Source: an optimization exercise on an open RTL-to-GDS flow (aim: small area). Production flows keep margins and buffers that such runs may drop. Only simulation tests tie the RTL to the original design; equivalence was not proved. Not every run is shown, and edits may drop behaviour that the tests do not exercise. Power is estimated from default activity; no workload was simulated.

## run.sh

```bash
#!/bin/bash
# synth_recipe.tcl (not shown) runs the flow's synth.tcl, then flattens the netlist and writes it again
# the make line also repeats each setting of config.mk as NAME=value (left out here)
make -C /OpenROAD-flow-scripts/flow DESIGN_CONFIG=/design/flow/config.mk WORK_HOME=/design/flow/orfs CLKGATE_MAP_FILE= SYNTH_SCRIPT=/design/flow/synth_recipe.tcl finish
```

## config.mk

```make
export PLATFORM = sky130hd
export DESIGN_NAME = BitEpicness
export DESIGN_NICKNAME = BitEpicness
export VERILOG_FILES = /design/flow/design.v
export SDC_FILE = /design/flow/constraint.sdc
export NUM_CORES = 4
export LEC_CHECK = 0
export CAP_MARGIN = 20
export CORE_MARGIN = 2
export CORE_UTILIZATION = 40
export SLEW_MARGIN = 20
```

## constraint.sdc

```tcl
create_clock -name core_clock -period 9.0 [get_ports {clk}]
set_input_delay 1.8000 -clock core_clock [delete_from_list [all_inputs] [get_ports {clk}]]
set_output_delay 1.8000 -clock core_clock [all_outputs]
set_load 0.01 [all_outputs]
```

## design.v

```verilog
module BitEpicness(input clk, input Reset, input [31:0] INPUT_interupt, input [31:0] INPUT_PortData, output [31:0] OUTPUT_PortData, output OUTPUT_WritePort,
		output OUTPUT_ReadPort, output [4:0] OUTPUT_PortAddress, output [31:0] iAddress, input [15:0] iDataOut,
		output [31:0] dAddress, output [31:0] dDataIn, output dWrite, output d32bit, input [31:0] dDataOut,
		output [31:0] baseAddress, input externalStall);
	integer i;
	reg [31:0] PC;
	reg        lastLDI;                       
	reg        prevStallable, prevStall, prevExtStall;
	reg [15:7] R_Ih;
	reg [6:3]  R_Im;                          
	reg [2:0]  R_Il;
	reg [31:0] R_PC;
	reg        R_v, R_w;
	reg [15:7] E_Ih;
	reg [6:3]  E_Im;
	reg [2:0]  E_Il;
	reg [31:0] E_PC;
	reg        E_v, E_w, E_W;
	reg [3:0]  E_T;
	reg [31:0] E_A, E_B, E_C;
	reg [4:0]  M_op;
	reg [6:3]  M_ca;
	reg [2:0]  M_cf;
	reg [31:0] M_PC, M_out, M_A, M_C;
	reg        M_v, M_w, M_W, M_lt;
	reg [3:0]  M_T;
	reg [31:0] W_D;
	reg        W_W;
	reg [3:0]  W_T;
	reg [32*16-1:32] rf;
	reg [15:1] rf_v;
	reg [31:0] epc, cause, osTemp, mode, baseReg, imask;
	reg        epc_v, cause_v, osTemp_v, mode_v;
	reg [31:0] ibuf;
	reg [4:0]  icnt;                          
	reg [3:0]  idelay;
	reg        ienabled;
	wire [15:0] R_I = {R_Ih, R_Im, R_Il};
	wire [15:0] E_I = {E_Ih, E_Im, E_Il};
	wire [15:0] I  = iDataOut;
	wire [4:0]  fo = I[15:11];
	wire [3:0]  fA = I[15] ? I[11:8] : I[10:7];
	wire [3:0]  fB = I[15] ? I[7:4]  : I[6:3];
	wire [3:0]  fC = I[3:0];
	wire [4:0] ro = R_I[15:11];
	wire [3:0] rA = R_I[15] ? R_I[11:8] : R_I[10:7];
	wire [3:0] rB = R_I[15] ? R_I[7:4]  : R_I[6:3];
	wire [3:0] rC = R_I[3:0];
	wire J = R_w & (ro[4:1] == 4'b0000);                     
	wire r_rw = (ro[4:2] == 3'b000 & ro[0])                  
	          | (ro[4:2] == 3'b001)                          
	          | (ro[4:1] == 4'b0100 & (ro[0] | R_I[0]))      
	          | (ro[4:2] == 3'b011)                          
	          | (ro[4:3] == 2'b11 & ~ro[1]);                 
	wire [3:0] r_T = (ro[4:2] == 3'b011) ? 4'd14
	               : (ro[4:2] == 3'b000 & ro[0]) ? 4'd15
	               : rA;
	wire [4:0] eo = E_I[15:11];
	wire [2:0] ef = E_I[2:0];
	wire e_mem  = eo[4:3] == 2'b11;
	wire e_br   = eo[4:3] == 2'b10;
	wire e_move = eo == 5'b00100;
	wire e_neg  = eo == 5'b00110;
	wire e_not  = eo == 5'b00111;
	wire e_addi = eo == 5'b01100;
	wire e_ori  = eo == 5'b01101;
	wire e_alu  = eo == 5'b01110;
	wire e_sll  = eo == 5'b01111;
	wire selAB = E_v & (e_mem | e_move | e_neg | e_not);     
	wire sbImm = E_v & (e_addi | e_ori | e_sll);             
	wire sbB   = E_v & (e_not | e_neg | e_alu | e_br);       
	wire sbZ   = E_v & e_move;                               
	wire [2:0] aop = ~E_v ? 3'b000
	               : e_alu ? ef
	               : (e_move | e_ori) ? 3'b010
	               : e_neg ? 3'b100
	               : e_not ? 3'b101
	               : e_sll ? 3'b011
	               : e_br ? 3'b111
	               : 3'b000;
	wire eJR = E_w & (eo[4:1] == 4'b0001);                   
	wire [31:0] opA = selAB ? E_B : E_A;
	wire [31:0] opB = sbImm ? {{25{E_I[6]}}, E_I[6:0]} : sbB ? E_B : sbZ ? 32'd0 : E_C;
	wire zA  = aop[2:1] == 2'b10;                            
	wire iB  = aop[2];                                       
	wire cin = aop[2] & (aop[1] | ~aop[0]);                  
	wire [31:0] X = zA ? 32'd0 : opA;
	wire [31:0] Y = iB ? ~opB : opB;
	wire [33:0] S = {1'b0, X, 1'b1} + {1'b0, Y, cin};
	wire [31:0] sum = S[32:1];
	wire eq = &(X ^ Y);                                      
	wire lt = (opA[31] ^ opB[31]) ? opA[31] : ~S[33];        
	wire [4:0]  k  = opB[4:0];
	wire [31:0] q0 = k[0] ? {opA[30:0], opA[31]}    : opA;
	wire [31:0] q1 = k[1] ? {q0[29:0], q0[31:30]}   : q0;
	wire [31:0] q2 = k[2] ? {q1[27:0], q1[31:28]}   : q1;
	wire [31:0] q3 = k[3] ? {q2[23:0], q2[31:24]}   : q2;
	wire [31:0] q4 = k[4] ? {q3[15:0], q3[31:16]}   : q3;
	wire [31:0] hm = 32'hFFFFFFFF << k;
	wire [31:0] shres = q4 & (hm ^ {32{opB[5]}});
	wire [31:0] aluout = (aop == 3'b001) ? (X & Y)
	                   : (aop == 3'b010) ? (X | Y)
	                   : (aop == 3'b011) ? shres
	                   : (aop == 3'b111) ? {31'd0, eq}
	                   : sum;
	wire m_sys  = M_op == 5'b01000;
	wire en     = M_v & m_sys;                               
	wire isBranch = M_v & (M_op[4:3] == 2'b10);
	wire [1:0] BT = {~M_op[2], M_op[1]};                     
	assign dWrite = M_w & (M_op[4:3] == 2'b11) & M_op[1];    
	assign d32bit = M_v & (M_op[4:2] == 3'b110);             
	assign dAddress = M_out;
	assign dDataIn = M_A;
	wire writeReg  = en & (M_cf == 3'b000);
	wire readPort  = en & (M_cf == 3'b011);
	wire writePort = en & (M_cf == 3'b010);
	wire intEnable = en & (M_cf == 3'b101);
	wire swi       = en & (M_cf == 3'b110);
	wire intDisable = (en & (M_cf == 3'b100)) | swi;
	wire hwint = ienabled & ibuf[icnt];
	wire interupt = hwint | swi;
	assign OUTPUT_PortAddress = {1'b0, M_ca};
	assign OUTPUT_ReadPort = readPort;
	assign OUTPUT_WritePort = writePort;
	assign OUTPUT_PortData = M_A;
	assign baseAddress = baseReg;
	wire [31:0] regOut = ((M_ca == 4'd0 & epc_v) ? epc : 32'd0)
	                   | ((M_ca == 4'd1 & cause_v) ? cause : 32'd0)
	                   | ((M_ca == 4'd2) ? baseReg : 32'd0)
	                   | ((M_ca == 4'd3) ? imask : 32'd0)
	                   | ((M_ca == 4'd4 & osTemp_v) ? osTemp : 32'd0)
	                   | ((M_ca == 4'd5 & mode_v) ? mode : 32'd0);
	wire [31:0] copData = M_cf[2] ? 32'd0 : M_cf[1] ? INPUT_PortData : regOut;
	wire [31:0] imm16 = {(M_op[2] & E_I[15]) ? 16'hFFFF : 16'h0000, E_I};
	wire m_imm = (M_op[3:2] == 2'b01 & M_op[1:0] == 2'b01) | (M_op[3:2] == 2'b10 & M_op[0]);
	wire [31:0] wbdata = M_op[4] ? dDataOut
	                   : (M_op[3:2] == 2'b00) ? M_PC + 32'd1
	                   : m_imm ? imm16
	                   : (M_op[3:2] == 2'b10) ? copData
	                   : M_out;
	wire E = M_out[0], L = M_lt;
	wire willBranch = isBranch & ((BT == 2'b00) ? E : (BT == 2'b01) ? ~E : (BT == 2'b10) ? ~(L | E) : L);
	wire stallIn  = prevStallable & ~prevStall & ((rA == fA) | (rA == fB) | (rA == fC));
	wire stallOut = externalStall & (~lastLDI | prevExtStall);
	wire stall = stallIn | stallOut;
	wire memmask = willBranch | interupt;
	wire exmask  = memmask | eJR;
	wire regmask = exmask | J | stall;
	wire [31:0] pcnext = interupt ? 32'd9
	                   : willBranch ? M_C
	                   : eJR ? E_A
	                   : J ? {21'd0, R_I[10:0]}
	                   : stall ? PC
	                   : PC + 32'd1;
	assign iAddress = PC;
	wire isStallable = ~regmask & (((fo[4:3] == 2'b11) & ~fo[1]) | (fo == 5'b01000));
	reg [31:0] rdA, rdB, rdC;
	always @* begin
		rdA = 32'd0; rdB = 32'd0; rdC = 32'd0;
		for (i = 1; i < 16; i = i + 1) begin
			rdA = rdA | ({32{rf_v[i] & (rA == i)}} & rf[32*i +: 32]);
			rdB = rdB | ({32{rf_v[i] & (rB == i)}} & rf[32*i +: 32]);
			rdC = rdC | ({32{rf_v[i] & (rC == i)}} & rf[32*i +: 32]);
		end
	end
	wire [31:0] fwdA = (E_W & (E_T == rA)) ? aluout : (M_W & (M_T == rA)) ? wbdata : (W_W & (W_T == rA)) ? W_D : rdA;
	wire [31:0] fwdB = (E_W & (E_T == rB)) ? aluout : (M_W & (M_T == rB)) ? wbdata : (W_W & (W_T == rB)) ? W_D : rdB;
	wire [31:0] fwdC = (E_W & (E_T == rC)) ? aluout : (M_W & (M_T == rC)) ? wbdata : (W_W & (W_T == rC)) ? W_D : rdC;
	always @(posedge clk or posedge Reset)
		if (Reset) begin
			PC <= 32'd0;
			lastLDI <= 1'b0;
			prevStallable <= 1'b0;
			prevStall <= 1'b0;
			prevExtStall <= 1'b0;
			R_Im <= 4'd0;
			R_v <= 1'b0;
			R_w <= 1'b0;
			E_Im <= 4'd0;
			E_v <= 1'b0;
			E_w <= 1'b0;
			E_W <= 1'b0;
			E_A <= 32'd0;
			E_C <= 32'd0;
			M_ca <= 4'd0;
			M_v <= 1'b0;
			M_w <= 1'b0;
			M_W <= 1'b0;
			M_out <= 32'd0;
			W_W <= 1'b0;
			rf_v <= 15'd0;
			epc_v <= 1'b0;
			cause_v <= 1'b0;
			osTemp_v <= 1'b0;
			mode_v <= 1'b0;
			baseReg <= 32'd0;
			imask <= 32'hFFFFFFFF;
			ibuf <= 32'd0;
			icnt <= 5'd0;
			idelay <= 4'd0;
			ienabled <= 1'b0;
		end else begin
			PC <= pcnext;
			lastLDI <= (fo == 5'b00101 | fo == 5'b01001) & ~lastLDI & ~regmask;
			prevStallable <= isStallable;
			prevStall <= stall;
			prevExtStall <= externalStall;
			R_Im <= I[6:3];
			R_v <= ~regmask;
			R_w <= ~regmask & ~lastLDI;
			E_Im <= R_Im;
			E_v <= R_v & ~exmask;
			E_w <= R_w & ~exmask;
			E_W <= R_w & r_rw & (r_T != 4'd0) & ~exmask;
			E_A <= fwdA;
			E_C <= fwdC;
			M_ca <= E_Im;
			M_v <= E_v & ~memmask;
			M_w <= E_w & ~memmask;
			M_W <= E_W & ~memmask;
			M_out <= aluout;
			W_W <= M_W & ~interupt;
			for (i = 1; i < 16; i = i + 1)
				if (W_W & (W_T == i)) rf_v[i] <= 1'b1;
			if (interupt) epc_v <= 1'b1;
			if (interupt) cause_v <= 1'b1;
			if (writeReg & (M_ca == 4'd4)) osTemp_v <= 1'b1;
			if (writeReg & (M_ca == 4'd5)) mode_v <= 1'b1;
			if (interupt) baseReg <= 32'd256;
			else if (writeReg & (M_ca == 4'd2)) baseReg <= M_A;
			if (writeReg & (M_ca == 4'd3)) imask <= M_A;
			ibuf <= (ibuf | (INPUT_interupt & imask)) & ~({31'd0, ienabled} << icnt);
			icnt <= icnt + 5'd1;
			idelay <= {intEnable, idelay[3:1]};
			if (intDisable | hwint) ienabled <= 1'b0;
			else if (idelay[0]) ienabled <= 1'b1;
		end
	always @(posedge clk) begin
		R_Ih <= I[15:7];
		R_Il <= I[2:0];
		if (~(lastLDI | regmask) | exmask)
			R_PC <= memmask ? M_PC : exmask ? E_PC : PC;
		E_Ih <= R_Ih;
		E_Il <= R_Il;
		if (~(exmask & ~memmask))
			E_PC <= memmask ? M_PC : R_PC;
		E_T <= r_T;
		E_B <= fwdB;
		M_op <= E_I[15:11];
		M_cf <= E_I[2:0];
		if (~memmask) M_PC <= E_PC;
		M_lt <= lt;
		M_A <= E_A;
		M_C <= E_C;
		M_T <= E_T;
		W_D <= wbdata;
		W_T <= M_T;
		for (i = 1; i < 16; i = i + 1)
			if (W_W & (W_T == i)) rf[32*i +: 32] <= W_D;
		if (interupt) epc <= M_PC;
		if (hwint) cause <= {27'd0, icnt};
		else if (swi) cause <= M_A;
		if (writeReg & (M_ca == 4'd4)) osTemp <= M_A;
		if (writeReg & (M_ca == 4'd5)) mode <= M_A;
	end
endmodule
```

==> run notes, run 1 <==
By area, the combinational part of the netlist is dominated by compound AO/OA/AOI/OAI gates. Counting instances, the worst hold path has a depth of 0. The mux cell area share after synthesis came out at ~4.3%.

In this run, placement finished with an instance count of 7438. The relative area of non-clock buffer cells in the final design is under 10%. The layout has approximately 160 clock buffers.

In this design, the stage delay of the slowest critical-path cell is 0.91 ns. The power consumption is around 0.018 W. Counting along the longest clock path gives a buffer depth of 3. The number of maximum-capacitance constraint violations is 0. The multi-input gate share of total cell area came out at a little under two fifths. The initial antenna violation count came out at 30.

TritonCTS built the clock tree. The async set or reset register ratio after synthesis is about a quarter. The commonest cells after synthesis are 677 x edfxtp_1, 448 x nand2_1, 419 x a22oi_1.

The terminating pin of the worst hold path is M_C[30]$_DFF_P_. The flop and latch count out of synthesis is roughly 1.2k. The xor/xnor share of the synthesized area came out at 2.85%. Setup repair after global routing left no endpoint under its margin. In this run, synthesis inferred 677 flip-flops with an integrated enable. Data on the critical path arrives at its endpoint at 7.44 ns. Fill cells in the final layout number roughly 13k. Ranked by flip-flop count, first place goes to rf. The final worst-path cycle share is 76.3%.

The DRC violation total after the first TritonRoute iteration came out at between 9k and 10k. Among all flip-flop cells after synthesis, the most frequent one is edfxtp_1. The cell group occupying the most layout area is registers. The total number of vias is 53.0k.

The run finished with no timing, DRC or antenna violations. The aggregate global-route resource usage came out at ~36%. The share of the final layout cell area in sequential cells is roughly 46%.

In this run the most critical hold path is launched from E_C[30]$_DFF_PP0_. The initial core utilization is slightly above 40%. The detail route stage leaves a number of antenna-violating nets equal to 0.
-- run 1: power breakdown --
group / internal [W] / switching, W / total, W / leakage [nW]
clock network: 0.00331 / 0.00228 / 0.00560 / 2.19
logic: 0.00173 / 0.00303 / 0.00476 / 11.7
registers: 0.00634 / 0.00121 / 0.00755 / 11.5
-- run 1: how the worst max path moves through the flow --
| stage | cells past startpoint | endpoint | start | slack (ns) |
|---|---|---|---|---|
| final | 17 | E_C[30]$_DFF_PP0_ | E_Ih[14]$_DFF_P_ | 2.14 |
| after detailed placement | 17 | E_C[30]$_DFF_PP0_ | E_Ih[14]$_DFF_P_ | 2.33 |
| after global routing | 17 | E_C[30]$_DFF_PP0_ | E_Ih[14]$_DFF_P_ | 1.85 |
| after global placement | 17 | E_C[30]$_DFF_PP0_ | E_Ih[14]$_DFF_P_ | 2.38 |
| after CTS | 17 | E_C[30]$_DFF_PP0_ | E_Ih[14]$_DFF_P_ | 2.25 |
| after floorplan | 21 | E_C[28]$_DFF_PP0_ | E_Ih[13]$_DFF_P_ | 3.53 |
-- run 1: metal layers --
layer | track usage [%] | share of wire [%]
met1 | 45.8 | 36
met2 | 54.2 | 42
met3 | 11.1 | 13
met4 | 23.8 | 8.1
met5 | 0 | 0.054
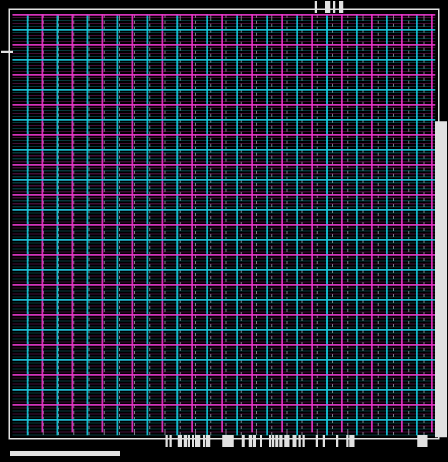
*Supply network, run 1*
The bar under the picture is 100 µm long. Pins as bars on the die edge. Tap cells in grey.
cyan -> VSS
magenta -> VDD
signal pins = 284
met5 straps = 28
tap cells = 1917
met4 straps = 28
Core Region: 0.146 mm²
IR drop worst, VDD: 0.000256 V
x dimension of the die: 388 µm
Die Y: 388 µm

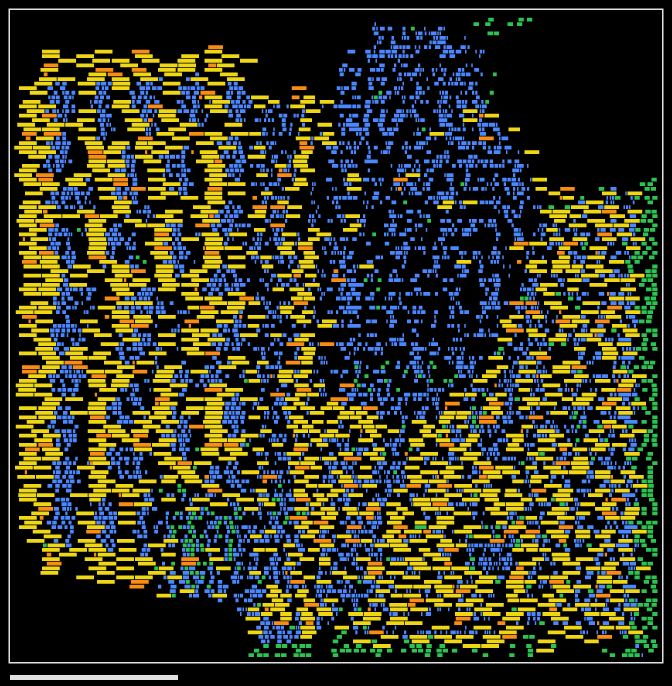
*Cells coloured by class, run 1*
The bar under the picture is 100 µm long.
yellow -> flops  # cells 1154
orange -> clock drivers and dummy loads  # cells 232
green -> other buffers and delay cells  # cells 433
blue -> combinational and other logic  # cells 3934
core utilization of the finished layout: 46.6%
floorplan row count: 140

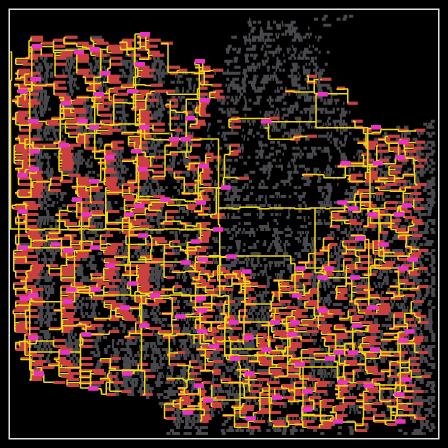
*Clock distribution, run 1*
magenta -> clock drivers  # count 121
red -> flip-flops  # count 1154
yellow -> clock wires  # length 14600 µm
flops lie = widely spread
routed clock nets = 122
source-to-sink clock delay at the later pin of the worst-skew pair: 0.79 ns
Worst Clk Skew: 0.0593 ns
Clock Power Share: 31.3%
clock network power: 0.00560 W

--- run 2 (changed files replaced; the others as in run 1) ---
==> design.v <==
module BitEpicness(input clk, input Reset, input [31:0] INPUT_interupt, input [31:0] INPUT_PortData, output [31:0] OUTPUT_PortData, output OUTPUT_WritePort,
		output OUTPUT_ReadPort, output [4:0] OUTPUT_PortAddress, output [31:0] iAddress, input [15:0] iDataOut,
		output [31:0] dAddress, output [31:0] dDataIn, output dWrite, output d32bit, input [31:0] dDataOut,
		output [31:0] baseAddress, input externalStall);
	integer i;
	reg [31:0] PC;
	reg        lastLDI;                       
	reg        prevStallable, prevStall, prevExtStall;
	reg [15:7] R_Ih;
	reg [6:3]  R_Im;                          
	reg [2:0]  R_Il;
	reg [31:0] R_PC;
	reg        R_v, R_w;
	reg [15:7] E_Ih;
	reg [6:3]  E_Im;
	reg [2:0]  E_Il;
	reg [31:0] E_PC;
	reg        E_v, E_w, E_W;
	reg [3:0]  E_T;
	reg [31:0] E_opA, E_opB;                  
	reg [3:0]  E_a3;                          
	reg [4:0]  M_op;
	reg [6:3]  M_ca;
	reg [2:0]  M_cf;
	reg [31:0] M_PC, M_out, M_P;            
	reg        M_v, M_w, M_W, M_lt;
	reg [3:0]  M_T;
	reg [32*16-1:32] rf;
	reg [15:1] rf_v;
	reg [31:0] epc, cause, osTemp, mode, baseReg, imask;
	reg        epc_v, cause_v, osTemp_v, mode_v;
	reg [31:0] ibuf;
	reg [4:0]  icnt;                          
	reg [3:0]  idelay;
	reg        ienabled;
	wire [15:0] R_I = {R_Ih, R_Im, R_Il};
	wire [15:0] E_I = {E_Ih, E_Im, E_Il};
	wire [15:0] I  = iDataOut;
	wire [4:0]  fo = I[15:11];
	wire [3:0]  fA = I[15] ? I[11:8] : I[10:7];
	wire [3:0]  fB = I[15] ? I[7:4]  : I[6:3];
	wire [3:0]  fC = I[3:0];
	wire [4:0] ro = R_I[15:11];
	wire [3:0] rA = R_I[15] ? R_I[11:8] : R_I[10:7];
	wire [3:0] rB = R_I[15] ? R_I[7:4]  : R_I[6:3];
	wire [3:0] rC = R_I[3:0];
	wire J = R_w & (ro[4:1] == 4'b0000);                     
	wire r_rw = (ro[4:2] == 3'b000 & ro[0])                  
	          | (ro[4:2] == 3'b001)                          
	          | (ro[4:1] == 4'b0100 & (ro[0] | R_I[0]))      
	          | (ro[4:2] == 3'b011)                          
	          | (ro[4:3] == 2'b11 & ~ro[1]);                 
	wire [3:0] r_T = (ro[4:2] == 3'b011) ? 4'd14
	               : (ro[4:2] == 3'b000 & ro[0]) ? 4'd15
	               : rA;
	wire xv = R_v & ~exmask;                                 
	wire r_mem  = ro[4:3] == 2'b11;
	wire r_br   = ro[4:3] == 2'b10;
	wire r_move = ro == 5'b00100;
	wire r_neg  = ro == 5'b00110;
	wire r_not  = ro == 5'b00111;
	wire r_addi = ro == 5'b01100;
	wire r_ori  = ro == 5'b01101;
	wire r_alu  = ro == 5'b01110;
	wire r_sll  = ro == 5'b01111;
	wire selAB = xv & (r_mem | r_move | r_neg | r_not);      
	wire sbImm = xv & (r_addi | r_ori | r_sll);              
	wire sbB   = xv & (r_not | r_neg | r_alu | r_br);        
	wire sbZ   = xv & r_move;                                
	wire [3:0] a1 = selAB ? rB : rA;
	wire [3:0] a2 = sbB ? rB : rC;
	wire [3:0] a3 = r_br ? rC : rA;
	wire z2 = sbImm | sbZ;
	wire [4:0] eo = E_I[15:11];
	wire [2:0] ef = E_I[2:0];
	wire e_mem  = eo[4:3] == 2'b11;
	wire e_br   = eo[4:3] == 2'b10;
	wire e_move = eo == 5'b00100;
	wire e_neg  = eo == 5'b00110;
	wire e_not  = eo == 5'b00111;
	wire e_addi = eo == 5'b01100;
	wire e_ori  = eo == 5'b01101;
	wire e_alu  = eo == 5'b01110;
	wire e_sll  = eo == 5'b01111;
	wire [2:0] aop = ~E_v ? 3'b000
	               : e_alu ? ef
	               : (e_move | e_ori) ? 3'b010
	               : e_neg ? 3'b100
	               : e_not ? 3'b101
	               : e_sll ? 3'b011
	               : e_br ? 3'b111
	               : 3'b000;
	wire eJR = E_w & (eo[4:1] == 4'b0001);                   
	wire [31:0] opA = E_opA;
	wire [31:0] opB = E_opB;
	wire zA  = aop[2:1] == 2'b10;                            
	wire iB  = aop[2];                                       
	wire cin = aop[2] & (aop[1] | ~aop[0]);                  
	wire [31:0] X = zA ? 32'd0 : opA;
	wire [31:0] Y = iB ? ~opB : opB;
	reg [32:0] G, P;
	integer l, j;
	always @* begin
		G = {X & Y, cin};
		P = {X ^ Y, 1'b0};
		for (l = 0; l < 5; l = l + 1)
			for (j = (2 << l) - 1; j < 33; j = j + (2 << l)) begin
				G[j] = G[j] | (P[j] & G[j - (1 << l)]);
				P[j] = P[j] & P[j - (1 << l)];
			end
		for (l = 4; l >= 0; l = l - 1)
			for (j = 3 * (1 << l) - 1; j < 33; j = j + (2 << l)) begin
				G[j] = G[j] | (P[j] & G[j - (1 << l)]);
				P[j] = P[j] & P[j - (1 << l)];
			end
	end
	wire [31:0] sum = (X ^ Y) ^ G[31:0];
	wire eq = &(X ^ Y);                                      
	wire lt = (opA[31] ^ opB[31]) ? opA[31] : ~G[32];        
	wire [4:0]  k  = opB[4:0];
	wire [31:0] q0 = k[0] ? {opA[30:0], opA[31]}    : opA;
	wire [31:0] q1 = k[1] ? {q0[29:0], q0[31:30]}   : q0;
	wire [31:0] q2 = k[2] ? {q1[27:0], q1[31:28]}   : q1;
	wire [31:0] q3 = k[3] ? {q2[23:0], q2[31:24]}   : q2;
	wire [31:0] q4 = k[4] ? {q3[15:0], q3[31:16]}   : q3;
	wire [31:0] hm = 32'hFFFFFFFF << k;
	wire [31:0] shres = q4 & (hm ^ {32{opB[5]}});
	wire [31:0] aluout = (aop == 3'b001) ? (X & Y)
	                   : (aop == 3'b010) ? (X | Y)
	                   : (aop == 3'b011) ? shres
	                   : (aop == 3'b111) ? {31'd0, eq}
	                   : sum;
	wire m_sys  = M_op == 5'b01000;
	wire en     = M_v & m_sys;                               
	wire isBranch = M_v & (M_op[4:3] == 2'b10);
	wire [1:0] BT = {~M_op[2], M_op[1]};                     
	assign dWrite = M_w & (M_op[4:3] == 2'b11) & M_op[1];    
	assign d32bit = M_v & (M_op[4:2] == 3'b110);             
	assign dAddress = M_out;
	assign dDataIn = M_P;
	wire writeReg  = en & (M_cf == 3'b000);
	wire readPort  = en & (M_cf == 3'b011);
	wire writePort = en & (M_cf == 3'b010);
	wire intEnable = en & (M_cf == 3'b101);
	wire swi       = en & (M_cf == 3'b110);
	wire intDisable = (en & (M_cf == 3'b100)) | swi;
	wire hwint = ienabled & ibuf[icnt];
	wire interupt = hwint | swi;
	assign OUTPUT_PortAddress = {1'b0, M_ca};
	assign OUTPUT_ReadPort = readPort;
	assign OUTPUT_WritePort = writePort;
	assign OUTPUT_PortData = M_P;
	assign baseAddress = baseReg;
	wire [31:0] regOut = ((M_ca == 4'd0 & epc_v) ? epc : 32'd0)
	                   | ((M_ca == 4'd1 & cause_v) ? cause : 32'd0)
	                   | ((M_ca == 4'd2) ? baseReg : 32'd0)
	                   | ((M_ca == 4'd3) ? imask : 32'd0)
	                   | ((M_ca == 4'd4 & osTemp_v) ? osTemp : 32'd0)
	                   | ((M_ca == 4'd5 & mode_v) ? mode : 32'd0);
	wire [31:0] copData = M_cf[2] ? 32'd0 : M_cf[1] ? INPUT_PortData : regOut;
	wire [31:0] imm16 = {(M_op[2] & E_I[15]) ? 16'hFFFF : 16'h0000, E_I};
	wire m_imm = (M_op[3:2] == 2'b01 & M_op[1:0] == 2'b01) | (M_op[3:2] == 2'b10 & M_op[0]);
	wire [31:0] wbdata = M_op[4] ? dDataOut
	                   : (M_op[3:2] == 2'b00) ? M_PC + 32'd1
	                   : m_imm ? imm16
	                   : (M_op[3:2] == 2'b10) ? copData
	                   : M_out;
	wire E = M_out[0], L = M_lt;
	wire willBranch = isBranch & ((BT == 2'b00) ? E : (BT == 2'b01) ? ~E : (BT == 2'b10) ? ~(L | E) : L);
	wire stallIn  = prevStallable & ~prevStall & ((rA == fA) | (rA == fB) | (rA == fC));
	wire stallOut = externalStall & (~lastLDI | prevExtStall);
	wire stall = stallIn | stallOut;
	wire memmask = willBranch | interupt;
	wire exmask  = memmask | eJR;
	wire regmask = exmask | J | stall;
	wire [31:0] pcnext = interupt ? 32'd9
	                   : willBranch ? M_P
	                   : eJR ? E_opA
	                   : J ? {21'd0, R_I[10:0]}
	                   : PC + {31'd0, ~stall};
	assign iAddress = PC;
	wire isStallable = ~regmask & (((fo[4:3] == 2'b11) & ~fo[1]) | (fo == 5'b01000));
	wire rfwe = M_W & ~interupt;
	wire h1E = E_W & (E_T == a1), h1M = M_W & (M_T == a1);
	wire h2E = E_W & (E_T == a2), h2M = M_W & (M_T == a2);
	wire h3M = M_W & (M_T == E_a3);
	wire n1 = ~(h1E | h1M), n2 = ~(h2E | h2M | z2), n3 = ~h3M;
	wire g2 = ~z2;
	reg [31:0] nOpA, nOpB, nP;
	always @* begin
		nOpA = ({32{h1E}} & aluout) | ({32{~h1E & h1M}} & wbdata);
		nOpB = ({32{g2 & h2E}} & aluout) | ({32{g2 & ~h2E & h2M}} & wbdata)
		     | ({32{sbImm}} & {{25{R_I[6]}}, R_I[6:0]});
		nP   = {32{h3M}} & M_out;
		for (i = 1; i < 16; i = i + 1) begin
			nOpA = nOpA | ({32{n1 & rf_v[i] & (a1 == i)}} & rf[32*i +: 32]);
			nOpB = nOpB | ({32{n2 & rf_v[i] & (a2 == i)}} & rf[32*i +: 32]);
			nP   = nP   | ({32{n3 & rf_v[i] & (E_a3 == i)}} & rf[32*i +: 32]);
		end
	end
	always @(posedge clk or posedge Reset)
		if (Reset) begin
			PC <= 32'd0;
			lastLDI <= 1'b0;
			prevStallable <= 1'b0;
			prevStall <= 1'b0;
			prevExtStall <= 1'b0;
			R_Im <= 4'd0;
			R_v <= 1'b0;
			R_w <= 1'b0;
			E_Im <= 4'd0;
			E_v <= 1'b0;
			E_w <= 1'b0;
			E_W <= 1'b0;
			E_opA <= 32'd0;
			E_opB <= 32'd0;
			M_ca <= 4'd0;
			M_v <= 1'b0;
			M_w <= 1'b0;
			M_W <= 1'b0;
			M_out <= 32'd0;
			rf_v <= 15'd0;
			epc_v <= 1'b0;
			cause_v <= 1'b0;
			osTemp_v <= 1'b0;
			mode_v <= 1'b0;
			baseReg <= 32'd0;
			imask <= 32'hFFFFFFFF;
			ibuf <= 32'd0;
			icnt <= 5'd0;
			idelay <= 4'd0;
			ienabled <= 1'b0;
		end else begin
			PC <= pcnext;
			lastLDI <= (fo == 5'b00101 | fo == 5'b01001) & ~lastLDI & ~regmask;
			prevStallable <= isStallable;
			prevStall <= stall;
			prevExtStall <= externalStall;
			R_Im <= I[6:3];
			R_v <= ~regmask;
			R_w <= ~regmask & ~lastLDI;
			E_Im <= R_Im;
			E_v <= R_v & ~exmask;
			E_w <= R_w & ~exmask;
			E_W <= R_w & r_rw & (r_T != 4'd0) & ~exmask;
			E_opA <= nOpA;
			E_opB <= nOpB;
			M_ca <= E_Im;
			M_v <= E_v & ~memmask;
			M_w <= E_w & ~memmask;
			M_W <= E_W & ~memmask;
			M_out <= aluout;
			for (i = 1; i < 16; i = i + 1)
				if (rfwe & (M_T == i)) rf_v[i] <= 1'b1;
			if (interupt) epc_v <= 1'b1;
			if (interupt) cause_v <= 1'b1;
			if (writeReg & (M_ca == 4'd4)) osTemp_v <= 1'b1;
			if (writeReg & (M_ca == 4'd5)) mode_v <= 1'b1;
			if (interupt) baseReg <= 32'd256;
			else if (writeReg & (M_ca == 4'd2)) baseReg <= M_P;
			if (writeReg & (M_ca == 4'd3)) imask <= M_P;
			ibuf <= (ibuf | (INPUT_interupt & imask)) & ~({31'd0, ienabled} << icnt);
			icnt <= icnt + 5'd1;
			idelay <= {intEnable, idelay[3:1]};
			if (intDisable | hwint) ienabled <= 1'b0;
			else if (idelay[0]) ienabled <= 1'b1;
		end
	always @(posedge clk) begin
		R_Ih <= I[15:7];
		R_Il <= I[2:0];
		if (~(lastLDI | regmask) | exmask)
			R_PC <= memmask ? M_PC : exmask ? E_PC : PC;
		E_Ih <= R_Ih;
		E_Il <= R_Il;
		if (~(exmask & ~memmask))
			E_PC <= memmask ? M_PC : R_PC;
		E_T <= r_T;
		E_a3 <= a3;
		M_op <= E_I[15:11];
		M_cf <= E_I[2:0];
		if (~memmask) M_PC <= E_PC;
		M_lt <= lt;
		M_P <= nP;
		M_T <= E_T;
		for (i = 1; i < 16; i = i + 1)
			if (rfwe & (M_T == i)) rf[32*i +: 32] <= wbdata;
		if (interupt) epc <= M_PC;
		if (hwint) cause <= {27'd0, icnt};
		else if (swi) cause <= M_P;
		if (writeReg & (M_ca == 4'd4)) osTemp <= M_P;
		if (writeReg & (M_ca == 4'd5)) mode <= M_P;
	end
endmodule
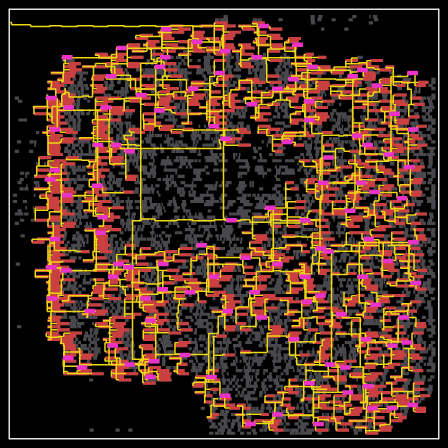
*Clock distribution, run 2*
yellow -> clock wires  # length 13400 µm
red -> flip-flops  # count 1057
magenta -> clock drivers  # count 113
routed clock nets = 114
clock network power: 0.00504 W
Clock Power Share: 30.8%

==> run notes, run 2 <==
Status: finished clean (unchanged). The sequential power came out at 0.00716 W (was 0.00755 W). The area of the die is 0.138 mm² (was 0.150 mm²).

The final worst-path cycle share came out at 80.8% (was 76.3%). The capture instance of the worst register-to-register path is E_opB[30]$_DFF_PP0_ (was E_C[30]$_DFF_PP0_). The commonest register cell after synthesis is edfxtp_1 (unchanged). The largest vdd supply drop is 0.000169 V (was 0.000256 V). The count of flip-flops with a built-in enable after synthesis is 677 (unchanged). The async set or reset register ratio after synthesis is 26.1% (was 24.0%). The CTS tree is done (unchanged). The depth of the worst hold-timing path came out at 0 (unchanged). The flop and latch count out of synthesis came to 1057 (was 1154).

The number of maximum-capacitance constraint violations was 0 (unchanged). The xor/xnor share of the synthesized area is 2.56% (was 2.85%). The HPWL after detailed placement is 166000 µm (was 186000 µm). The mux cell area share after synthesis came out at 6.18% (was 4.34%).

The met2 routing resource usage after global routing came out at 53.2% (was 54.2%). The combinational group power came out at 0.00418 W (was 0.00476 W). The post-route met1 wirelength came out at 94100 µm (was 103000 µm). The DRC violation total after the first TritonRoute iteration came out at 9164 (was 9542). The power spent charging and discharging nets came to 0.00588 W (was 0.00653 W). The uppermost layer routed was met5 (unchanged). The residual antenna-violating net count after detailed routing came to 0 (unchanged). The main combinational cell family by area after synthesis is compound AO/OA/AOI/OAI gates (unchanged). Synth cell count leaders: 677 x edfxtp_1, 379 x nand2_1, 292 x a221oi_1 (was 677 x edfxtp_1, 448 x nand2_1, 419 x a22oi_1).

The buffer levels on the longest clock path came out at 3 (unchanged). The filler cell count in the final layout came out at 12.0k (was 13.4k). The register with the most flip-flops is rf (unchanged). The terminating pin of the worst hold path is idelay[1]$_DFF_PP0_ (was M_C[30]$_DFF_P_). The longest individual stage delay on the worst path is 0.67 ns (was 0.91 ns).

The setup clock skew after layout came out at 0.0519 ns (was 0.0593 ns). The switching part of the total power was 35.9% (was 36.5%). The most heavily used metal layer in global routing is met2 (unchanged). The number of iterations in the first detailed-routing pass was 14 (was 11). The total number of vias came out at 48.3k (was 53.0k). The internal power consumption is 0.0105 W (was 0.0114 W). The met3 demand-to-capacity share in global routing was 16.4% (was 11.1%).

The count of buffers inserted at the top-level ports is 282 (unchanged). The met1 routing resource usage after global routing came out at 46.8% (was 45.8%). The core area is 0.134 mm² (was 0.146 mm²).

RSZ-0062 raised after global routing: false (unchanged). The startpoint of the most critical setup path was E_Ih[15]$_DFF_P_ (was E_Ih[14]$_DFF_P_). The total stage count of the critical path is 26 (was 17). The met2 wire length was 108000 µm (was 120000 µm).

The worst-skew pair later-pin latency came out at 0.79 ns (about the same). The worst setup path endpoint is E_opB[30]$_DFF_PP0_ (was E_C[30]$_DFF_PP0_). The placement row count is 134 (was 140). The relative slew slack is 13.1% (was 16.5%). The portion of total power attributed to combinational logic is 25.5% (was 26.6%).

The group with the largest share of power is registers (unchanged). The sequential fraction of design power is 43.7% (was 42.2%). The aggregate global-route resource usage is 37.6% (was 36.4%). The initial antenna violation count is 17 (was 30). The worst endpoint data arrival time is 7.90 ns (was 7.44 ns). The floorplan die height came out at 372 µm (was 388 µm).

The wire length on met3 is 42700 µm (was 37000 µm). The overall die width came out at 372 µm (was 388 µm). The remaining global-route overflow came out at 0 (unchanged).
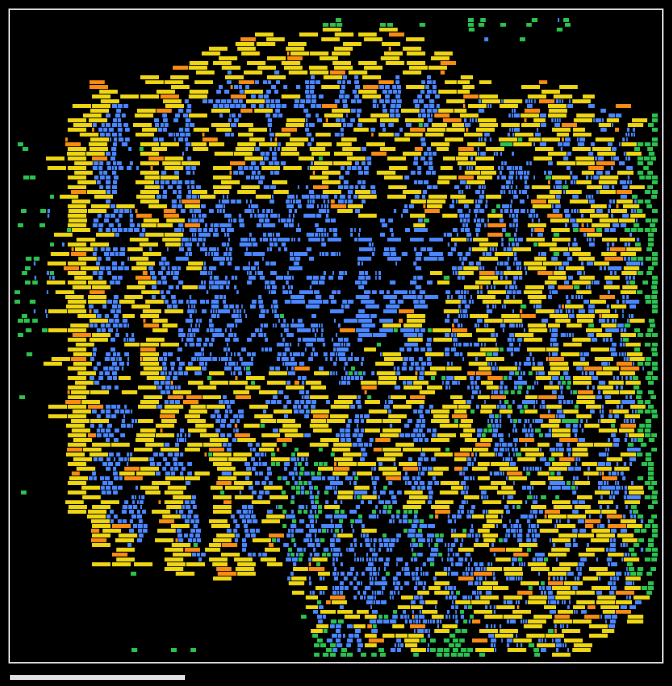
*Cells coloured by class, run 2*
The bar under the picture is 100 µm long.
blue -> combinational and other logic  # cells 3209
orange -> clock drivers and dummy loads  # cells 213
green -> other buffers and delay cells  # cells 448
yellow -> flops  # cells 1057

## run 2: cell count changes after synthesis, sizes merged, moves of 105 or more
cell	delta
o21ai	-105
nor2	-194
a22oi	-137
clkbuf	-131
a221oi	+136
a22o	+126
a21oi	-153
## run 2: final cells by class
cell class / instances / area, µm² / area share (%)
diodes: 13 / 32.5 / 0.0516
repair buffers: 448 / 4100 / 6.50
clock inverters: 60 / 806 / 1.28
inverters: 117 / 445 / 0.706
well taps: 1768 / 2210 / 3.51
clock buffers: 153 / 3200 / 5.08
flip-flops and latches: 1057 / 29400 / 46.5
multi-input cells: 3092 / 22900 / 36.3
## run 2: stage by stage
step | instance area, µm² | util [%] | hold slack, ns | power, W | instances
after floorplan | 54100 | - | 0.329 | 0.00877 | 4673
after global placement | 59000 | 44.1 | 0.332 | 0.0111 | 6481
after detailed placement | 59000 | 44.1 | 0.336 | 0.0112 | 6481
after CTS | 63000 | 47.1 | 0.347 | 0.0162 | 6694
after global routing | 63100 | 47.1 | 0.358 | 0.0168 | 6697
final | 63100 | 47.2 | 0.345 | 0.0164 | 6708
==> inputs of run 3 (changes only) <==
--- a/design.v
+++ b/design.v
@@ -6,6 +6,7 @@
 	reg [31:0] PC;
 	reg        lastLDI;                       
 	reg        prevStallable, prevStall, prevExtStall;
+	reg        fz;                            
 	reg [15:7] R_Ih;
 	reg [6:3]  R_Im;                          
 	reg [2:0]  R_Il;
@@ -125,7 +126,8 @@
 	wire [31:0] q4 = k[4] ? {q3[15:0], q3[31:16]}   : q3;
 	wire [31:0] hm = 32'hFFFFFFFF << k;
 	wire [31:0] shres = q4 & (hm ^ {32{opB[5]}});
-	wire [31:0] aluout = (aop == 3'b001) ? (X & Y)
+	wire [31:0] aluout = fz ? 32'd0
+	                   : (aop == 3'b001) ? (X & Y)
 	                   : (aop == 3'b010) ? (X | Y)
 	                   : (aop == 3'b011) ? shres
 	                   : (aop == 3'b111) ? {31'd0, eq}
@@ -212,8 +214,7 @@
 			E_v <= 1'b0;
 			E_w <= 1'b0;
 			E_W <= 1'b0;
-			E_opA <= 32'd0;
-			E_opB <= 32'd0;
+			fz <= 1'b1;
 			M_ca <= 4'd0;
 			M_v <= 1'b0;
 			M_w <= 1'b0;
@@ -243,8 +244,7 @@
 			E_v <= R_v & ~exmask;
 			E_w <= R_w & ~exmask;
 			E_W <= R_w & r_rw & (r_T != 4'd0) & ~exmask;
-			E_opA <= nOpA;
-			E_opB <= nOpB;
+			fz <= 1'b0;
 			M_ca <= E_Im;
 			M_v <= E_v & ~memmask;
 			M_w <= E_w & ~memmask;
@@ -276,6 +276,8 @@
 			E_PC <= memmask ? M_PC : R_PC;
 		E_T <= r_T;
 		E_a3 <= a3;
+		E_opA <= nOpA;
+		E_opB <= nOpB;
 		M_op <= E_I[15:11];
 		M_cf <= E_I[2:0];
 		if (~memmask) M_PC <= E_PC;
==> flow/run.sh (new file) <==
#!/bin/bash
# Own layout flow: the standard flow (standard.sh: ORFS from the standard
# synthesis to the routed layout) with two changes:
#  - the input and output port buffers are the smallest buffer, buf_1;
#  - clock tree synthesis inserts no dummy loads and builds the tree from
#    clkbuf_4 cells.
# make's output goes to flow.log here; ORFS keeps each step's log in orfs/logs/.
set -euo pipefail
export BUFFER_PORTS_ARGS="-buffer_cell sky130_fd_sc_hd__buf_1"
export CTS_ARGS="-sink_clustering_enable -repair_clock_nets -dont_use_dummy_load -buf_list sky130_fd_sc_hd__clkbuf_4"
bash standard.sh finish > flow.log 2>&1
==> standard.sh (new file) <==
#!/bin/bash
# synth_recipe.tcl (not shown) runs the flow's synth.tcl, then flattens the netlist and writes it again
# the make line also repeats each setting of config.mk as NAME=value (left out here)
make -C /OpenROAD-flow-scripts/flow DESIGN_CONFIG=/design/flow/config.mk WORK_HOME=/design/flow/orfs CLKGATE_MAP_FILE= SYNTH_SCRIPT=/design/flow/synth_recipe.tcl "${@:-finish}"
removed: run.sh
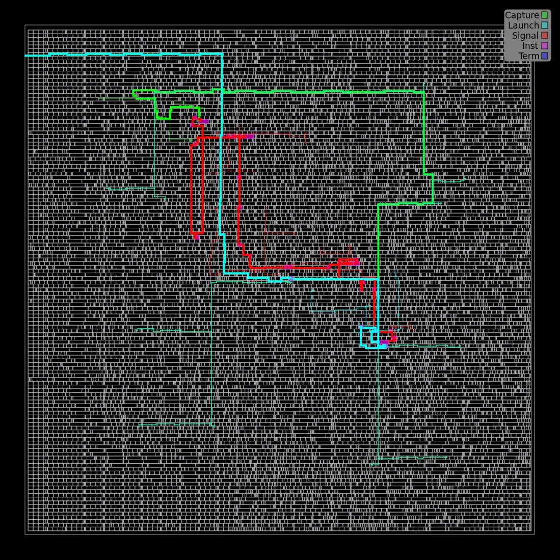
*Critical path on the layout, run 3*
Final TNS setup: 0 ns
Worst Slack Setup Final: 2.06 ns
core utilization of the finished layout: 44.6%
final instance count without filler cells: 6955

==> run notes, run 3 <==
The number of combinational gates with multiple inputs came out at 3213 (was 3092). The worst hold-check slack was 0.351 ns (was 0.345 ns). The async set or reset register ratio after synthesis is 20.1% (was 26.1%). The DRC violation total after the first TritonRoute iteration is 9922 (was 9164). The HPWL after detailed placement is 181000 µm (was 166000 µm). The initial antenna violation count came to 21 (was 17). The instance area at placement came out at 0.0571 mm² (was 0.0590 mm²). RSZ-0062 raised after global routing: false (unchanged).

The internal power consumption came out at 0.00850 W (was 0.0105 W). Status: finished clean (unchanged). The switching part of the total power is 38.6% (was 35.9%). The count of buffers inserted at the top-level ports came to 282 (unchanged). The total number of vias came out at 50.9k (was 48.3k).

The commonest register cell after synthesis was edfxtp_1 (unchanged). The initial core utilization is 40.3% (was 40.4%). The multi-input gate share of total cell area is 38.6% (was 36.3%). The clock buffer and inverter area fraction after layout came out at 3.81% (was 6.36%). The placement row count came out at 134 (unchanged). The met1 routing resource usage after global routing is 49.4% (was 46.8%).

The post-route met1 wirelength is 101000 µm (was 94100 µm). The uppermost layer routed was met5 (unchanged). The cell group occupying the most layout area is registers (unchanged).

The flop and latch count out of synthesis is 1058 (was 1057). The mux cell area share after synthesis is 5.04% (was 6.18%). The share of the final layout cell area in sequential cells came to 48.9% (was 46.5%).

The worst endpoint data arrival time is 8.07 ns (was 7.90 ns). The number of iterations in the first detailed-routing pass came to 15 (was 14). The post-route standard cell area excluding fillers came to 0.0595 mm² (was 0.0631 mm²). The aggregate global-route resource usage is 39.5% (was 37.6%). The met2 routing resource usage after global routing is 55.8% (was 53.2%). The register with the most flip-flops is rf (unchanged). The clock buffer count came out at 302 (was 153). The clock share of power is 24.8% (was 30.8%). The met2 wire length came to 114000 µm (was 108000 µm). The number of ordinary inverters in the final layout came out at 129 (was 117). The setup clock skew after layout is 0.149 ns (was 0.0519 ns).

The largest vdd supply drop is 0.0000978 V (was 0.000169 V). The antenna diode count is 30 (was 13). The overall die width came out at 371 µm (was 372 µm). The worst-skew pair later-pin latency is 1.36 ns (was 0.79 ns).

The remaining global-route overflow came out at 0 (unchanged). The count of plain and timing-repair buffers was 455 (was 448). The longest individual stage delay on the worst path is 0.63 ns (was 0.67 ns).

The cell total after placement is 6623 (was 6481). The count of flip-flops with a built-in enable after synthesis was 677 (unchanged). The number of maximum-capacitance constraint violations is 0 (unchanged). The final worst-path cycle share came out at 77.1% (was 80.8%). The sequential fraction of design power is 49.8% (was 43.7%). The xor/xnor share of the synthesized area came out at 2.57% (was 2.56%). The portion of total power attributed to combinational logic is 25.4% (was 25.5%).
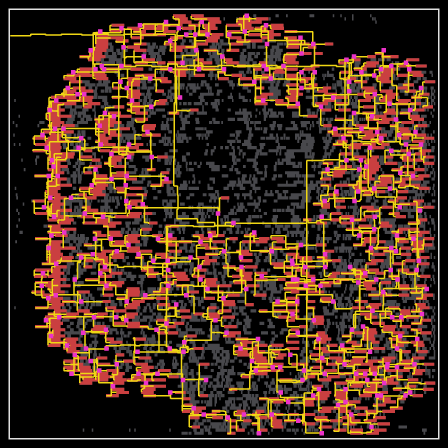
*Clock distribution, run 3*
yellow -> clock wires  # length 15300 µm
red -> flip-flops  # count 1058
magenta -> clock drivers  # count 302
flops lie = widely spread
routed clock nets = 303

## run 3: cell count changes after synthesis, moves of 45 or more
cell,previous run,this run
a222oi_1,38,86
dfrtp_1,244,180
nand2_1,379,460
nor2_1,190,236
a22oi_1,282,184
o21ai_0,141,186
dfxtp_1,104,168
## run 3: worst paths after layout
path | start | endpoint | slack, ns | cells after the start
max | E_Ih[15]$_DFF_P_ | E_opB[28]$_DFF_P_ | 2.06 | 26
min | idelay[2]$_DFF_PP0_ | idelay[1]$_DFF_PP0_ | 0.35 | 0
max reg2reg | E_Ih[15]$_DFF_P_ | E_opB[28]$_DFF_P_ | 2.06 | 26
min reg2reg | idelay[2]$_DFF_PP0_ | idelay[1]$_DFF_PP0_ | 0.35 | 0
max in group asynchronous | Reset | M_out[2]$_DFF_PP0_ | 6.88 | 3
min in group asynchronous | Reset | baseReg[9]$_DFFE_PP0P_ | 0.58 | 2
## run 3: power by group through the flow
stage	registers, W	logic [W]	clock network [W]
after floorplan	0.00628	0.00206	0
after global placement	0.00690	0.00335	0
after detailed placement	0.00691	0.00335	0
after CTS	0.00681	0.00337	0.00345
after global routing	0.00687	0.00371	0.00371
final	0.00690	0.00352	0.00343
==> inputs of run 4 (changes only) <==
--- a/design.v
+++ b/design.v
@@ -126,12 +126,17 @@
 	wire [31:0] q4 = k[4] ? {q3[15:0], q3[31:16]}   : q3;
 	wire [31:0] hm = 32'hFFFFFFFF << k;
 	wire [31:0] shres = q4 & (hm ^ {32{opB[5]}});
-	wire [31:0] aluout = fz ? 32'd0
-	                   : (aop == 3'b001) ? (X & Y)
-	                   : (aop == 3'b010) ? (X | Y)
-	                   : (aop == 3'b011) ? shres
-	                   : (aop == 3'b111) ? {31'd0, eq}
-	                   : sum;
+	wire a_and = ~fz & (aop == 3'b001);
+	wire a_or  = ~fz & (aop == 3'b010);
+	wire a_sh  = ~fz & (aop == 3'b011);
+	wire a_eq  = ~fz & (aop == 3'b111);
+	wire a_sum = ~fz & ~(a_and | a_or | a_sh | a_eq);
+	wire [31:0] Gx = X & Y, Px = X ^ Y;                      
+	wire [31:0] aluout = ({32{a_and | a_or}} & Gx)
+	                   | ({32{a_or}} & Px)
+	                   | ({32{a_sh}} & shres)
+	                   | {31'd0, a_eq & eq}
+	                   | ({32{a_sum}} & sum);
 	wire m_sys  = M_op == 5'b01000;
 	wire en     = M_v & m_sys;                               
 	wire isBranch = M_v & (M_op[4:3] == 2'b10);
@@ -153,20 +158,25 @@
 	assign OUTPUT_WritePort = writePort;
 	assign OUTPUT_PortData = M_P;
 	assign baseAddress = baseReg;
-	wire [31:0] regOut = ((M_ca == 4'd0 & epc_v) ? epc : 32'd0)
-	                   | ((M_ca == 4'd1 & cause_v) ? cause : 32'd0)
-	                   | ((M_ca == 4'd2) ? baseReg : 32'd0)
-	                   | ((M_ca == 4'd3) ? imask : 32'd0)
-	                   | ((M_ca == 4'd4 & osTemp_v) ? osTemp : 32'd0)
-	                   | ((M_ca == 4'd5 & mode_v) ? mode : 32'd0);
-	wire [31:0] copData = M_cf[2] ? 32'd0 : M_cf[1] ? INPUT_PortData : regOut;
 	wire [31:0] imm16 = {(M_op[2] & E_I[15]) ? 16'hFFFF : 16'h0000, E_I};
-	wire m_imm = (M_op[3:2] == 2'b01 & M_op[1:0] == 2'b01) | (M_op[3:2] == 2'b10 & M_op[0]);
-	wire [31:0] wbdata = M_op[4] ? dDataOut
-	                   : (M_op[3:2] == 2'b00) ? M_PC + 32'd1
-	                   : m_imm ? imm16
-	                   : (M_op[3:2] == 2'b10) ? copData
-	                   : M_out;
+	wire w_ld   = M_op[4];
+	wire w_link = ~M_op[4] & (M_op[3:2] == 2'b00);
+	wire w_imm  = ~M_op[4] & ((M_op[3:2] == 2'b01 & M_op[1:0] == 2'b01) | (M_op[3:2] == 2'b10 & M_op[0]));
+	wire w_sys  = ~M_op[4] & (M_op[3:2] == 2'b10) & ~M_op[0];
+	wire w_out  = ~M_op[4] & ((M_op[3:2] == 2'b11) | (M_op[3:2] == 2'b01 & M_op[1:0] != 2'b01));
+	wire w_port = w_sys & (M_cf[2:1] == 2'b01);
+	wire w_reg  = w_sys & (M_cf[2:1] == 2'b00);
+	wire [31:0] wbdata = ({32{w_ld}} & dDataOut)
+	                   | ({32{w_link}} & (M_PC + 32'd1))
+	                   | ({32{w_imm}} & imm16)
+	                   | ({32{w_out}} & M_out)
+	                   | ({32{w_port}} & INPUT_PortData)
+	                   | ({32{w_reg & (M_ca == 4'd0) & epc_v}} & epc)
+	                   | ({32{w_reg & (M_ca == 4'd1) & cause_v}} & cause)
+	                   | ({32{w_reg & (M_ca == 4'd2)}} & baseReg)
+	                   | ({32{w_reg & (M_ca == 4'd3)}} & imask)
+	                   | ({32{w_reg & (M_ca == 4'd4) & osTemp_v}} & osTemp)
+	                   | ({32{w_reg & (M_ca == 4'd5) & mode_v}} & mode);
 	wire E = M_out[0], L = M_lt;
 	wire willBranch = isBranch & ((BT == 2'b00) ? E : (BT == 2'b01) ? ~E : (BT == 2'b10) ? ~(L | E) : L);
 	wire stallIn  = prevStallable & ~prevStall & ((rA == fA) | (rA == fB) | (rA == fC));
@@ -175,11 +185,16 @@
 	wire memmask = willBranch | interupt;
 	wire exmask  = memmask | eJR;
 	wire regmask = exmask | J | stall;
-	wire [31:0] pcnext = interupt ? 32'd9
-	                   : willBranch ? M_P
-	                   : eJR ? E_opA
-	                   : J ? {21'd0, R_I[10:0]}
-	                   : PC + {31'd0, ~stall};
+	wire p_br  = ~interupt & willBranch;
+	wire p_jr  = ~interupt & ~willBranch & eJR;
+	wire p_j   = ~interupt & ~willBranch & ~eJR & J;
+	wire p_seq = ~interupt & ~willBranch & ~eJR & ~J;
+	wire [31:0] pcnext = {28'd0, interupt, 2'b00, interupt}
+	                   | ({32{p_br}} & M_P)
+	                   | ({32{p_jr}} & E_opA)
+	                   | ({32{p_j}} & {21'd0, R_I[10:0]})
+	                   | ({32{p_seq}} & (PC + {31'd0, ~stall}));
+	wire [31:0] pcHold = memmask ? M_PC : E_PC;
 	assign iAddress = PC;
 	wire isStallable = ~regmask & (((fo[4:3] == 2'b11) & ~fo[1]) | (fo == 5'b01000));
 	wire rfwe = M_W & ~interupt;
@@ -269,11 +284,10 @@
 		R_Ih <= I[15:7];
 		R_Il <= I[2:0];
 		if (~(lastLDI | regmask) | exmask)
-			R_PC <= memmask ? M_PC : exmask ? E_PC : PC;
+			R_PC <= exmask ? pcHold : PC;
 		E_Ih <= R_Ih;
 		E_Il <= R_Il;
-		if (~(exmask & ~memmask))
-			E_PC <= memmask ? M_PC : R_PC;
+		E_PC <= exmask ? pcHold : R_PC;
 		E_T <= r_T;
 		E_a3 <= a3;
 		E_opA <= nOpA;
==> flow/run.sh (replaced) <==
#!/bin/bash
# Own layout flow: the standard flow (standard.sh: ORFS from the standard
# synthesis to the routed layout) with two changes:
#  - the input and output port buffers are the smallest buffer, buf_1;
#  - clock tree synthesis inserts no dummy loads and builds the tree from
#    clkbuf_8 cells, with clusters of at most 14 sinks within 60 um.
# make's output goes to flow.log here; ORFS keeps each step's log in orfs/logs/.
set -euo pipefail
export BUFFER_PORTS_ARGS="-buffer_cell sky130_fd_sc_hd__buf_1"
export CTS_ARGS="-sink_clustering_enable -repair_clock_nets -dont_use_dummy_load -buf_list sky130_fd_sc_hd__clkbuf_8 -sink_clustering_size 14 -sink_clustering_max_diameter 60"
bash standard.sh finish > flow.log 2>&1
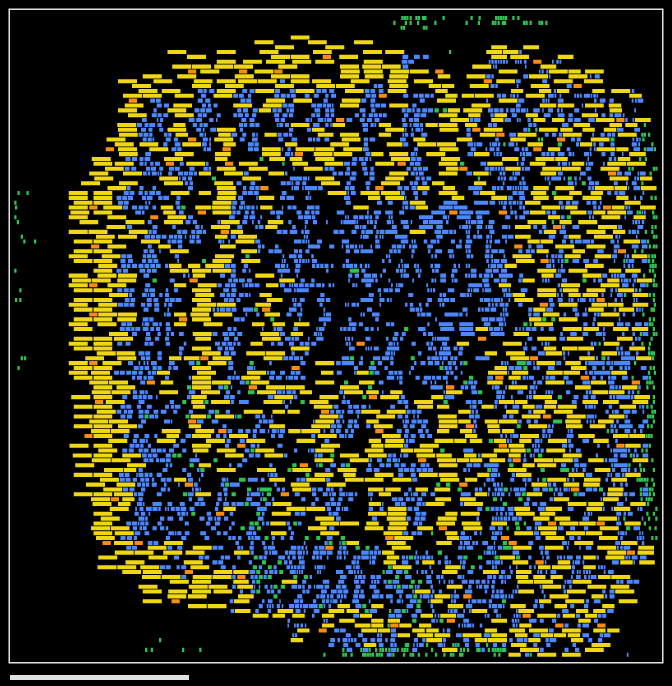
*Cells coloured by class, run 4*
The bar under the picture is 100 µm long.
blue -> combinational and other logic  # cells 3103
yellow -> flops  # cells 1058
orange -> clock drivers  # cells 100
green -> other buffers and delay cells  # cells 442

==> run notes, run 4 <==
The met1 routing resource usage after global routing is 48.3% (was 49.4%). The met2 routing resource usage after global routing is 54.4% (was 55.8%). The sequential power is 0.00671 W (was 0.00690 W). The final worst-path cycle share came out at 77.4% (was 77.1%). The group with the largest share of power is registers (unchanged). The HPWL after detailed placement came out at 174000 µm (was 181000 µm). The flop and latch count out of synthesis was 1058 (unchanged). The critical register-to-register path startpoint is E_Ih[15]$_DFF_P_ (unchanged).

The most heavily used metal layer in global routing is met2 (unchanged). The core area came out at 0.129 mm² (was 0.133 mm²). The wire length on met3 is 42700 µm (was 43000 µm). The overall die width came out at 365 µm (was 371 µm). The total stage count of the critical path is 24 (was 26). The power spent charging and discharging nets came out at 0.00490 W (was 0.00535 W). The worst-case reg-to-reg path depth came out at 24 (was 26).

The number of iterations in the first detailed-routing pass came out at 12 (was 15). Status: finished clean (unchanged). The critical hold path startpoint is idelay[1]$_DFF_PP0_ (was idelay[2]$_DFF_PP0_). The xor/xnor share of the synthesized area was 2.10% (was 2.57%).

The startpoint of the most critical setup path is E_Ih[15]$_DFF_P_ (unchanged). The placement row count came to 132 (was 134). The met2 wire length was 106000 µm (was 114000 µm). RSZ-0062 raised after global routing: false (unchanged). The post-route met1 wirelength was 95000 µm (was 101000 µm). The total number of vias came out at 47.8k (was 50.9k). The capture instance of the worst register-to-register path is E_opB[31]$_DFF_P_ (was E_opB[28]$_DFF_P_). The count of flip-flops with a built-in enable after synthesis was 613 (was 677). The final design utilization came out at 43.9% (was 44.6%). Synth cell count leaders: 613 x edfxtp_1, 387 x nand2_1, 278 x clkbuf_1 (was 677 x edfxtp_1, 460 x nand2_1, 294 x clkbuf_1). The count of buffers inserted at the top-level ports is 282 (unchanged).

The reg2reg setup slack came out at 2.03 ns (was 2.06 ns). The worst setup path endpoint is E_opB[31]$_DFF_P_ (was E_opB[28]$_DFF_P_). The DRC violation total after the first TritonRoute iteration is 10.5k (was 9922). The worst-skew pair later-pin latency came out at 0.86 ns (was 1.36 ns). The residual antenna-violating net count after detailed routing came out at 0 (unchanged). The remaining global-route overflow is 0 (unchanged). The terminating pin of the worst hold path is idelay[0]$_DFF_PP0_ (was idelay[1]$_DFF_PP0_). The smallest setup slack after layout came to 2.03 ns (was 2.06 ns). The sequential fraction of design power is 52.8% (was 49.8%). The largest vdd supply drop is 0.000105 V (was 0.0000978 V). The worst endpoint data arrival time was 7.60 ns (was 8.07 ns). The initial core utilization is 40.3% (about the same). The number of maximum-capacitance constraint violations came out at 0 (unchanged). The longest individual stage delay on the worst path was 0.50 ns (was 0.63 ns).

The depth of the worst hold-timing path is 0 (unchanged). The combinational group power came out at 0.00337 W (was 0.00352 W). The met3 demand-to-capacity share in global routing came out at 17.6% (was 17.1%). The buffer levels on the longest clock path came out at 3 (was 4).

The switching part of the total power was 38.6% (about the same).
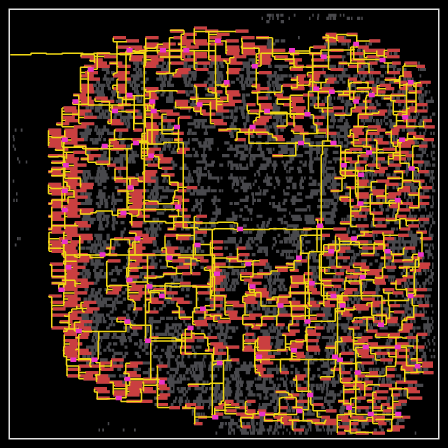
*Clock distribution, run 4*
magenta -> clock drivers  # count 100
yellow -> clock wires  # length 12700 µm
red -> flip-flops  # count 1058
routed clock nets = 101
clock network power: 0.00262 W
Clock Power Share: 20.6%
Worst Clk Skew: 0.123 ns

==> run 4: changes by cell type in the layout (fill, tap and decap cells not counted), moves of 32 or more <==
cell      previous run  this run
clkbuf_8             0       100
ha_1                68        36
nand2b_1            17        50
a221oi_1           291       230
nor2_1             220       150
o21a_1               8        75
clkbuf_4           302         0
inv_1              123        80
nand2_1            458       386
edfxtp_1           677       613
a22oi_1            184       269
o21ai_0            176        74
dfxtp_1            164       230
==> run 4: layout make-up <==
class	count	area (µm²)
diodes	9	22.5
clock buffers	100	1380
fillers	12000	72500
inverters	83	320
multi-input cells	3020	22200
flip-flops and latches	1058	28400
well taps	1742	2180
repair buffers	442	2320
==> run 4: stage by stage <==
| step | instance area, µm² | cells | total power [W] |
|---|---|---|---|
| after floorplan | 52100 | 4536 | 0.00807 |
| after global placement | 55300 | 6338 | 0.00988 |
| after detailed placement | 55400 | 6343 | 0.00990 |
| after CTS | 56700 | 6443 | 0.0124 |
| after global routing | 56800 | 6448 | 0.0130 |
| final | 56800 | 6454 | 0.0127 |
==> inputs of run 5 (changes only) <==
==> flow/run.sh (replaced) <==
#!/bin/bash
# Own layout flow: the standard flow (standard.sh: ORFS from synthesis to
# the routed layout) with these changes:
#  - synthesis is the standard synthesis script with ABC's mapping script
#    replaced by the area-oriented flow/abc.script (see flow/synth.tcl); the
#    registers are mapped before ABC, so they are the standard ones;
#  - the input and output port buffers are the smallest buffer, buf_1;
#  - clock tree synthesis inserts no dummy loads and builds the tree from
#    clkbuf_8 cells, with clusters of at most 14 sinks within 60 um.
# make's output goes to flow.log here; ORFS keeps each step's log in orfs/logs/.
set -euo pipefail
here=$(pwd)
export BUFFER_PORTS_ARGS="-buffer_cell sky130_fd_sc_hd__buf_1"
export CTS_ARGS="-sink_clustering_enable -repair_clock_nets -dont_use_dummy_load -buf_list sky130_fd_sc_hd__clkbuf_8 -sink_clustering_size 14 -sink_clustering_max_diameter 60"
sed -E "s#SYNTH_SCRIPT=[^ ]+#SYNTH_SCRIPT=$here/flow/synth.tcl#" standard.sh > own_standard.sh
grep -q "SYNTH_SCRIPT=$here/flow/synth.tcl" own_standard.sh
bash own_standard.sh finish > flow.log 2>&1
==> flow/abc.script (new file) <==
&get -n
&st
&syn2
&dch -f
&nf -R 1000 -p
&st
&dch -f
&nf -R 1000 -p
&put
==> flow/synth.tcl (new file) <==
# The standard synthesis (synth_recipe.tcl) with one change: ABC maps with
# the area-oriented script abc.script beside this file instead of ORFS's
# abc_speed.script. Registers are mapped before ABC runs, so they are the
# standard synthesis's registers.
proc synth {args} { yosys synth -nofsm -noshare {*}$args }
set ::area_abc_script [file join [file dirname [file normalize [info script]]] abc.script]
proc abc {args} {
  set i [lsearch -exact $args -script]
  if { $i >= 0 } { lset args [expr {$i + 1}] $::area_abc_script }
  yosys abc {*}$args
}
source $::env(SCRIPTS_DIR)/synth.tcl
# left out here: clear keep_hierarchy, flatten, clean up, hide names made inside functions, write 1_2_yosys.v
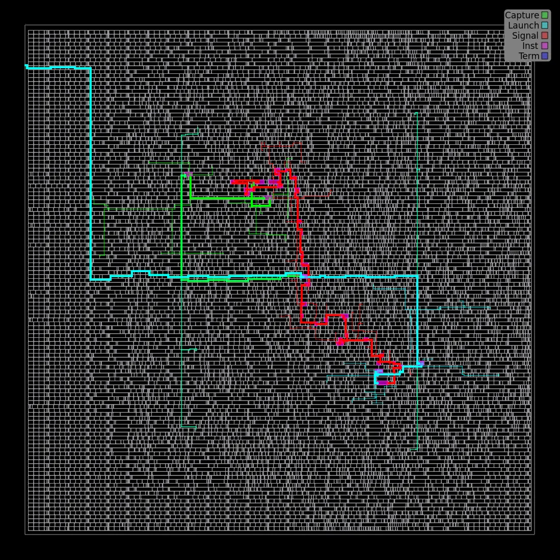
*Critical path on the layout, run 5*
final critical delay including setup and external delays: 8.04 ns
Worst Slack Setup Final: 0.955 ns
core utilization of the finished layout: 45.0%
final instance count without filler cells: 6105

==> run notes, run 5 <==
Status: finished clean (unchanged). The final worst-path cycle share was 89.4% (was 77.4%). The capture instance of the worst register-to-register path is E_opB[31]$_DFF_P_ (unchanged).

The critical hold path startpoint is idelay[2]$_DFF_PP0_ (was idelay[1]$_DFF_PP0_). The async set or reset register ratio after synthesis is 20.1% (unchanged). The longest individual stage delay on the worst path came out at 0.50 ns (about the same).

The remaining global-route overflow was 0 (unchanged). The core area is 0.120 mm² (was 0.129 mm²). The startpoint of the most critical setup path is E_Ih[15]$_DFF_P_ (unchanged).

The terminating pin of the worst hold path was idelay[1]$_DFF_PP0_ (was idelay[0]$_DFF_PP0_). The number of maximum-capacitance constraint violations was 0 (unchanged). The mux cell area share after synthesis came to 3.13% (was 4.97%).

The DRC violation total after the first TritonRoute iteration came out at 9671 (was 10.5k). The flop and latch count out of synthesis is 1058 (unchanged). The total stage count of the critical path is 35 (was 24). The overall die width came out at 352 µm (was 365 µm). The worst setup path endpoint was E_opB[31]$_DFF_P_ (unchanged).

The residual antenna-violating net count after detailed routing is 0 (unchanged). The sequential power came out at 0.00655 W (was 0.00671 W). The placement row count came to 127 (was 132). The count of flip-flops with a built-in enable after synthesis is 613 (unchanged). The initial core utilization is 40.3% (about the same). The count of buffers inserted at the top-level ports is 282 (unchanged). The aggregate global-route resource usage is 36.7% (was 39.2%). The combinational group power came to 0.00301 W (was 0.00337 W).

The buffer levels on the longest clock path came out at 3 (unchanged). The cell total after placement is 5992 (was 6343). Synth cell count leaders: 613 x edfxtp_1, 365 x a22oi_1, 351 x nand2_1 (was 613 x edfxtp_1, 387 x nand2_1, 278 x clkbuf_1).

The worst endpoint data arrival time is 8.75 ns (was 7.60 ns). The commonest register cell after synthesis is edfxtp_1 (unchanged). The relative slew slack came out at 11.5% (was 18.5%). The depth of the worst hold-timing path is 0 (unchanged). The internal power consumption is 0.00766 W (was 0.00780 W). The worst-skew pair later-pin latency came to 0.84 ns (was 0.86 ns). The portion of total power attributed to combinational logic is 24.7% (was 26.6%). The reg2reg setup slack is 0.96 ns (was 2.03 ns). The area of the die came out at 0.124 mm² (was 0.133 mm²).

The xor/xnor share of the synthesized area came out at 1.83% (was 2.10%). The largest vdd supply drop was 0.000107 V (was 0.000105 V). The sequential fraction of design power is 53.8% (was 52.8%). The CTS tree is done (unchanged).

The group with the largest share of power was registers (unchanged). The main combinational cell family by area after synthesis is compound AO/OA/AOI/OAI gates (unchanged).
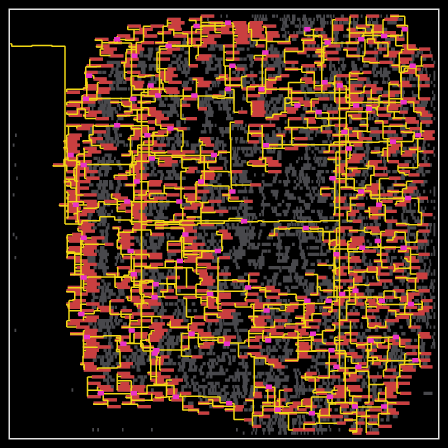
*Clock distribution, run 5*
red -> flip-flops  # count 1058
magenta -> clock drivers  # count 100
yellow -> clock wires  # length 12800 µm
routed clock nets = 101
clock network power: 0.00261 W
Worst Clk Skew: 0.0846 ns

[run 5: layout make-up]
| cell class | instances | share of cell area, % |
|---|---|---|
| diodes | 13 | 0.0602 |
| well taps | 1612 | 3.73 |
| inverters | 83 | 0.591 |
| clock buffers | 100 | 2.55 |
| multi-input cells | 2825 | 36.5 |
| flip-flops and latches | 1058 | 52.6 |
| repair buffers | 414 | 3.93 |
[run 5: routing by layer]
| metal | up-vias | part of all wire [%] | global-route usage (%) |
|---|---|---|---|
| met5 | - | 0.061 | 0.314 |
| met4 | 14 | 7.2 | 21.3 |
| met3 | 1152 | 16 | 15.9 |
| met2 | 4226 | 41 | 52.8 |
| met1 | 21500 | 36 | 45.6 |
| li1 | 17400 | - | - |
[run 5: stage by stage]
stage	setup WS, ns	hold slack (ns)	area, µm²
CTS	0.579	0.358	53900
detailed placement	0.599	0.338	52600
finish	0.955	0.355	54000
global route	0.0281	0.361	54000
floorplan	0.194	0.331	48400
global placement	0.761	0.334	52600
[run 5: logic make-up after synthesis]
family / Yosys count
compound gates: 1447
xor+xnor: 101
fa+ha+maj: 53
buf+inv: 117
flops: 1058
mux: 139
other cells: 1
simple gates: 1083
==> inputs of run 6 (changes only) <==
--- a/design.v
+++ b/design.v
@@ -71,6 +71,7 @@
 	wire [3:0] a1 = selAB ? rB : rA;
 	wire [3:0] a2 = sbB ? rB : rC;
 	wire [3:0] a3 = r_br ? rC : rA;
+	wire z1 = xv & (r_neg | r_not | (r_alu & R_I[2:1] == 2'b10));  
 	wire z2 = sbImm | sbZ;
 	wire [4:0] eo = E_I[15:11];
 	wire [2:0] ef = E_I[2:0];
@@ -94,10 +95,9 @@
 	wire eJR = E_w & (eo[4:1] == 4'b0001);                   
 	wire [31:0] opA = E_opA;
 	wire [31:0] opB = E_opB;
-	wire zA  = aop[2:1] == 2'b10;                            
 	wire iB  = aop[2];                                       
 	wire cin = aop[2] & (aop[1] | ~aop[0]);                  
-	wire [31:0] X = zA ? 32'd0 : opA;
+	wire [31:0] X = opA;
 	wire [31:0] Y = iB ? ~opB : opB;
 	reg [32:0] G, P;
 	integer l, j;
@@ -201,11 +201,11 @@
 	wire h1E = E_W & (E_T == a1), h1M = M_W & (M_T == a1);
 	wire h2E = E_W & (E_T == a2), h2M = M_W & (M_T == a2);
 	wire h3M = M_W & (M_T == E_a3);
-	wire n1 = ~(h1E | h1M), n2 = ~(h2E | h2M | z2), n3 = ~h3M;
-	wire g2 = ~z2;
+	wire n1 = ~(h1E | h1M | z1), n2 = ~(h2E | h2M | z2), n3 = ~h3M;
+	wire g1 = ~z1, g2 = ~z2;
 	reg [31:0] nOpA, nOpB, nP;
 	always @* begin
-		nOpA = ({32{h1E}} & aluout) | ({32{~h1E & h1M}} & wbdata);
+		nOpA = ({32{g1 & h1E}} & aluout) | ({32{g1 & ~h1E & h1M}} & wbdata);
 		nOpB = ({32{g2 & h2E}} & aluout) | ({32{g2 & ~h2E & h2M}} & wbdata)
 		     | ({32{sbImm}} & {{25{R_I[6]}}, R_I[6:0]});
 		nP   = {32{h3M}} & M_out;
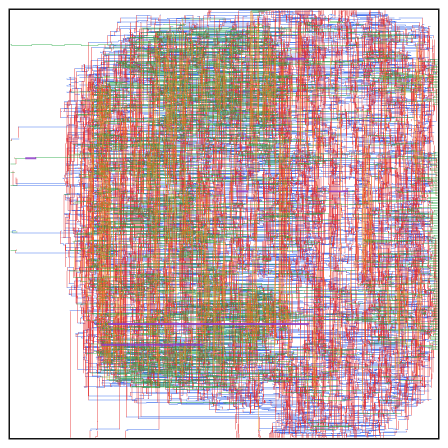
*Metal layers overlaid, run 6*
blue -> metal 1  # wire length 83.8 mm
green -> metal 3  # wire length 36.7 mm
orange -> metal 4  # wire length 17200 µm
purple -> metal 5  # wire length 288 µm
red -> metal 2  # wire length 97.1 mm

==> run notes, run 6 <==
The met1 routing resource usage after global routing is 46.1% (was 45.6%). The met2 routing resource usage after global routing is 53.9% (was 52.8%). RSZ-0062 raised after global routing: false (unchanged). The setup clock skew after layout is 0.115 ns (was 0.0846 ns). The critical register-to-register path startpoint is E_Ih[15]$_DFF_P_ (unchanged). The power consumption came out at 0.0119 W (was 0.0122 W).

The placement row count came out at 127 (unchanged). The capture instance of the worst register-to-register path is E_opB[31]$_DFF_P_ (unchanged). The critical hold path startpoint is idelay[3]$_DFF_PP0_ (was idelay[2]$_DFF_PP0_).

The async set or reset register ratio after synthesis was 20.1% (unchanged). The post-route met1 wirelength came to 83800 µm (was 83300 µm). The uppermost layer routed is met5 (unchanged). The total stage count of the critical path came out at 32 (was 35). The HPWL after detailed placement came to 146000 µm (was 147000 µm). The final worst-path cycle share is 91.4% (was 89.4%).

The worst hold-check slack came out at 0.368 ns (was 0.355 ns). The relative slew slack came out at 15.4% (was 11.5%). The worst endpoint data arrival time came out at 8.95 ns (was 8.75 ns). The depth of the worst hold-timing path is 0 (unchanged).

The count of non-filler cells in the finished layout came out at 6047 (was 6105). The total number of vias is 44.0k (was 44.3k). The minimum period implied by the final worst setup slack came out at 8.23 ns (was 8.04 ns). The residual antenna-violating net count after detailed routing came to 0 (unchanged). The post-route setup TNS was 0 ns (unchanged). The core area came out at 0.120 mm² (about the same). The cell total after placement came to 5947 (was 5992). The register with the most flip-flops is rf (unchanged). The post-route standard cell area excluding fillers came out at 0.0538 mm² (was 0.0540 mm²). The number of maximum-capacitance constraint violations is 0 (unchanged). The smallest setup slack after layout is 0.771 ns (was 0.955 ns). The floorplan die height is 351 µm (was 352 µm). Status: finished clean (unchanged). The instance area at placement is 0.0525 mm² (was 0.0526 mm²). The area of the die came out at 0.123 mm² (was 0.124 mm²).

The DRC violation total after the first TritonRoute iteration is 10.1k (was 9671). The most heavily used metal layer in global routing is met2 (unchanged). The worst setup path endpoint is E_opB[31]$_DFF_P_ (unchanged). The worst-case reg-to-reg path depth came out at 32 (was 35). The worst-skew pair later-pin latency came out at 0.86 ns (was 0.84 ns).
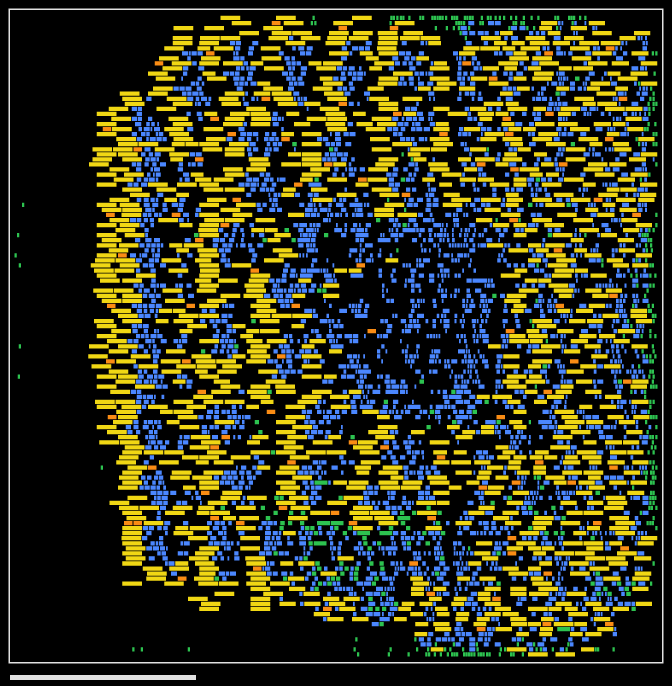
*Cells coloured by class, run 6*
The bar under the picture is 100 µm long.
green -> other buffers and delay cells  # cells 425
yellow -> flops  # cells 1058
orange -> clock drivers  # cells 95
blue -> combinational and other logic  # cells 2852

## run 6: cell count changes in the layout (fill, tap and decap cells not counted), moves of 26 or more
cell	change
a21oi_1	-26
a222oi_1	+34
a22o_1	+56
a22oi_1	-65
and2_0	-31
nand2_1	-47
nand4_1	-29
nor2_1	+34
nor3_1	+26
## run 6: cell type report
| class | instances | area (µm²) |
|---|---|---|
| Inverter | 74 | 285 |
| Sequential cell | 1058 | 28400 |
| Clock buffer | 95 | 1310 |
| Antenna cell | 5 | 12.5 |
| Multi-Input combinational cell | 2778 | 19500 |
| Timing Repair Buffer | 425 | 2230 |
| Fill cell | 11100 | 65900 |
| Tap cell | 1612 | 2020 |
## run 6: kinds of logic after synthesis
group | count (synthesis) | share of synthesized area, %
multiplexers | 126 | 2.85
AND/OR/NAND/NOR | 1058 | 11.2
XOR/XNOR | 113 | 2.05
AO/OA/AOI/OAI | 1426 | 22.2
adder cells (fa/ha/maj) | 53 | 1.64
buffers and inverters | 108 | 1.11
flip-flops | 1058 | 59.0
other | 1 | 0.00778
## run 6: power breakdown
group          switching (W)  internal (W)
combinational        0.00188      0.000935
clock                0.00161      0.000937
sequential          0.000901       0.00565
total                0.00439       0.00752
==> inputs of run 7 (changes only) <==
==> flow/run.sh (replaced) <==
#!/bin/bash
# Own layout flow: the standard flow (standard.sh: ORFS from synthesis to
# the routed layout) with these changes:
#  - synthesis is the standard synthesis script with ABC's mapping script
#    replaced by the area-oriented flow/abc.script (see flow/synth.tcl); the
#    registers are mapped before ABC, so they are the standard ones;
#  - the input and output port buffers are the smallest buffer, buf_1;
#  - clock tree synthesis inserts no dummy loads and builds the tree from
#    clkbuf_4 cells, with clusters of at most 8 sinks within 40 um.
# make's output goes to flow.log here; ORFS keeps each step's log in orfs/logs/.
set -euo pipefail
here=$(pwd)
export BUFFER_PORTS_ARGS="-buffer_cell sky130_fd_sc_hd__buf_1"
export CTS_ARGS="-sink_clustering_enable -repair_clock_nets -dont_use_dummy_load -buf_list sky130_fd_sc_hd__clkbuf_4 -sink_clustering_size 8 -sink_clustering_max_diameter 40"
sed -E "s#SYNTH_SCRIPT=[^ ]+#SYNTH_SCRIPT=$here/flow/synth.tcl#" standard.sh > own_standard.sh
grep -q "SYNTH_SCRIPT=$here/flow/synth.tcl" own_standard.sh
bash own_standard.sh finish > flow.log 2>&1
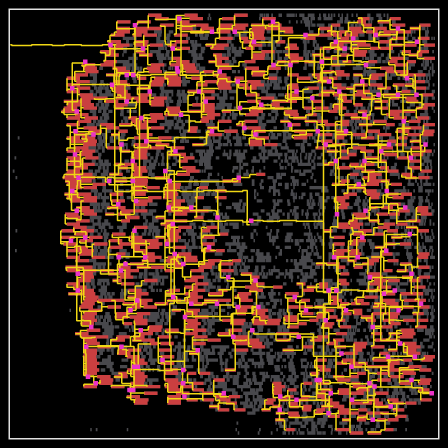
*Clock distribution, run 7*
red -> flip-flops  # count 1058
magenta -> clock drivers  # count 168
yellow -> clock wires  # length 13300 µm
routed clock nets = 169
flops lie = widely spread

==> run notes, run 7 <==
The aggregate global-route resource usage was 37.3% (was 37.0%). The worst hold-check slack is 0.325 ns (was 0.368 ns). The final design utilization was 44.9% (about the same). Status: finished clean (unchanged). The largest vdd supply drop is 0.000124 V (was 0.000108 V). The reg2reg setup slack came out at 0.71 ns (was 0.77 ns).

The count of buffers inserted at the top-level ports is 282 (unchanged). The power spent charging and discharging nets is 0.00444 W (was 0.00439 W). The met3 demand-to-capacity share in global routing came out at 16.2% (was 15.2%).

The met2 wire length is 98000 µm (was 97100 µm). The worst endpoint data arrival time is 9.36 ns (was 8.95 ns). The register with the most flip-flops is rf (unchanged). The overall die width was 351 µm (unchanged). The residual antenna-violating net count after detailed routing is 0 (unchanged). The filler cell count in the final layout came out at 11.2k (was 11.1k). The longest individual stage delay on the worst path is 0.49 ns (about the same). The uppermost layer routed is met5 (unchanged). RSZ-0062 raised after global routing: false (unchanged). The CTS tree is done (unchanged). The count of plain and timing-repair buffers came out at 425 (unchanged). The number of maximum-capacitance constraint violations came out at 0 (unchanged). The final worst-path cycle share is 92.1% (was 91.4%).

The setup clock skew after layout is 0.155 ns (was 0.115 ns). The wire length on met3 came out at 36800 µm (was 36700 µm). The flop and latch count out of synthesis came out at 1058 (unchanged). The smallest setup slack after layout was 0.711 ns (was 0.771 ns). The number of well taps is 1612 (unchanged). The worst-skew pair later-pin latency came out at 1.25 ns (was 0.86 ns). The relative slew slack came out at 11.5% (was 15.4%). The met2 routing resource usage after global routing came to 54.3% (was 53.9%). The worst setup slack after placement is 0.737 ns (unchanged).

The group with the largest share of power is registers (unchanged). The core area came out at 0.120 mm² (unchanged). The total number of vias came to 44.5k (was 44.0k). The number of iterations in the first detailed-routing pass came out at 15 (unchanged). The multi-input gate share of total cell area is 36.3% (about the same). The count of flip-flops with a built-in enable after synthesis was 613 (unchanged). The combinational group power came out at 0.00281 W (about the same). The minimum period implied by the final worst setup slack is 8.29 ns (was 8.23 ns). The sequential power came to 0.00656 W (was 0.00655 W). The cell total after placement is 5947 (unchanged). The number of combinational gates with multiple inputs came to 2778 (unchanged).

The initial core utilization came out at 40.3% (unchanged). The switching part of the total power came to 37.4% (was 36.9%). The internal power consumption is 0.00744 W (was 0.00752 W). The clock share of power came to 21.1% (was 21.4%). The remaining global-route overflow came to 0 (unchanged). The instance area at placement is 0.0525 mm² (unchanged). The commonest register cell after synthesis was edfxtp_1 (unchanged). The clock buffer count is 168 (was 95).

The power consumption is 0.0119 W (about the same). The relative area of non-clock buffer cells in the final design came out at 4.15% (about the same). The async set or reset register ratio after synthesis came out at 20.1% (unchanged). The most heavily used metal layer in global routing was met2 (unchanged).
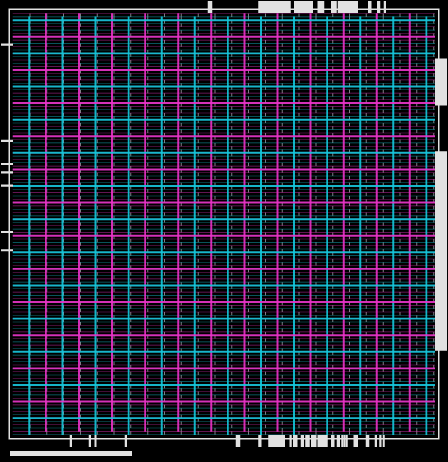
*Supply network, run 7*
The bar under the picture is 100 µm long. Pins as bars on the die edge. Tap cells in grey.
magenta -> VDD
cyan -> VSS
met5 straps = 25
met1 rails = 128
signal pins = 284

-- run 7: cells by family (layout without fill, tap and decap cells) --
family | after synthesis | after routing | synth area share, %
xor+xnor | 113 | 113 | 2.05
simple gates | 1058 | 1058 | 11.2
buf+inv | 108 | 667 | 1.11
compound gates | 1426 | 1426 | 22.2
fa+ha+maj | 53 | 53 | 1.64
flops | 1058 | 1058 | 59.0
mux | 126 | 126 | 2.85
other cells | 1 | 13 | 0.00778
-- run 7: final timing paths --
| check | start | end | depth (start not counted) |
|---|---|---|---|
| hold reg to reg | E_Il[0]$_DFF_P_ | M_cf[0]$_DFF_P_ | 0 |
| max in group asynchronous | Reset | M_out[20]$_DFF_PP0_ | 3 |
| setup reg to reg | E_Ih[15]$_DFF_P_ | E_opB[31]$_DFF_P_ | 32 |
| hold / removal | E_Il[0]$_DFF_P_ | M_cf[0]$_DFF_P_ | 0 |
| min in group asynchronous | Reset | M_ca[4]$_DFF_PP0_ | 2 |
| setup / recovery | E_Ih[15]$_DFF_P_ | E_opB[31]$_DFF_P_ | 32 |

-- afterwards: timing with drivers on the ports --
How much do the figures lean on ideal ports? The routed layouts below were timed once more, with nothing changed but the port constraints.
Step 1 (the two cells are an assumption about what drives the block):
set clk [get_ports {clk}]
set_driving_cell -lib_cell sky130_fd_sc_hd__clkbuf_16 $clk
set_driving_cell -lib_cell sky130_fd_sc_hd__buf_2 [delete_from_list [all_inputs] $clk]
Step 2, shift: input delay + t, output delay - t, t = (earliest + latest rising clock arrival at the registers) / 2. This alone moves slack from input paths to output paths.
Three values: ideal ports, drivers, drivers and shift; two values: the first two.
| run | shift t [ns] | setup WS [ns] | hold WS [ns] | pins driven straight from the clock port |
|---|---|---|---|---|
| run 1 | 0.836 | 2.136 / 2.136 / 2.136 | 0.340 / 0.340 / 0.340 | 1 |
| run 2 | 0.844 | 1.731 / 1.731 / 1.731 | 0.345 / 0.345 / 0.345 | 1 |
| run 3 | 1.365 | 2.063 / 2.063 / 2.063 | 0.351 / 0.351 / 0.351 | 1 |
| run 4 | 0.882 | 2.034 / 2.034 / 2.034 | 0.354 / 0.354 / 0.354 | 1 |
| run 5 | 0.869 | 0.955 / 0.955 / 0.955 | 0.355 / 0.355 / 0.355 | 1 |
| run 6 | 0.874 | 0.771 / 0.771 / 0.771 | 0.368 / 0.368 / 0.368 | 1 |
| run 7 | 1.248 | 0.711 / 0.711 / 0.711 | 0.325 / 0.325 / 0.325 | 1 |
After both steps every run listed still meets setup and hold.
